What follows belongs to an exercise in optimizing a design on an open flow for small area; a production flow would make more cautious choices.
Only simulation tests tie the RTL to the original design; equivalence was not proved.
Power and IR drop assume default switching activity.

===== flow/constraint.sdc =====
create_clock -name core_clock -period 20.0 [get_ports {clk}]
set_input_delay 4.0000 -clock core_clock [delete_from_list [all_inputs] [get_ports {clk}]]
set_output_delay 4.0000 -clock core_clock [all_outputs]
set_load 0.01 [all_outputs]

===== flow/config.mk =====
export PLATFORM = sky130hd
export DESIGN_NAME = core
export DESIGN_NICKNAME = core
export VERILOG_FILES = /design/flow/design.v
export SDC_FILE = /design/flow/constraint.sdc
export NUM_CORES = 8
export LEC_CHECK = 0
export CAP_MARGIN = 20
export CORE_MARGIN = 2
export CORE_UTILIZATION = 40
export PLACE_DENSITY = 0.6
export SLEW_MARGIN = 20

===== flow/design.v =====
typedef enum logic[3:0] { REG_SRC, I_IMM_SRC, ALU_PC_SRC } sr2_src_t;
typedef enum logic[3:0] { REG_SRC2, ALU_U_IMM_SRC, ALU_4, ALU_J_IMM, I_IMM_SRC1 } sr1_src_t;
typedef enum logic[3:0] { ALU_INPUT, U_IMM_SRC, AUIPC_SRC, LOAD_SRC, PC_SRC, CSR_SRC } regfile_src_t;
typedef enum logic[3:0] { J_IMM, B_IMM, I_IMM, EPC } jmp_target_src_t;
typedef enum logic[3:0] { MEM_NONE, LOAD_DATA, STORE_DATA, FETCH_DATA} memory_operation_t;
typedef enum logic[3:0] { CSR_SET, CSR_CLEAR, CSR_WRITE } write_mode_t;
typedef enum logic[3:0] { VAL_IR, VAL_PC, VAL_ADDR } val_src_t;
typedef enum logic [1:0] { BYTE, HALF_WORD, WORD } access_size_t;
typedef struct packed {  
    logic [31:0] high;
    logic [31:0] low;
} memory_map_t;
module decoder
(
    input logic [31:0] IR,
    output logic [6:0] opcode,
    output logic [4:0] rd,
    output logic [2:0] funct3,
    output logic [4:0] rs1,
    output logic [4:0] rs2,
    output logic [6:0] funct7,
    output logic [11:0] i_imm,
    output logic [11:0] s_imm,
    output logic [12:0] b_imm,
    output logic [31:0] u_imm,
    output logic [20:0] j_imm
);
assign opcode = IR [6:0];
assign rd = IR [11:7];
assign funct3 = IR [14:12];
assign rs1 = IR [19:15];
assign rs2 = IR [24:20];
assign funct7 = IR [31:25];
assign i_imm = IR [31:20];
assign s_imm = {IR [31:25], IR[11:7]};
assign b_imm [0:0] = 1'b0;
assign b_imm [11:11] = IR [7:7];
assign b_imm [4:1] = IR [11:8];
assign b_imm [10:5] = IR [30:25];
assign b_imm [12:12] = IR [31:31];
assign u_imm = {IR [31:12], 12'b000000000000};
assign j_imm [0:0] = 1'b0;
assign j_imm [19:12] = IR [19:12];
assign j_imm [11:11] = IR [20:20];
assign j_imm [10:1] = IR [31:21];
assign j_imm [20:20] = IR [31:31];
endmodule
module full_adder
(
    input a,
    input b,
    input cin,
    output cout,
    output z
);
wire p;
wire r;
wire s;
xor(p, a, b);
xor(z, p, cin);
and(r, p, cin);
and(s, a, b);
or(cout, r, s);
endmodule
module scmp(
    input a,
    input b,
    output eq,
    output ba,
    output ab,
    input eqi,
    input bai,
    input abi
);
assign eq = ((a == b) & eqi);
assign ba = (a == b)? bai : (b > a);
assign ab = (a == b)? abi : (a > b);
endmodule
module alu
(
    input  logic        clk,
    input  logic        rst,
    input  logic [31:0] rs1,
    input  logic [31:0] rs2,
    output logic [31:0] rd,
    input [3:0] op,
    output logic done,
    input  logic start
);
parameter ADD =  4'b0000;
parameter SUB =  4'b1000;
parameter SLL =  4'b0001;
parameter SLT =  4'b0010;
parameter SLTU = 4'b0011;
parameter XOR =  4'b0100;
parameter SRL =  4'b0101;
parameter SRA =  4'b1101;
parameter OR =   4'b0110;
parameter AND =  4'b0111;
reg carry;
wire cout;
reg [3:0]  op_r;
reg [31:0] result;
reg [5:0] index;
typedef enum logic [1:0] { IDDLE, COMPUTE } alu_state_t;
alu_state_t state;
wire rs1_b = rs1[index[4:0]];
wire rs2_b = rs2[index[4:0]];
reg sub_enable;
wire add;
wire xor_w;
xor(xor_w, rs2_b, sub_enable);
full_adder full_adder_1
(
    .a(rs1_b),
    .b(xor_w),
    .cin(carry),
    .cout(cout),
    .z(add)
);
reg eqi;
reg bai;
reg abi;
wire ba;
wire ab;
wire eq;
reg ase;  
reg bse;  
reg signb;
scmp scmp_0(
    .a(rs1_b ^ ase),
    .b(rs2_b ^ bse),
    .eq(eq),
    .ba(ba),
    .ab(ab),
    .eqi(eqi),
    .bai(bai),
    .abi(abi)
);
always@(posedge clk)
begin
    if(rst)
    begin
        state = IDDLE;
        done = 1'b0;
    end
    else
    begin
        case(state)
            IDDLE:
            begin
                done = 1'b0;
                if(op == SUB)
                begin
                    carry = 1'b1;
                    sub_enable = 1'b1;
                end
                else
                begin
                    carry = 1'b0;
                    sub_enable = 1'b0;
                end
                if(op == SRA)
                begin
                    signb = rs1[31:31];
                end
                if(op == SLT)
                begin
                    ase = rs1[31:31];
                    bse = rs2[31:31];
                end
                else
                begin
                    ase = 1'b0;
                    bse = 1'b0;
                end
                if(start)
                begin
                    state = COMPUTE;
                    op_r = op;
                    index = 0;
                    bai = 0;
                    abi = 0;
                    eqi = 1'b1;
                end 
            end
            COMPUTE:
            begin
                if((op_r == SRL) | (op_r == SRA))
                begin
                    if(index >= (31 + rs2[4:0]))
                    begin
                        state = IDDLE;
                        done = 1'b1;
                    end
                end
                else if((op_r == SLTU) | (op_r == SLT))
                begin
                    if(index == 62)
                    begin
                        state = IDDLE;
                        done = 1'b1;
                    end
                end
                else if(index == 31)
                begin
                    state = IDDLE;
                    done = 1'b1;
                end
                carry = cout;
                eqi = eq;
                bai = ba;
                abi = ab;
                index = index + 1;
            end
        endcase
    end
end
always@(negedge clk)
begin
    case(state)
        COMPUTE:
        begin
            case(op_r)
                ADD, SUB:
                begin
                    result[31:0] = {add, result[31:1]};
                end
                SLL:
                begin
                    if(index < rs2[4:0])
                    begin
                        result[31:0] = {1'b0, result[31:1]};
                    end
                    else
                    begin
                        result[31:0] = {rs1[index[4:0]-rs2[4:0]], result[31:1]};
                    end
                end
                SLT:
                begin
                    if(index == 31)
                    begin
                        if((rs1_b == 1) & (rs2_b == 0))
                        begin
                            result[31:0] = {1'b1, result[31:1]};
                        end
                        else if((rs1_b == 0) & (rs2_b == 1))
                        begin
                            result[31:0] = {1'b0, result[31:1]};
                        end
                        else
                        begin
                            result[31:0] = {(ase & bse)? ab : ba, result[31:1]};
                        end
                    end
                    else
                    begin
                        result[31:0] = {1'b0, result[31:1]};
                    end
                end
                SLTU:
                begin
                    if(index == 31)
                    begin
                        result[31:0] = {ba, result[31:1]};
                    end
                    else
                    begin
                        result[31:0] = {1'b0, result[31:1]};
                    end
                end
                XOR: 
                begin
                    result[31:0] = {rs1_b ^ rs2_b, result[31:1]};
                end
                SRL: 
                begin
                    if(index > 31)
                    begin
                        result[31:0] = {1'b0, result[31:1]};
                    end
                    else
                    begin
                        result[31:0] = {rs1_b, result[31:1]};
                    end
                end
                SRA: 
                begin
                    if(index > 31)
                    begin
                        result[31:0] = {signb, result[31:1]};
                    end
                    else
                    begin
                        result[31:0] = {rs1_b, result[31:1]};
                    end
                end
                OR: 
                begin
                    result[31:0] = {rs1_b | rs2_b, result[31:1]};
                end
                AND: 
                begin
                    result[31:0] = {rs1_b & rs2_b, result[31:1]};
                end
            endcase
        end
    endcase
end
assign rd = result;
wire [31:0] diff_bus = (result ^ (rs1 + rs2));
endmodule
module branch_unit
(
    input logic clk,
    input logic rst,
    input logic start,
    input logic [31:0] rs1,
    input logic [31:0] rs2,
    input logic [2:0] funct3,
    output logic done,
    output logic jump
);
parameter BEQ = 3'b000;
parameter BNE = 3'b001;
parameter BLT = 3'b100;
parameter BGE = 3'b101;
parameter BLTU = 3'b110;
parameter BGEU = 3'b111;
typedef enum logic [2:0] { IDDLE, COMPARE } states_t;
states_t state;
always @(posedge clk) begin
    if(rst)
    begin
        state = IDDLE;
        done = 1'b0;
        jump = 1'b0;
    end
    else
    begin        
        case(state)
            IDDLE:
            begin
                done = 1'b0;
                jump = 1'b0;
                if(start)
                begin
                    state = COMPARE;
                end
            end
            COMPARE:
            begin
                done = 1'b1;
                case(funct3)
                    BEQ:
                    begin
                        if($signed(rs1) == $signed(rs2))
                        begin
                            jump = 1'b1;
                        end
                        else
                        begin
                            jump = 1'b0;
                        end
                    end
                    BNE:
                    begin
                        if($signed(rs1) != $signed(rs2))
                        begin
                            jump = 1'b1;
                        end
                        else
                        begin
                            jump = 1'b0;
                        end
                    end
                    BLT:
                    begin
                        if($signed(rs1) < $signed(rs2))
                            jump = 1'b1;
                        else
                            jump = 1'b0;
                    end
                    BGE:
                    begin
                        if($signed(rs1) >= $signed(rs2))
                            jump = 1'b1;
                        else
                            jump = 1'b0;
                    end
                    BLTU:
                    begin
                        if(rs1 < rs2)
                            jump = 1'b1;
                        else
                            jump = 1'b0;
                    end
                    BGEU:
                    begin
                        if(rs1 >= rs2)
                            jump = 1'b1;
                        else
                            jump = 1'b0;
                    end
                endcase
                state = IDDLE;
            end
        endcase
    end
end
endmodule
module regfile
(
    input logic clk,
    input logic [4:0] rd,
    input logic [31:0] rd_d,
    input logic wr,
    input logic [4:0] rs1,
    input logic [4:0] rs2,
    output logic [31:0] rs1_d,
    output logic [31:0] rs2_d
);
reg [31:0] registers [31:0];
always @(posedge clk) begin
    if(wr & (rd != 0)) registers[rd] <= rd_d;
end
logic [31:0] rs1_b;
logic [31:0] rs2_b;
always@(posedge clk)
begin
    rs1_d <= (rs1 == 5'd0) ? 32'b0 : registers [rs1];
    rs2_d <= (rs2 == 5'd0) ? 32'b0 : registers [rs2];
end
endmodule
module memory_access
(
    input logic clk,
    input logic rst,
    input  logic [3:0] memory_operation,
    input  logic cyc,
    output logic ack,
    output logic err,  
    output logic done,  
    output logic data_valid,  
    input  logic [2:0] funct3,
    input  logic [31:0] store_data,
    input  logic [31:0] address,
    output logic [31:0] load_data,
    input  logic        ACK,
    input  logic        ERR,
    input  logic        RTY,
    output logic        STB,
    output logic        CYC,
    output logic [31:0] ADR,
    input  logic [31:0] DAT_I,
    output logic [31:0] DAT_O,
    output logic [2:0]  CTI_O,
    output logic WE
);
assign CTI_O = 3'b000;  
full_adder full_adder_1
(
    .a(rs1_b),
    .b(xor_w),
    .cin(carry),
    .cout(cout),
    .z(add)
);
reg [63:0] shift_reg;
logic [3:0] mask;
wire [31:0] ALIGNED_BYTE = {(shift_reg [7:7])? 24'hffffff : 24'h0, shift_reg [7:0]};
wire [31:0] ALIGNED_U_BYTE = {24'h0, shift_reg [7:0]};
wire [31:0] ALIGNED_HALF_WORD = {(shift_reg [15:15])? 16'hffff : 16'h0, shift_reg [15:0]};
wire [31:0] ALIGNED_U_HALF_WORD = {16'h0, shift_reg [15:0]};
wire [31:0] ALIGNED_WORD_BUS = shift_reg[31:0];
always_comb
begin
    case(funct3)
        LB: load_data = ALIGNED_BYTE;
        LH: load_data = ALIGNED_HALF_WORD;
        LW: load_data = ALIGNED_WORD_BUS;
        LBU: load_data = ALIGNED_U_BYTE;
        LHU: load_data = ALIGNED_U_HALF_WORD;
        default: load_data = 32'h00000000;
    endcase
end
parameter LB = 3'b000;
parameter LH = 3'b001;
parameter LW = 3'b010;
parameter LBU = 3'b100;
parameter LHU = 3'b101;
parameter SB = 3'b000;
parameter SH = 3'b001;
parameter SW = 3'b010;
access_size_t access_size; 
always_comb
begin
    case(funct3)
        LB: access_size = BYTE;
        LH: access_size = HALF_WORD;
        LW: access_size = WORD;
        LBU: access_size = BYTE;
        LHU: access_size = HALF_WORD;
        default: access_size = WORD;  
    endcase
end
wire unaligned = (((address [1:0] == 3) & (access_size != BYTE)) | ((address [1:0] != 0) & (access_size == WORD)))? 1 : 0;
typedef enum logic[3:0] { IDDLE, LOAD_H1, ROTATE_H2, ALIGN, LOAD_CALC_ADDR, STORE_CALC_ADDR, LOAD_H2, STORE_LOAD_H1, STORE_LOAD_H2, STORE_ROTATE_H2, STORE_ALIGN, STORE_MODIFY, STORE_ROTATE_BACK, STORE_H1, ROTATE_BACK_H2, STORE_H2 } states_t;
states_t state;
reg [5:0] count;  
always@(posedge clk)
begin
    if(rst)
    begin
        state = IDDLE;
        done = 1'b0;
        data_valid = 1'b0;
        ack = 1'b0;
        err = 1'b0;
        CYC = 1'b0;
        STB = 1'b0;
        WE = 1'b0;
        ADR = 32'b0;
    end
    else
    begin   
        case(state)
            IDDLE:
            begin
                done = 1'b0;
                data_valid = 0;
                count = 0;
                ack = 1'b0;
                err = 1'b0;
                if(cyc)
                begin
                    data_valid = 0;
                    ack = 1'b1;
                    err = 1'b0;
                    case(memory_operation)
                        MEM_NONE: state = IDDLE; 
                        FETCH_DATA:
                        begin
                            if(unaligned)
                            begin
                                state = LOAD_H2;
                            end
                            else
                            begin
                                state = LOAD_H1;
                            end
                        end
                        LOAD_DATA:
                        begin
                            if(unaligned)
                            begin
                                state = LOAD_H2;
                            end
                            else
                            begin
                                state = LOAD_H1;
                            end
                        end
                        STORE_DATA:
                        begin
                            if(unaligned)
                            begin
                                state = STORE_LOAD_H2;
                            end
                            else
                            begin
                                if((address [1:0] == 0) & (access_size == WORD))
                                begin
                                    state = STORE_MODIFY;
                                end
                                else
                                begin
                                    state = STORE_LOAD_H1;
                                end
                            end
                        end
                    endcase
                end
            end
            LOAD_CALC_ADDR:
            begin
            end
            LOAD_H2:
            begin
                ack = 1'b0;
                CYC = 1'b1;
                STB = 1'b1; 
                WE = 1'b0;
                ADR = address[31:0] + 4;
                if(ACK)
                begin
                    shift_reg[31:0] = DAT_I;
                    state = ROTATE_H2;
                    count = 0;  
                    CYC = 1'b0;
                    STB = 1'b0; 
                    WE = 1'b0;
                end
                else if(ERR)
                begin
                    state = IDDLE;
                    err = 1'b1;
                    CYC = 1'b0;
                    STB = 1'b0; 
                    WE = 1'b0;
                end
                else if(RTY)
                begin
                    CYC = 1'b0;
                    STB = 1'b0; 
                    state = LOAD_H2;
                    CYC = 1'b0;
                    STB = 1'b0; 
                    WE = 1'b0;
                end
            end
            ROTATE_H2:
            begin
                if(count < 32)
                begin
                    shift_reg[63:0] = {shift_reg[0:0], shift_reg[63:1]};
                    count = count + 1;
                end
                else
                begin
                    state = LOAD_H1;
                    count = 0;
                end
            end
            LOAD_H1:
            begin
                ack = 1'b0;
                CYC = 1'b1;
                STB = 1'b1; 
                WE = 1'b0;
                ADR = address[31:0];
                if(ACK)
                begin
                    shift_reg[31:0] = DAT_I;
                    state = ALIGN;
                    count = 0;  
                    CYC = 1'b0;
                    STB = 1'b0; 
                    WE = 1'b0;
                end
                else if(ERR)
                begin
                    state = IDDLE;
                    err = 1'b1;
                    CYC = 1'b0;
                    STB = 1'b0; 
                    WE = 1'b0;
                end
                else if(RTY)
                begin
                    CYC = 1'b0;
                    STB = 1'b0; 
                    state = LOAD_H1;
                    count = 0;
                    CYC = 1'b0;
                    STB = 1'b0; 
                    WE = 1'b0;
                end
            end
            ALIGN:
            begin
                if(count < 5'(address[1:0] << 3))
                begin
                    shift_reg[63:0] = {shift_reg[0:0], shift_reg[63:1]};
                    count = count + 1;
                end
                else
                begin
                    state = IDDLE;
                    data_valid = 1'b1;
                end
            end
            STORE_LOAD_H2:
            begin
                ack = 1'b0;
                CYC = 1'b1;
                STB = 1'b1; 
                WE = 1'b0;
                ADR = (address[31:0] + 4);
                if(ACK)
                begin
                    shift_reg[31:0] = DAT_I;
                    state = STORE_ROTATE_H2;
                    count = 0;  
                    CYC = 1'b0;
                    STB = 1'b0; 
                    WE = 1'b0;
                end
                else if(ERR)
                begin
                    state = IDDLE;
                    err = 1'b1;
                    CYC = 1'b0;
                    STB = 1'b0; 
                    WE = 1'b0;
                end
                else if(RTY)
                begin
                    CYC = 1'b0;
                    STB = 1'b0; 
                    state = STORE_LOAD_H2;
                    CYC = 1'b0;
                    STB = 1'b0; 
                    WE = 1'b0;
                end
            end
            STORE_ROTATE_H2:
            begin
                if(count < 32)
                begin
                    shift_reg[63:0] = {shift_reg[0:0], shift_reg[63:1]};
                    count = count + 1;
                end
                else
                begin
                    state = STORE_LOAD_H1;
                    count = 0;
                end
            end
            STORE_LOAD_H1:
            begin
                ack = 1'b0;
                CYC = 1'b1;
                STB = 1'b1; 
                WE = 1'b0;
                ADR = address[31:0];
                if(ACK)
                begin
                    shift_reg[31:0] = DAT_I;
                    state = STORE_ALIGN;
                    count = 0;  
                    CYC = 1'b0;
                    STB = 1'b0; 
                    WE = 1'b0;
                end
                else if(ERR)
                begin
                    state = IDDLE;
                    err = 1'b1;
                    CYC = 1'b0;
                    STB = 1'b0; 
                    WE = 1'b0;
                end
                else if(RTY)
                begin
                    CYC = 1'b0;
                    STB = 1'b0; 
                    state = STORE_LOAD_H1;
                    count = 0;
                    CYC = 1'b0;
                    STB = 1'b0; 
                    WE = 1'b0;
                end 
            end
            STORE_ALIGN:
            begin
                if(count < 5'(address[1:0] << 3))
                begin
                    shift_reg[63:0] = {shift_reg[0:0], shift_reg[63:1]};
                    count = count + 1;
                end
                else
                begin
                    state = STORE_MODIFY;  
                end
            end
            STORE_MODIFY:
            begin
                case(access_size)
                    BYTE:
                    begin
                       shift_reg [7:0] = store_data[7:0]; 
                    end
                    HALF_WORD:
                    begin
                       shift_reg [15:0] = store_data[15:0]; 
                    end
                    WORD:
                    begin
                       shift_reg [31:0] = store_data[31:0]; 
                    end
                endcase
                state = STORE_ROTATE_BACK;
                count = 0;  
            end
            STORE_ROTATE_BACK:
            begin
                if((count < (64 - 5'(address[1:0] << 3))) & ~(5'(address[1:0] << 3) == 0))
                begin
                    shift_reg[63:0] = {shift_reg[0:0], shift_reg[63:1]};
                    count = count + 1;
                end
                else
                begin
                    state = STORE_H1;
                end
            end
            STORE_H1:
            begin
                WE = 1'b1;
                CYC = 1'b1;
                STB = 1'b1;
                ADR = address[31:0];
                if(ACK)
                begin
                    if(unaligned)
                    begin
                        state = ROTATE_BACK_H2;  
                    end
                    else
                    begin
                        state = IDDLE;
                        done = 1'b1;
                    end
                    WE = 1'b0;
                    CYC = 1'b0;
                    STB = 1'b0;
                    count = 0;
                end
                if(ERR)
                begin
                    state = IDDLE;  
                    WE = 1'b0;
                    CYC = 1'b0;
                    STB = 1'b0;
                    err = 1'b1;
                end
                if(RTY)
                begin
                    state = STORE_H1;  
                    WE = 1'b0;
                    CYC = 1'b0;
                    STB = 1'b0;
                end
            end
            ROTATE_BACK_H2:
            begin
                if(count < 32)
                begin
                    shift_reg[63:0] = {shift_reg[0:0], shift_reg[63:1]};
                    count = count + 1;
                end
                else
                begin
                    state = STORE_H2;  
                end
            end
            STORE_H2:
            begin
                WE = 1'b1;
                CYC = 1'b1;
                STB = 1'b1;
                ADR = address[31:0] + 4;
                if(ACK)
                begin
                    state = IDDLE;
                    done = 1'b1;  
                    WE = 1'b0;
                    CYC = 1'b0;
                    STB = 1'b0;
                end
                if(ERR)
                begin
                    state = IDDLE;  
                    WE = 1'b0;
                    CYC = 1'b0;
                    STB = 1'b0;
                    err = 1'b1;
                end
                if(RTY)
                begin
                    state = STORE_H2;  
                    WE = 1'b0;
                    CYC = 1'b0;
                    STB = 1'b0;
                end
            end
        endcase
    end
end
assign DAT_O = shift_reg [31:0];
wire [5:0] align_by;
assign align_by = (5'(address[1:0]) << 3);
endmodule
module control_unit
(
    input clk,
    input rst,
    output logic [3:0] memory_operation,
    output logic cyc,
    input  logic ack,
    input  logic err,  
    input  logic done,  
    input  logic data_valid,  
    output logic [2:0] funct3_cu,
    input logic [31:0] fetched_data,
    output logic [31:0] pc,
    output logic [31:0] ir,
    output logic [3:0] regfile_src,
    output logic wr,
    output logic [3:0] op,
    output logic start,
    input  logic alu_done,
    output logic [3:0] sr2_src,
    output logic [3:0] sr1_src,
    input logic [31:0] alu_result,
    output logic  bu_start,
    input  logic  bu_done,
    input  logic  jump,
    output logic [31:0] csr_out,  
    input logic [31:0] rs1_d,     
    input timer_interrupt,
    input external_interrupt
);
parameter LOAD   = 7'b0000011;
parameter STORE  = 7'b0100011;
parameter OP_IMM = 7'b0010011;
parameter OP     = 7'b0110011;
parameter BRANCH = 7'b1100011;
parameter AUIPC  = 7'b0010111;
parameter LUI    = 7'b0110111;
parameter JAL    = 7'b1101111;
parameter JALR   = 7'b1100111;
parameter SYSTEM = 7'b1110011;
parameter ECALL = 12'b000000000000;
parameter EBREAK = 12'b000000000001;
parameter PRIV = 3'b000;
parameter URET = 12'b000000000010;
parameter SRET = 12'b000100000010;
parameter MRET = 12'b001100000010;
parameter CSRRW = 3'b001;
parameter CSRRS = 3'b010;
parameter CSRRC = 3'b011;
parameter CSRRWI = 3'b101;
parameter CSRRSI = 3'b110;
parameter CSRRCI = 3'b111;
parameter RESET_VECTOR = 32'h00000000; 
reg [5:0] count;
reg [31:0] IR;
reg [31:0] PC;
parameter mvendorid = 12'hF11;  
parameter marchid = 12'hF12;  
parameter mimpid = 12'hF13;  
parameter mhartid = 12'hF14;  
parameter mstatus = 12'h300; 
parameter misa = 12'h301; 
parameter medeleg = 12'h302; 
parameter mideleg = 12'h303; 
parameter mie = 12'h304; 
parameter mtvec = 12'h305; 
parameter mcounteren = 12'h306; 
parameter mscratch = 12'h340; 
parameter mepc = 12'h341; 
parameter mcause = 12'h342; 
parameter mtval = 12'h343; 
parameter mip = 12'h344; 
parameter pmpcfg0 = 12'h3A0; 
parameter pmpcfg1 = 12'h3A1; 
parameter pmpcfg2 = 12'h3A2; 
parameter pmpcfg3 = 12'h3A3; 
parameter pmpaddr0 = 12'h3B0; 
parameter pmpaddr1 = 12'h3B1; 
parameter pmpaddr2 = 12'h3B2; 
parameter pmpaddr3 = 12'h3B3; 
parameter pmpaddr4 = 12'h3B4; 
parameter pmpaddr5 = 12'h3B5; 
parameter pmpaddr6 = 12'h3B6; 
parameter pmpaddr7 = 12'h3B7; 
parameter pmpaddr8 = 12'h3B8; 
parameter pmpaddr9 = 12'h3B9; 
parameter pmpaddr10 = 12'h3BA; 
parameter pmpaddr11 = 12'h3BB; 
parameter pmpaddr12 = 12'h3BC; 
parameter pmpaddr13 = 12'h3BD; 
parameter pmpaddr14 = 12'h3BE; 
parameter pmpaddr15 = 12'h3BF; 
parameter EVENT_BRANCH = 31'h00000000;
parameter EVENT_MEMORY = 31'h00000001;
parameter EVENT_ALUOPS = 31'h00000002;
parameter EVENT_FENCES = 31'h00000003;
parameter EVENT_ASCINT = 31'h00000004;
parameter EVENT_SCHINT = 31'h00000005;
parameter EVENT_BREAKS = 31'h00000006;
parameter EVENT_ECALLS = 31'h00000007;
parameter mcycle = 12'hB00; 
parameter minstret = 12'hB02; 
parameter mhpmcounter3 = 12'hB03; 
parameter mhpmcounter4 = 12'hB04; 
parameter mhpmcounter5 = 12'hB05; 
parameter mhpmcounter6 = 12'hB06; 
parameter mhpmcounter7 = 12'hB07; 
parameter mhpmcounter8 = 12'hB08; 
parameter mhpmcounter9 = 12'hB09; 
parameter mhpmcounter10 = 12'hB0A; 
parameter mhpmcounter11 = 12'hB0B; 
parameter mhpmcounter12 = 12'hB0C; 
parameter mhpmcounter13 = 12'hB0D; 
parameter mhpmcounter14 = 12'hB0E; 
parameter mhpmcounter15 = 12'hB0F; 
parameter mhpmcounter16 = 12'hB10; 
parameter mhpmcounter17 = 12'hB11; 
parameter mhpmcounter18 = 12'hB12; 
parameter mhpmcounter19 = 12'hB13; 
parameter mhpmcounter20 = 12'hB14; 
parameter mhpmcounter21 = 12'hB15; 
parameter mhpmcounter22 = 12'hB16; 
parameter mhpmcounter23 = 12'hB17; 
parameter mhpmcounter24 = 12'hB18; 
parameter mhpmcounter25 = 12'hB19; 
parameter mhpmcounter26 = 12'hB1A; 
parameter mhpmcounter27 = 12'hB1B; 
parameter mhpmcounter28 = 12'hB1C; 
parameter mhpmcounter29 = 12'hB1D; 
parameter mhpmcounter30 = 12'hB1E; 
parameter mhpmcounter31 = 12'hB1F; 
parameter mcycleh = 12'hB80; 
parameter minstreth = 12'hB82; 
parameter mhpmcounter3h = 12'hB83; 
parameter mhpmcounter4h = 12'hB84; 
parameter mhpmcounter5h = 12'hB85; 
parameter mhpmcounter6h = 12'hB86; 
parameter mhpmcounter7h = 12'hB87; 
parameter mhpmcounter8h = 12'hB88; 
parameter mhpmcounter9h = 12'hB89; 
parameter mhpmcounter10h = 12'hB8A; 
parameter mhpmcounter11h = 12'hB8B; 
parameter mhpmcounter12h = 12'hB8C; 
parameter mhpmcounter13h = 12'hB8D; 
parameter mhpmcounter14h = 12'hB8E; 
parameter mhpmcounter15h = 12'hB8F; 
parameter mhpmcounter16h = 12'hB90; 
parameter mhpmcounter17h = 12'hB91; 
parameter mhpmcounter18h = 12'hB92; 
parameter mhpmcounter19h = 12'hB93; 
parameter mhpmcounter20h = 12'hB94; 
parameter mhpmcounter21h = 12'hB95; 
parameter mhpmcounter22h = 12'hB96; 
parameter mhpmcounter23h = 12'hB97; 
parameter mhpmcounter24h = 12'hB98; 
parameter mhpmcounter25h = 12'hB99; 
parameter mhpmcounter26h = 12'hB9A; 
parameter mhpmcounter27h = 12'hB9B; 
parameter mhpmcounter28h = 12'hB9C; 
parameter mhpmcounter29h = 12'hB9D; 
parameter mhpmcounter30h = 12'hB9E; 
parameter mhpmcounter31h = 12'hB9F; 
reg [63:0] mcycle_reg;
reg [63:0] minstret_reg;
reg [63:0] mhpmcounter_reg [3:31];
reg [31:0] mcountinhibit_reg;
parameter mcountinhibit = 12'h320; 
parameter mhpmevent3 = 12'h323; 
parameter mhpmevent4 = 12'h324; 
parameter mhpmevent5 = 12'h325; 
parameter mhpmevent6 = 12'h326; 
parameter mhpmevent7 = 12'h327; 
parameter mhpmevent8 = 12'h328; 
parameter mhpmevent9 = 12'h329; 
parameter mhpmevent10 = 12'h32A; 
parameter mhpmevent11 = 12'h32B; 
parameter mhpmevent12 = 12'h32C; 
parameter mhpmevent13 = 12'h32D; 
parameter mhpmevent14 = 12'h32E; 
parameter mhpmevent15 = 12'h32F; 
parameter mhpmevent16 = 12'h330; 
parameter mhpmevent17 = 12'h331; 
parameter mhpmevent18 = 12'h332; 
parameter mhpmevent19 = 12'h333; 
parameter mhpmevent20 = 12'h324; 
parameter mhpmevent21 = 12'h335; 
parameter mhpmevent22 = 12'h336; 
parameter mhpmevent23 = 12'h337; 
parameter mhpmevent24 = 12'h338; 
parameter mhpmevent25 = 12'h339; 
parameter mhpmevent26 = 12'h33A; 
parameter mhpmevent27 = 12'h33B; 
parameter mhpmevent28 = 12'h33C; 
parameter mhpmevent29 = 12'h33D; 
parameter mhpmevent30 = 12'h33E; 
parameter mhpmevent31 = 12'h33F; 
parameter MXL_32 = 2'b01;
parameter MXL_64 = 2'b10;
parameter MXL_128 = 2'b11;
wire [31:0] misa_ext_impl;
assign misa_ext_impl [0:0] = 1'b0;    
assign misa_ext_impl [1:1] = 1'b0;    
assign misa_ext_impl [2:2] = 1'b0;    
assign misa_ext_impl [3:3] = 1'b0;    
assign misa_ext_impl [4:4] = 1'b0;    
assign misa_ext_impl [6:6] = 1'b0;    
assign misa_ext_impl [7:7] = 1'b0;    
assign misa_ext_impl [8:8] = 1'b1;    
assign misa_ext_impl [9:9] = 1'b0;    
assign misa_ext_impl [10:10] = 1'b0;  
assign misa_ext_impl [11:11] = 1'b0;  
assign misa_ext_impl [12:12] = 1'b0;  
assign misa_ext_impl [13:13] = 1'b0;  
assign misa_ext_impl [14:14] = 1'b0;  
assign misa_ext_impl [15:15] = 1'b0;  
assign misa_ext_impl [16:16] = 1'b0;  
assign misa_ext_impl [17:17] = 1'b0;  
assign misa_ext_impl [19:19] = 1'b0;  
assign misa_ext_impl [20:20] = 1'b0;  
assign misa_ext_impl [21:21] = 1'b0;  
assign misa_ext_impl [22:22] = 1'b0;  
assign misa_ext_impl [23:23] = 1'b0;  
assign misa_ext_impl [24:24] = 1'b0;  
assign misa_ext_impl [25:25] = 1'b0;  
assign misa_ext_impl [31:26] = 6'b0;  
assign misa_ext_impl [31:30] = MXL_32;  
logic mstatus_uie;
logic mstatus_sie;
logic mstatus_mie;
logic mstatus_upie;
logic mstatus_spie;
logic mstatus_mpie;
logic [1:0] mstatus_spp;
logic [1:0] mstatus_mpp;
logic [1:0] mstatus_fs;
logic [1:0] mstatus_xs;
logic mstatus_mprv;
logic mstatus_sum;
logic mstatus_mxr;
logic mstatus_tvm;
logic mstatus_tw;
logic mstatus_tsr;
logic mstatus_sd;
logic [31:0] misa_reg;
logic [31:0] medeleg_reg;
logic [31:0] mideleg_reg;
parameter TRAP_DIRECT = 2'b0;
parameter TRAP_VECTORED = 2'b1;
reg [31:0] mie_reg;
reg [31:0] mtvec_reg;
reg [31:0] mcounteren_reg;
parameter mvendorid_data = 32'hdeadbeef;  
parameter marchid_data = 32'hcafefeed;  
parameter mimpid_data = 32'h01ABCDEF;  
parameter mhartid_data = 32'h00000001;  
logic [31:0] mscratch_reg;  
logic [31:0] mepc_reg;  
logic [31:0] mcause_reg;  
logic [31:0] mtval_reg;  
logic [31:0] mip_reg_ro;  
always @(posedge clk) begin
    mip_mtip <= timer_interrupt;
    mip_meip <= external_interrupt;
end
logic mip_meip;
logic mip_seip;
logic mip_ueip;
logic mip_mtip;
logic mip_stip;
logic mip_utip;
wire mip_msip = 1'b0;
logic mip_ssip;
logic mip_usip;
assign mip_reg_ro [31:12] = 0;
assign mip_reg_ro [11:11] = mip_meip;
assign mip_reg_ro [10:10] = 1'b0;
assign mip_reg_ro [9:9] = mip_seip;
assign mip_reg_ro [8:8] = mip_ueip;
assign mip_reg_ro [7:7] = mip_mtip;
assign mip_reg_ro [6:6] = 1'b0;
assign mip_reg_ro [5:5] = mip_stip;
assign mip_reg_ro [4:4] = mip_utip;
assign mip_reg_ro [3:3] = mip_msip;
assign mip_reg_ro [2:2] = 1'b0;
assign mip_reg_ro [1:1] = mip_ssip;
assign mip_reg_ro [0:0] = mip_usip;
wire mie_meie;
wire mie_seie;
wire mie_ueie;
wire mie_mtie;
wire mie_stie;
wire mie_utie;
wire mie_msie;
wire mie_ssie;
wire mie_usie;
assign mie_meie = mie_reg [11:11];
assign mie_seie = mie_reg [9:9];
assign mie_ueie = mie_reg [8:8];
assign mie_mtie = mie_reg [7:7];
assign mie_stie = mie_reg [5:5];
assign mie_utie = mie_reg [4:4];
assign mie_msie = mie_reg [3:3];
assign mie_ssie = mie_reg [1:1];
assign mie_usie = mie_reg [0:0];
parameter MCAUSE_U_SOFT_INT                     = {1'b1, 31'd0};
parameter MCAUSE_S_SOFT_INT                     = {1'b1, 31'd1};
parameter MCAUSE_M_SOFT_INT                     = {1'b1, 31'd3};
parameter MCAUSE_U_TIMER_INTT                   = {1'b1, 31'd4};
parameter MCAUSE_S_TIMER_INT                    = {1'b1, 31'd5};
parameter MCAUSE_M_TIMER_INT                    = {1'b1, 31'd7};
parameter MCAUSE_U_EXT_INT                      = {1'b1, 31'd8};
parameter MCAUSE_S_EXT_INT                      = {1'b1, 31'd9};
parameter MCAUSE_M_EXT_INT                      = {1'b1, 31'd11};
parameter MCAUSE_INS_ADDRESS_MISALIGNED         = {1'b0, 31'd0};
parameter MCAUSE_INS_ACCESS_FAULT               = {1'b0, 31'd1};
parameter MCAUSE_ILLEGAL_INS                    = {1'b0, 31'd2};
parameter MCAUSE_BREAKPOINT                     = {1'b0, 31'd3};
parameter MCAUSE_LOAD_ADDRESS_MISALIGNED        = {1'b0, 31'd4};
parameter MCAUSE_LOAD_ACCESS_FAULT              = {1'b0, 31'd5};
parameter MCAUSE_STORE_AMO_ADDRESS_MISALIGNED   = {1'b0, 31'd6};
parameter MCAUSE_STORE_AMO_ACCESS_FAULT         = {1'b0, 31'd7};
parameter MCAUSE_ENV_CALL_U_MODE                = {1'b0, 31'd8};
parameter MCAUSE_ENV_CALL_S_MODE                = {1'b0, 31'd9};
parameter MCAUSE_ENV_CALL_M_MODE                = {1'b0, 31'd11};
parameter MCAUSE_INS_PAGE_FAULT                 = {1'b0, 31'd12};
parameter MCAUSE_LOAD_PAGE_FAULT                = {1'b0, 31'd13};
parameter MCAUSE_STORE_AMO_PAGE_FAULT           = {1'b0, 31'd15};
wire [11:0] csr_read_address;
assign csr_read_address = i_imm;  
logic [31:0] read_data;
logic [31:0] write_data;
logic [31:0] internal_cause;
logic [31:0] internal_mtval;
logic csr_write;
logic trap_sig;
logic priv_return;
always@(posedge clk)
begin
    if(rst)
    begin
        mstatus_uie = 0; mstatus_sie = 0; mstatus_mie = 0; mstatus_upie = 0;
        mstatus_spie = 0; mstatus_mpie = 0; mstatus_spp = 0; mstatus_mpp = 0;
        mstatus_fs = 0; mstatus_xs = 0; mstatus_sum = 0; mstatus_mxr = 0;
        mstatus_tvm = 0; mstatus_tw = 0; mstatus_tsr = 0; mstatus_sd = 0;
        misa_reg = 0; medeleg_reg = 0; mideleg_reg = 0; mie_reg = 0;
        mtvec_reg = 0; mcounteren_reg = 0; mscratch_reg = 0; mepc_reg = 0;
        mcause_reg = 0; mtval_reg = 0; read_data <= 0;
        mip_seip = 0; mip_ueip = 0; mip_stip = 0; mip_utip = 0; mip_ssip = 0; mip_usip = 0;
        mstatus_mprv = 0;
        current_mode = M_MODE;
    end
    else
    begin
        if(priv_return)
        begin
            case(i_imm)
                URET:
                begin
                end
                SRET:
                begin
                end
                MRET:
                begin
                    mstatus_mpp <= M_MODE;  
                    mstatus_mie <= mstatus_mpie;
                    mstatus_mpie <= 1'b1;
                    current_mode <= mstatus_mpp;
                end
            endcase
        end else if(trap_sig)
        begin
            mepc_reg <= PC;
            mcause_reg <= internal_cause;  
            current_mode <= M_MODE;  
            mtval_reg <= internal_mtval;
            mstatus_mpp <= current_mode;
            mstatus_mie <= 1'b0;
            mstatus_mpie <= mstatus_mie;
        end
        else
        begin
            if((csr_read_address >= mvendorid) & (csr_read_address <= mhartid))
            begin
                case(csr_read_address)
                    mvendorid: read_data <= mvendorid_data; 
                    marchid: read_data <= marchid_data; 
                    mimpid: read_data <= mimpid_data; 
                    mhartid: read_data <= mhartid_data; 
                endcase
            end
            else if((csr_read_address >= mstatus) & (csr_read_address <= mcounteren))
            begin
                case(csr_read_address)
                    mstatus:
                    begin
                        read_data <= 
                        {
                            mstatus_uie,
                            mstatus_sie,
                            2'b0,
                            mstatus_mie,
                            mstatus_upie,
                            mstatus_spie,
                            1'b0,
                            mstatus_mpie,
                            mstatus_spp,
                            2'b0,
                            mstatus_mpp,
                            mstatus_fs,
                            mstatus_xs,
                            mstatus_mprv,
                            mstatus_sum,
                            mstatus_mxr,
                            mstatus_tvm,
                            mstatus_tw,
                            mstatus_tsr,
                            8'b0,
                            mstatus_sd
                        };
                    end
                    misa: read_data <= misa_reg;
                    medeleg: read_data <= 32'b0;  
                    mideleg: read_data <= 32'b0;  
                    mie: read_data <= mie_reg;
                    mtvec: read_data <= mtvec_reg;
                    mcounteren: read_data <= mcounteren_reg;
                endcase
                if(csr_write)
                begin
                    case(csr_read_address)
                        mstatus: 
                        begin
                            mstatus_uie = write_data [0:0];
                            mstatus_sie = write_data [1:1];
                            mstatus_mie = write_data [3:3];
                            mstatus_upie = write_data [4:4];
                            mstatus_spie = write_data [5:5];
                            mstatus_mpie = write_data [7:7];
                            mstatus_spp = write_data [8:8];
                            mstatus_mpp = write_data [12:11];
                            mstatus_fs = write_data [14:13];
                            mstatus_xs = write_data [16:15];
                            mstatus_mprv = write_data [17:17];
                            mstatus_sum = write_data [18:18];
                            mstatus_mxr = write_data [19:19];
                            mstatus_tvm = write_data [20:20];
                            mstatus_tw = write_data [21:21];
                            mstatus_tsr = write_data [22:22];
                            mstatus_sd = write_data [31:31];
                        end
                        mie: mie_reg = write_data;
                        mtvec: mtvec_reg = write_data;
                        mcounteren: mcounteren_reg = write_data;
                    endcase
                end
            end
            else if((csr_read_address >= mscratch) & (csr_read_address <= mip))
            begin
                case(csr_read_address)
                    mscratch: read_data <= mscratch_reg;
                    mepc: read_data <= mepc_reg;
                    mcause: read_data <= mcause_reg;
                    mtval: read_data <= mtval_reg;
                    mip: read_data <= mip_reg_ro;
                endcase
                if(csr_write)
                begin
                    case(csr_read_address)
                        mscratch: mscratch_reg = write_data;
                        mepc: mepc_reg = write_data;
                        mcause: mcause_reg = write_data;
                        mtval: mtval_reg = write_data;
                        mip: 
                        begin
                            mip_seip = write_data [9:9];
                            mip_ueip = write_data [8:8];
                            mip_stip = write_data [5:5];
                            mip_utip = write_data [4:4];
                            mip_ssip = write_data [1:1];
                            mip_usip = write_data [0:0];
                        end
                    endcase
                end
            end
            else
            begin
                read_data <= 32'b0;
            end
        end
    end
end
assign csr_out = read_data;
parameter U_MODE = 2'b00;  
parameter S_MODE = 2'b01;  
parameter M_MODE = 2'b11;  
reg [1:0] current_mode;
typedef enum logic [3:0] { FETCH, WAIT_FETCH, EXECUTE, INC, TRAP, ATRAP} states_t;
states_t state;
wire [2:0] funct3;
wire [6:0] funct7;
assign funct3 = IR [14:12];
assign funct7 = IR [31:25];
assign rd = IR [11:7];
assign rs1 = IR [19:15];
reg carry;
logic inc_add;
logic inc_cout;
wire add;
wire cout;
full_adder full_adder_0
(
    .a(PC[0:0]),
    .b((count == 5'h2)? 1'b1 : 1'b0),  
    .cin(carry),
    .cout(cout),
    .z(add)
);
parameter LB = 3'b000;
parameter LH = 3'b001;
parameter LW = 3'b010;
parameter ADD =  4'b0000;
parameter SUB =  4'b1000;
parameter SLL =  4'b0001;
parameter SLT =  4'b0010;
parameter SLTU = 4'b0011;
parameter XOR =  4'b0100;
parameter SRL =  4'b0101;
parameter SRA =  4'b1101;
parameter OR =   4'b0110;
parameter AND =  4'b0111;
parameter BEQ = 3'b000;
parameter BNE = 3'b001;
parameter BLT = 3'b100;
parameter BGE = 3'b101;
parameter BLTU = 3'b110;
parameter BGEU = 3'b111;
typedef enum logic [1:0] { CALC_NPC, SAVE_PC, CALC_TARGET, JUMP_TARGET } jalr_states_t;
typedef enum logic { SET_OPERATION, WAIT} mauc_state_t;
mauc_state_t mauc_state;
jalr_states_t jalr_states;
typedef enum logic { WRITE_CSR, SET_PC } trap_t;
trap_t trap_state;
wire [31:0] u_imm = {IR [31:12], 12'b000000000000};
logic [12:0] b_imm;
logic [11:0] i_imm;
assign b_imm [0:0] = 1'b0;
assign b_imm [11:11] = IR [7:7];
assign b_imm [4:1] = IR [11:8];
assign b_imm [10:5] = IR [30:25];
assign b_imm [12:12] = IR [31:31];
assign i_imm = IR [31:20];
wire csr_writable;  
wire csr_illegal_access;
wire csr_addr_priv = i_imm [9:8];
assign csr_illegal_access = (current_mode < csr_addr_priv)? 1'b1 : 1'b0;
parameter READ_WRITE_0 = 2'b00;  
parameter READ_WRITE_1 = 2'b01;  
parameter READ_WRITE_C = 2'b10;  
parameter READ_ONLY    = 2'b11;  
assign csr_writable = (((i_imm[11:10] == READ_WRITE_0) | (i_imm[11:10] == READ_WRITE_0)) & ~(i_imm[11:10] == READ_ONLY))? 1'b1 : 1'b0;
always @(negedge clk) begin
    if(rst)
    begin
        state = FETCH;
        PC = RESET_VECTOR;
        cyc = 1'b0;
        count = 0;
        memory_operation = MEM_NONE;
        bu_start = 1'b0;
        jalr_states = CALC_NPC;
        mauc_state = SET_OPERATION;
        trap_sig = 1'b0;
        trap_sig = 1'b0;
        priv_return = 1'b0;
        trap_state = WRITE_CSR;
        wr = 1'b0;
        csr_write = 1'b0;
        start = 1'b0;
    end
    else
    begin        
        case(state)
            ATRAP:
            begin
                priv_return = 1'b0;  
                wr = 1'b0;
                csr_write = 1'b0;
                trap_sig = 1'b1;
                case(trap_state)
                    WRITE_CSR:
                    begin
                        trap_sig = 1'b1;     
                        trap_state = SET_PC;       
                    end
                    SET_PC:
                    begin
                        trap_sig = 1'b0;            
                        if(mtvec_reg [1:0] == TRAP_DIRECT)
                        begin
                            PC = {mtvec_reg [31:2], 2'b0};
                        end
                        else if(mtvec_reg [1:0] == TRAP_VECTORED & internal_cause[31:31])  
                        begin
                            PC = {mtvec_reg [31:2], 2'b0} + {internal_cause [29:0], 2'b0};
                        end
                        else
                        begin
                            PC = {mtvec_reg [31:2], 2'b0};
                        end
                        state = FETCH;
                    end
                endcase
            end
            FETCH:
            begin
                if(mip_meip & mie_meie & ((mstatus_mie | (current_mode < M_MODE))))
                begin
                    state = ATRAP;
                    internal_cause = MCAUSE_M_EXT_INT;
                    internal_mtval = 32'b0;
                end else if(mip_msip & mie_msie & ((mstatus_mie | (current_mode < M_MODE))))
                begin
                    state = ATRAP;
                    internal_cause = MCAUSE_M_SOFT_INT;
                    internal_mtval = 32'b0;
                end else if(mip_mtip & mie_mtie & ((mstatus_mie | (current_mode < M_MODE))))
                begin
                    state = ATRAP;
                    internal_cause = MCAUSE_M_TIMER_INT;
                    internal_mtval = 32'b0;
                end
                else  
                begin
                    memory_operation = FETCH_DATA;
                    funct3_cu <= LW;
                    bu_start = 1'b0;
                    cyc = 1'b1;
                    wr = 0;
                    trap_sig = 1'b0;
                    trap_state = WRITE_CSR;
                    priv_return = 1'b0;
                    if(ack)
                    begin
                        state = WAIT_FETCH;
                    end else if(err)
                    begin
                    end
                end 
            end
            WAIT_FETCH:
            begin
                funct3_cu <= LW;
                cyc = 1'b0;
                if(data_valid)
                begin
                    IR = fetched_data;
                    state = EXECUTE;
                    jalr_states = CALC_NPC;
                    mauc_state = SET_OPERATION;
                end
                else if(err)
                begin
                end
            end
            EXECUTE:
            begin
                count = 0;
                carry = 0;
                funct3_cu <= funct3;
                case(IR[6:0])
                    LOAD:
                    begin
                        regfile_src = LOAD_SRC;
                        memory_operation = LOAD_DATA;
                        case(mauc_state)
                            SET_OPERATION:
                            begin
                                cyc = 1'b1;
                                if(ack)
                                begin
                                    mauc_state = WAIT;
                                end
                            end
                            WAIT:
                            begin
                                cyc = 1'b0;
                                if(data_valid)
                                begin
                                    wr = 1'b1;
                                    state = INC;
                                end
                            end
                        endcase
                    end
                    STORE:
                    begin
                        memory_operation = STORE_DATA;
                        case(mauc_state)
                            SET_OPERATION:
                            begin
                                cyc = 1'b1;
                                if(ack)
                                begin
                                    mauc_state = WAIT;
                                end
                            end
                            WAIT:
                            begin
                                cyc = 1'b0;
                                if(done)
                                begin
                                    state = INC;
                                end
                            end
                        endcase
                    end
                    OP_IMM:
                    begin
                        regfile_src = ALU_INPUT;
                        sr2_src = I_IMM_SRC;
                        sr1_src = REG_SRC2;
                        op = {((funct3 == 3'b001) | (funct3 == 3'b101))? funct7[5:5] : 1'b0, funct3};
                        start = 1'b1;
                        if(alu_done)
                        begin
                            start = 1'b0;
                            state = INC;
                            wr = 1'b1;  
                        end
                    end
                    OP:
                    begin
                        regfile_src = ALU_INPUT;
                        sr2_src = REG_SRC;
                        sr1_src = REG_SRC2;
                        op = {funct7[5:5], funct3};
                        start = 1'b1;
                        if(alu_done)
                        begin
                            start = 1'b0;
                            state = INC;
                            wr = 1'b1;  
                        end
                    end
                    BRANCH:
                    begin
                        bu_start = 1'b1;
                        if(bu_done)
                        begin
                            bu_start = 1'b0;
                            if(jump)
                            begin
                                state = FETCH;
                                PC = PC + 32'($signed(b_imm));
                            end
                            else
                            begin
                                state = INC;  
                            end
                        end
                    end
                    AUIPC:
                    begin                    
                        op = ADD;
                        regfile_src = ALU_INPUT;
                        sr2_src = ALU_PC_SRC;
                        sr1_src = ALU_U_IMM_SRC;
                        start = 1'b1;
                        if(alu_done)
                        begin
                            start = 1'b0;
                            state = INC;
                            wr = 1'b1;  
                        end
                    end
                    LUI:
                    begin
                        regfile_src = U_IMM_SRC;
                        wr = 1'b1;  
                        state = INC;
                    end
                    JAL, JALR:
                    begin
                        regfile_src = ALU_INPUT;
                        case(jalr_states)
                            CALC_NPC:
                            begin
                                op = ADD;
                                sr2_src = ALU_PC_SRC;
                                sr1_src = ALU_4;
                                wr = 1'b0;  
                                start = 1'b1;
                                jalr_states = SAVE_PC;
                            end
                            SAVE_PC:
                            begin
                                start = 1'b0;
                                if(alu_done)
                                begin
                                    wr = 1'b1;  
                                    jalr_states = CALC_TARGET;
                                end
                            end
                            CALC_TARGET:
                            begin
                                wr = 1'b0;  
                                if(IR[6:0] == JAL)
                                begin
                                    sr2_src = ALU_PC_SRC;
                                    sr1_src = ALU_J_IMM;
                                end
                                else if(IR[6:0] == JALR)
                                begin
                                    sr2_src = I_IMM_SRC;
                                    sr1_src = REG_SRC2;
                                end
                                start = 1'b1;
                                jalr_states = JUMP_TARGET;
                            end
                            JUMP_TARGET:
                            begin
                                start = 1'b0;
                                if(alu_done)
                                begin
                                    PC = alu_result;
                                    state = FETCH;
                                end
                            end
                        endcase
                    end
                    SYSTEM:
                    begin
                        case(funct3)
                            PRIV:
                            begin
                                case(i_imm)
                                    EBREAK:
                                    begin
                                    end
                                    URET:
                                    begin
                                        state = TRAP;
                                        internal_cause <= MCAUSE_ILLEGAL_INS;
                                        internal_mtval = IR; 
                                    end
                                    SRET:
                                    begin
                                        state = TRAP;
                                        internal_cause <= MCAUSE_ILLEGAL_INS;
                                        internal_mtval = IR; 
                                    end
                                    MRET:
                                    begin
                                        PC = mepc_reg;
                                        priv_return = 1'b1;
                                        state = FETCH;
                                    end
                                endcase
                            end
                            CSRRW:
                            begin
                                if(csr_illegal_access)
                                begin
                                    state = TRAP;
                                    internal_cause <= MCAUSE_ILLEGAL_INS;
                                    internal_mtval = IR; 
                                end
                                else
                                begin
                                    if(rd == 0)  
                                    begin
                                        if(csr_writable)
                                        begin
                                            write_data <= rs1_d;
                                            csr_write = 1'b1;
                                            state = INC;
                                        end
                                        else
                                        begin
                                            state = TRAP;
                                            internal_cause <= MCAUSE_ILLEGAL_INS;
                                            internal_mtval = IR; 
                                        end
                                    end
                                    else  
                                    begin
                                        if(csr_writable)
                                        begin
                                            write_data <= rs1_d;
                                            csr_write = 1'b1;
                                            state = INC;
                                            wr = 1'b1;
                                            regfile_src = CSR_SRC;
                                        end
                                        else
                                        begin
                                            state = TRAP;
                                            internal_cause <= MCAUSE_ILLEGAL_INS;
                                            internal_mtval = IR; 
                                        end
                                    end
                                end
                            end
                            CSRRS:
                            begin
                                if(csr_illegal_access)
                                begin
                                    state = TRAP;
                                    internal_cause <= MCAUSE_ILLEGAL_INS;
                                    internal_mtval = IR; 
                                end
                                else
                                begin
                                    if(rs1 == 0)  
                                    begin
                                        state = INC;
                                        wr = 1'b1;
                                        regfile_src = CSR_SRC;
                                    end
                                    else  
                                    begin
                                        if(csr_writable)
                                        begin
                                            write_data <= (rs1_d | read_data);  
                                            csr_write = 1'b1;
                                            state = INC;
                                            wr = 1'b1;
                                            regfile_src = CSR_SRC;
                                        end
                                        else
                                        begin
                                            state = TRAP;
                                            internal_cause <= MCAUSE_ILLEGAL_INS;
                                            internal_mtval = IR; 
                                        end
                                    end
                                end
                            end
                            CSRRC:
                            begin
                                if(csr_illegal_access)
                                begin
                                    state = TRAP;
                                    internal_cause <= MCAUSE_ILLEGAL_INS;
                                    internal_mtval = IR; 
                                end
                                else
                                begin
                                    if(rs1 == 0)  
                                    begin
                                            state = INC;
                                            wr = 1'b1;
                                            regfile_src = CSR_SRC;
                                    end
                                    else  
                                    begin
                                        if(csr_writable)
                                        begin
                                            write_data <= read_data & ~(rs1_d);  
                                            csr_write = 1'b1;
                                            state = INC;
                                            wr = 1'b1;
                                            regfile_src = CSR_SRC;
                                        end
                                        else
                                        begin
                                            state = TRAP;
                                            internal_cause <= MCAUSE_ILLEGAL_INS;
                                            internal_mtval = IR; 
                                        end
                                    end
                                end
                            end
                            CSRRWI:
                            begin
                                if(csr_illegal_access)
                                begin
                                    state = TRAP;
                                    internal_cause <= MCAUSE_ILLEGAL_INS;
                                    internal_mtval = IR; 
                                end
                                else
                                begin
                                    if(rd == 0)  
                                    begin
                                        if(csr_writable)
                                        begin
                                            write_data <= {26'b0,rs1};
                                            csr_write = 1'b1;
                                            state = INC;
                                        end
                                        else
                                        begin
                                            state = TRAP;
                                            internal_cause <= MCAUSE_ILLEGAL_INS;
                                            internal_mtval = IR; 
                                        end
                                    end
                                    else  
                                    begin
                                        if(csr_writable)
                                        begin
                                            write_data <= {26'b0,rs1};
                                            csr_write = 1'b1;
                                            state = INC;
                                            wr = 1'b1;
                                            regfile_src = CSR_SRC;
                                        end
                                        else
                                        begin
                                            state = TRAP;
                                            internal_cause <= MCAUSE_ILLEGAL_INS;
                                            internal_mtval = IR; 
                                        end
                                    end
                                end
                            end
                            CSRRSI:
                            begin
                                if(csr_illegal_access)
                                begin
                                    state = TRAP;
                                    internal_cause <= MCAUSE_ILLEGAL_INS;
                                    internal_mtval = IR; 
                                end
                                else
                                begin
                                    if(rs1 == 0)  
                                    begin
                                        state = INC;
                                        wr = 1'b1;
                                        regfile_src = CSR_SRC;
                                    end
                                    else  
                                    begin
                                        if(csr_writable)
                                        begin
                                            write_data <= (rs1_d | {26'b0,rs1});  
                                            csr_write = 1'b1;
                                            state = INC;
                                            wr = 1'b1;
                                            regfile_src = CSR_SRC;
                                        end
                                        else
                                        begin
                                            state = TRAP;
                                            internal_cause <= MCAUSE_ILLEGAL_INS;
                                            internal_mtval = IR; 
                                        end
                                    end
                                end
                            end
                            CSRRCI:
                            begin
                                if(csr_illegal_access)
                                begin
                                    state = TRAP;
                                    internal_cause <= MCAUSE_ILLEGAL_INS;
                                    internal_mtval = IR; 
                                end
                                else
                                begin
                                    if(rs1 == 0)  
                                    begin
                                            state = INC;
                                            wr = 1'b1;
                                            regfile_src = CSR_SRC;
                                    end
                                    else  
                                    begin
                                        if(csr_writable)
                                        begin
                                            write_data <= read_data & ~({26'b0,rs1});  
                                            csr_write = 1'b1;
                                            state = INC;
                                            wr = 1'b1;
                                            regfile_src = CSR_SRC;
                                        end
                                        else
                                        begin
                                            state = TRAP;
                                            internal_cause <= MCAUSE_ILLEGAL_INS;
                                            internal_mtval = IR; 
                                        end
                                    end
                                end
                            end
                        endcase
                    end
                    default:
                    begin
                        state = TRAP;
                        internal_cause <= MCAUSE_ILLEGAL_INS;
                        internal_mtval = IR; 
                    end
                endcase
            end
            INC:  
            begin
                wr = 1'b0;
                csr_write = 1'b0;
                if(count > 31)
                begin
                    state = FETCH;
                end
                else
                begin
                    inc_add = add;
                    inc_cout = cout;
                    count = count + 1;
                    carry = inc_cout;
                    PC[31:0] = {inc_add, PC[31:1]};  
                end
            end
            TRAP:
            begin
                if(mip_meip & mie_meie & ((mstatus_mie | (current_mode < M_MODE))))
                begin
                    state = ATRAP;
                    internal_cause = MCAUSE_M_EXT_INT;
                    internal_mtval = 32'b0;
                end else if(mip_msip & mie_msie & ((mstatus_mie | (current_mode < M_MODE))))
                begin
                    state = ATRAP;
                    internal_cause = MCAUSE_M_SOFT_INT;
                    internal_mtval = 32'b0;
                end else if(mip_mtip & mie_mtie & ((mstatus_mie | (current_mode < M_MODE))))
                begin
                    state = ATRAP;
                    internal_cause = MCAUSE_M_TIMER_INT;
                    internal_mtval = 32'b0;
                end
                else
                begin
                    wr = 1'b0;
                    csr_write = 1'b0;
                    trap_sig = 1'b1;
                    case(trap_state)
                        WRITE_CSR:
                        begin
                            trap_sig = 1'b1;     
                        trap_sig = 1'b1;     
                            trap_sig = 1'b1;     
                            trap_state = SET_PC;       
                        trap_state = SET_PC;       
                            trap_state = SET_PC;       
                        end
                        SET_PC:
                        begin
                            trap_sig = 1'b0;            
                        trap_sig = 1'b0;            
                            trap_sig = 1'b0;            
                            PC = {mtvec_reg [31:2], 2'b0};  
                            state = FETCH;
                        end
                    endcase
                end
            end
        endcase
    end
end
assign pc = PC;
assign ir = IR; 
wire [6:0] instruction;
assign instruction = IR[6:0]; 
endmodule
module core
(
    input clk,
    input rst,
    input irq,
    input  logic        ACK,
    input  logic        ERR,
    input  logic        RTY,
    output logic        STB,
    output logic        CYC,
    output logic [31:0] ADR,
    input  logic [31:0] DAT_I,
    output logic [31:0] DAT_O,
    output logic [2:0]  CTI_O,
    output logic        WE
);
logic [3:0] memory_operation;
wire cyc;
wire ack;
wire err;  
wire done;  
wire data_valid;  
logic [31:0] store_data;
logic [31:0] address;
logic [31:0] load_data;
logic [3:0] op;
logic start;
logic alu_done;
wire [31:0] fetched_data = load_data;
wire [31:0] pc;
logic wr;
logic [31:0] rs1_d;
logic [31:0] rs2_d;
logic [31:0] rd_d;
logic [31:0] alu_out;
logic [31:0] csr_out;
logic [2:0] funct3_cu;
regfile_src_t regfile_src;
sr2_src_t sr2_src;
sr1_src_t sr1_src;
logic bu_start;
logic bu_done;
logic jump;
control_unit control_unit_0
(
    .clk(clk),
    .rst(rst),
    .memory_operation(memory_operation),
    .cyc(cyc),
    .ack(ack),
    .err(err),  
    .done(done),  
    .data_valid(data_valid),  
    .funct3_cu(funct3_cu),
    .fetched_data(fetched_data),
    .pc(pc),
    .ir(IR),
    .regfile_src(regfile_src),
    .wr(wr),
    .op(op),
    .start(start),
    .alu_done(alu_done),
    .sr2_src(sr2_src),
    .sr1_src(sr1_src),
    .alu_result(alu_out),
    .bu_start(bu_start),
    .jump(jump),
    .bu_done(bu_done),
    .csr_out(csr_out),
    .rs1_d(rs1_d),
    .timer_interrupt(irq),
    .external_interrupt(1'b0)
);
logic [31:0] IR;
logic [6:0]  opcode;
logic [4:0]  rd;
logic [2:0]  funct3;
logic [4:0]  rs1;
logic [4:0]  rs2;
logic [6:0]  funct7;
logic [11:0] i_imm;
logic [11:0] s_imm;
logic [12:0] b_imm;
logic [31:0] u_imm;
logic [20:0] j_imm;
decoder decoder_0
(
    .IR(IR),
    .opcode(opcode),
    .rd(rd),
    .funct3(funct3),
    .rs1(rs1),
    .rs2(rs2),
    .funct7(funct7),
    .i_imm(i_imm),
    .s_imm(s_imm),
    .b_imm(b_imm),
    .u_imm(u_imm),
    .j_imm(j_imm)
);
branch_unit branch_unit_0
(
    .clk(clk),
    .rst(rst),
    .start(bu_start),
    .rs1(rs1_d),
    .rs2(rs2_d),
    .funct3(funct3),
    .done(bu_done),
    .jump(jump)
);
always_comb begin
    case (regfile_src)
            ALU_INPUT: rd_d = alu_out;     
            U_IMM_SRC: rd_d = u_imm;       
            LOAD_SRC: rd_d = load_data;  
            CSR_SRC:   rd_d = csr_out;
            default: rd_d = 32'b0;
    endcase
end
regfile regfile_0
( 
    .clk(clk),
    .rd(rd),
    .rd_d(rd_d),
    .wr(wr),
    .rs1(rs1),
    .rs2(rs2),
    .rs1_d(rs1_d),
    .rs2_d(rs2_d)
);
logic [31:0] alu_src2;
always_comb begin
    case(sr2_src)
        REG_SRC: alu_src2 = rs2_d;
        I_IMM_SRC: alu_src2 = 32'($signed(i_imm));
        ALU_PC_SRC: alu_src2 = pc;
        default: alu_src2 = 32'b0;
    endcase    
end
logic [31:0] alu_src1;
always_comb begin
    case(sr1_src)
        REG_SRC2:  alu_src1 = rs1_d;
        U_IMM_SRC: alu_src1 = u_imm;
        I_IMM_SRC1: alu_src1 = 32'($signed(i_imm));
        ALU_J_IMM: alu_src1 = 32'($signed(j_imm));
        ALU_4: alu_src1 = 32'h4;
        default: alu_src1 = 32'b0;
    endcase    
end
alu alu_0
(
    .clk(clk),
    .rst(rst),
    .rs1(alu_src1),
    .rs2(alu_src2),
    .rd(alu_out),
    .op(op),
    .done(alu_done),
    .start(start)
);
logic [31:0] address_ld;
assign address = address_ld;
always_comb
begin
    case(memory_operation)
        FETCH_DATA:  address_ld = pc;
        LOAD_DATA: address_ld = rs1_d + 32'($signed(i_imm));
        STORE_DATA: address_ld = rs1_d + 32'($signed(s_imm));
        MEM_NONE: address_ld = 32'b0;
        default: address_ld = 32'b0;
    endcase
end
memory_access memory_access_0
(
    .clk(clk),
    .rst(rst),
    .memory_operation(memory_operation),
    .cyc(cyc),
    .ack(ack),
    .err(err),  
    .done(done),  
    .data_valid(data_valid),  
    .funct3(funct3_cu),  
    .store_data(rs2_d),
    .address(address),
    .load_data(load_data),
    .ACK(ACK),
    .ERR(ERR),
    .RTY(RTY),
    .STB(STB),
    .CYC(CYC),
    .ADR(ADR),
    .DAT_I(DAT_I),
    .DAT_O(DAT_O),
    .CTI_O(CTI_O),
    .WE(WE)
);
endmodule

===== flow/run.sh =====
#!/bin/bash
# synth_recipe.tcl (not shown) runs the flow's synth.tcl, then flattens the netlist and writes it again
# the make line also repeats each setting of config.mk as NAME=value (left out here)
make -C /OpenROAD-flow-scripts/flow DESIGN_CONFIG=/design/flow/config.mk WORK_HOME=/design/flow/orfs CLKGATE_MAP_FILE= SYNTH_SCRIPT=/design/flow/synth_recipe.tcl finish

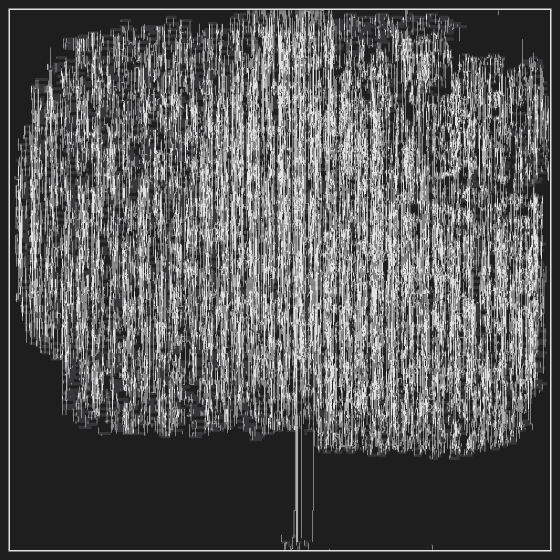
*Met2 routing*
Cells faint in the background.
longest straight run: 195 um
main direction: vertical
wire length on this layer: 144 mm
nets with wire on the layer: 6137
share of all routed wire: 45%

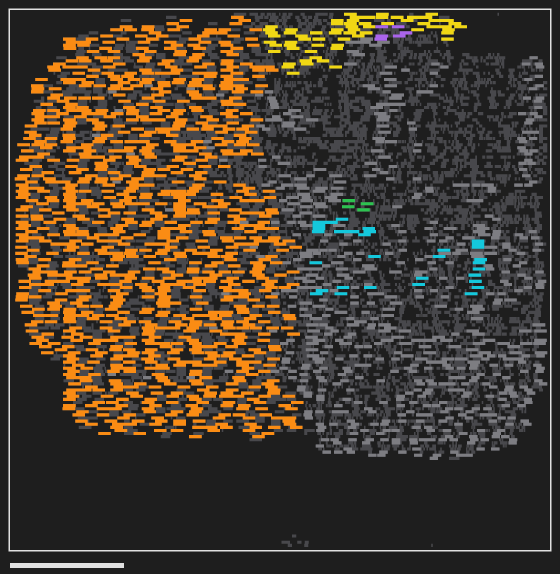
*Where the registers sit*
Bar = 100 um. Other sequential cells in the stronger gray, the rest of the logic in the fainter gray.
[purple] memory_access_0.count | placed flops: 6
[yellow] memory_access_0.shift_reg | placed flops: 64
[green] control_unit_0.regfile_src | placed flops: 4
[cyan] control_unit_0.internal_mtval | placed flops: 32
[orange] regfile_0.registers | placed flops: 1024
not colored: 605

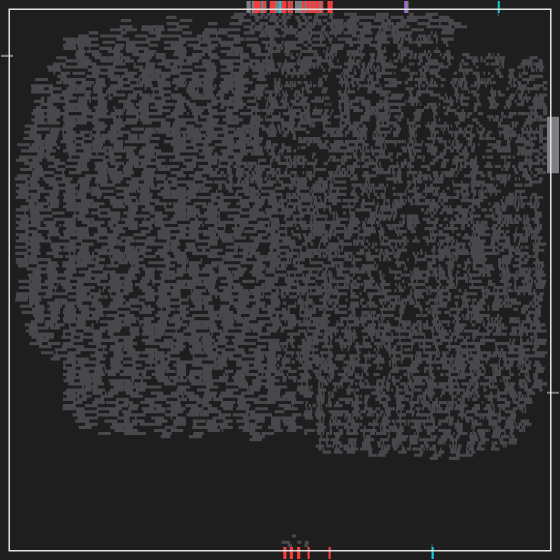
*Ports around the boundary*
Pins as bars across the die edge, other pins in gray.
[purple] RTY | pins: 1 | direction: input | edge: north
[cyan] CTI_O | pins: 3 | direction: output | edge: 2 north, 1 south
[red] DAT_O | pins: 32 | direction: output | edge: 24 north, 8 south
all pins by edge: 61 north, 37 east, 9 south, 1 west

==> flow_summary.toml <==
[status]
outcome = "finished clean"

[finish]
largestClassByArea = "sequential cells"
mostFrequentLayoutCells = "edfxtp_1, mux4_2, nand2_1"
buffer_area_share_pct = 2.71
drive_gt1_share_pct = 18.5
largest_reg_flops = 1024
final_common_cell = "edfxtp_1"
multi_input_area_um2 = 38200
fin_util_pct = 45.6
fin_nets = 7185
seq_area_um2 = 47600
fillers = 19400
multi_input_gates = 4371
multi_input_area_share_pct = 38.3

[die]
dieWidth_um = 473
die_area_um2 = 224000
start_util_pct = 40.1
fp.dieH_um = 473

[worst_setup_path]
critical_path.max_stage_delay_ns = 0.66
r2r-end = "memory_access_0.shift_reg[13]"
rr_worst_depth = 17
worst-path-max-fanout = 58
slowest_stage = "a21boi_4"
cp.required_ns = 10.47
path_buf_inv = 5

[routing]
num_vias = 64000
wl_um = 317000
drt_iter0_drc = 9096

[synthesis]
ys.warnings.count = 13
async_reset_ff_share_pct = 0
ys_seq_elements = 1735
syn_area_um2 = 88000
synth_flop_cell = "edfxtp_1"
synth_edf_count = 1287
syn_inst = 6748
synth_top_area_cell = "edfxtp_1"

[placed_design]
gp_congestion = 1.00
dpl-instance-area_um2 = 92600
hpwl_um = 205000
io_buffers = 104
dp_slack_ns = 3.01

[worst_hold_path]
hp-start = "branch_unit_0.state[0]"
hp-class = "reg2reg"
whs_path_depth = 1

[power]
netSwitchingPower_w = 0.00276
seq_power_w = 0.00423
p_per_area_nw_per_um2 = 93.7
power-top-group = "sequential cells"
switching_share_pct = 29.5
ir_drop_mv = 0.0787
power.internal_w = 0.00660

[clock_network]
cts_sinks = 1735
cts_tree = "done"
clockRootBuffer = "clkbuf_16"
clk_pin_slew_worst_paths_ns = 0.07
post_cts_buffers = 0

[sta]
rsz0062_at_grt = "false"
finalWorstSetupSlack_ns = 3.71

[grt]
track_usage_pct = 27.8
grt_max_degree = 136
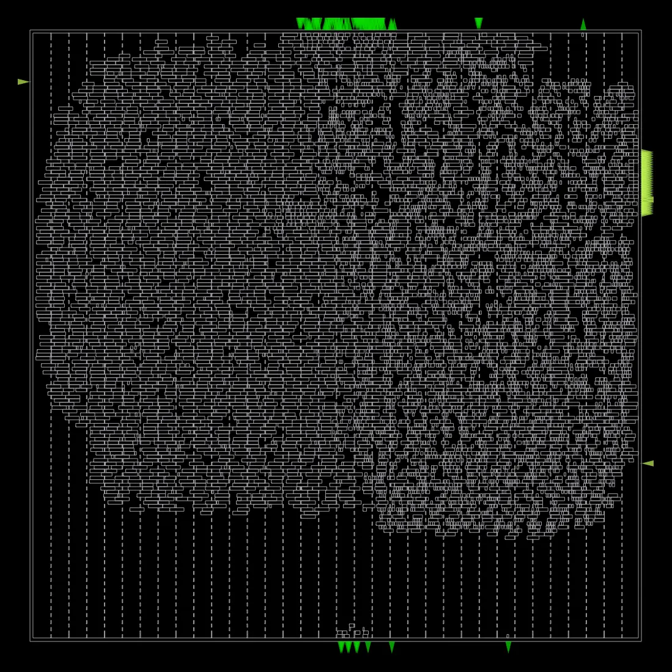
*Cell outlines without signal wires*
Seq cells: 1735
core area: 219000 um2

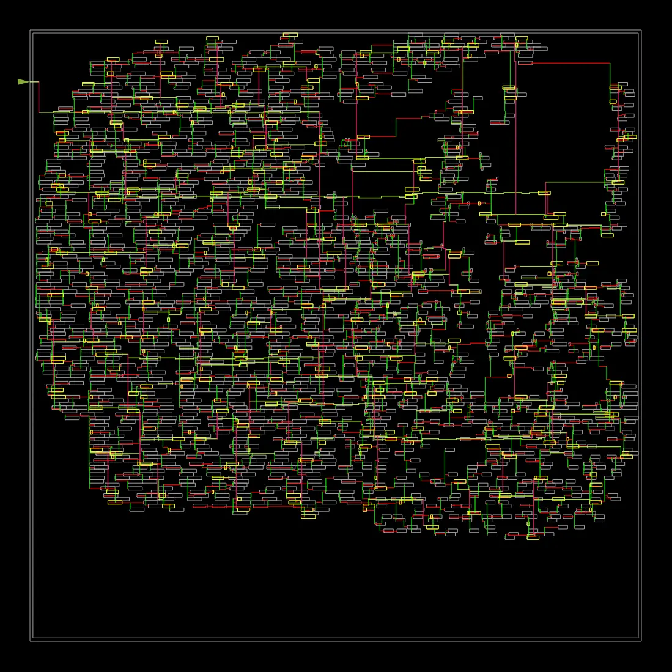
*The clock network*
worst-skew pair later-pin latency: 0.86 ns
clkbuf count: 251
CTS Buf Count: 180
skew final: 0.0733 ns

-- layer usage --
metal	routed length, um	share of wire (%)	global-route usage (%)	vias to the layer above
met2	144000	45	42.3	3796
met4	20200	6.4	15.9	10
met1	120000	38	36.4	32500
met5	66	0.021	0	-
li1	-	-	-	26900
met3	33100	10	6.66	806
-- worst max path at each step --
stage | startpoint | to | depth (start not counted)
global route | rst | control_unit_0.internal_mtval[16] | 7
CTS | rst | control_unit_0.internal_mtval[6] | 7
floorplan | rst | control_unit_0.internal_mtval[0] | 5
global placement | rst | control_unit_0.internal_mtval[8] | 7
finish | rst | control_unit_0.internal_mtval[6] | 7
detailed placement | rst | control_unit_0.internal_mtval[8] | 7
-- logic make-up after synthesis --
kind of cell / share of synthesized area (%)
AND/OR/NAND/NOR: 8.97
AO/OA/AOI/OAI: 11.3
other: 0.00426
XOR/XNOR: 0.916
flip-flops: 54.1
multiplexers: 19.2
buffers and inverters: 3.06
adder cells (fa/ha/maj): 2.43
-- through the flow --
stage,cells,hold WS [ns]
floorplan,6782,0.388
global placement,9430,0.401
detailed placement,9431,0.402
CTS,10000,0.412
global route,10000,0.424
finish,10000,0.413
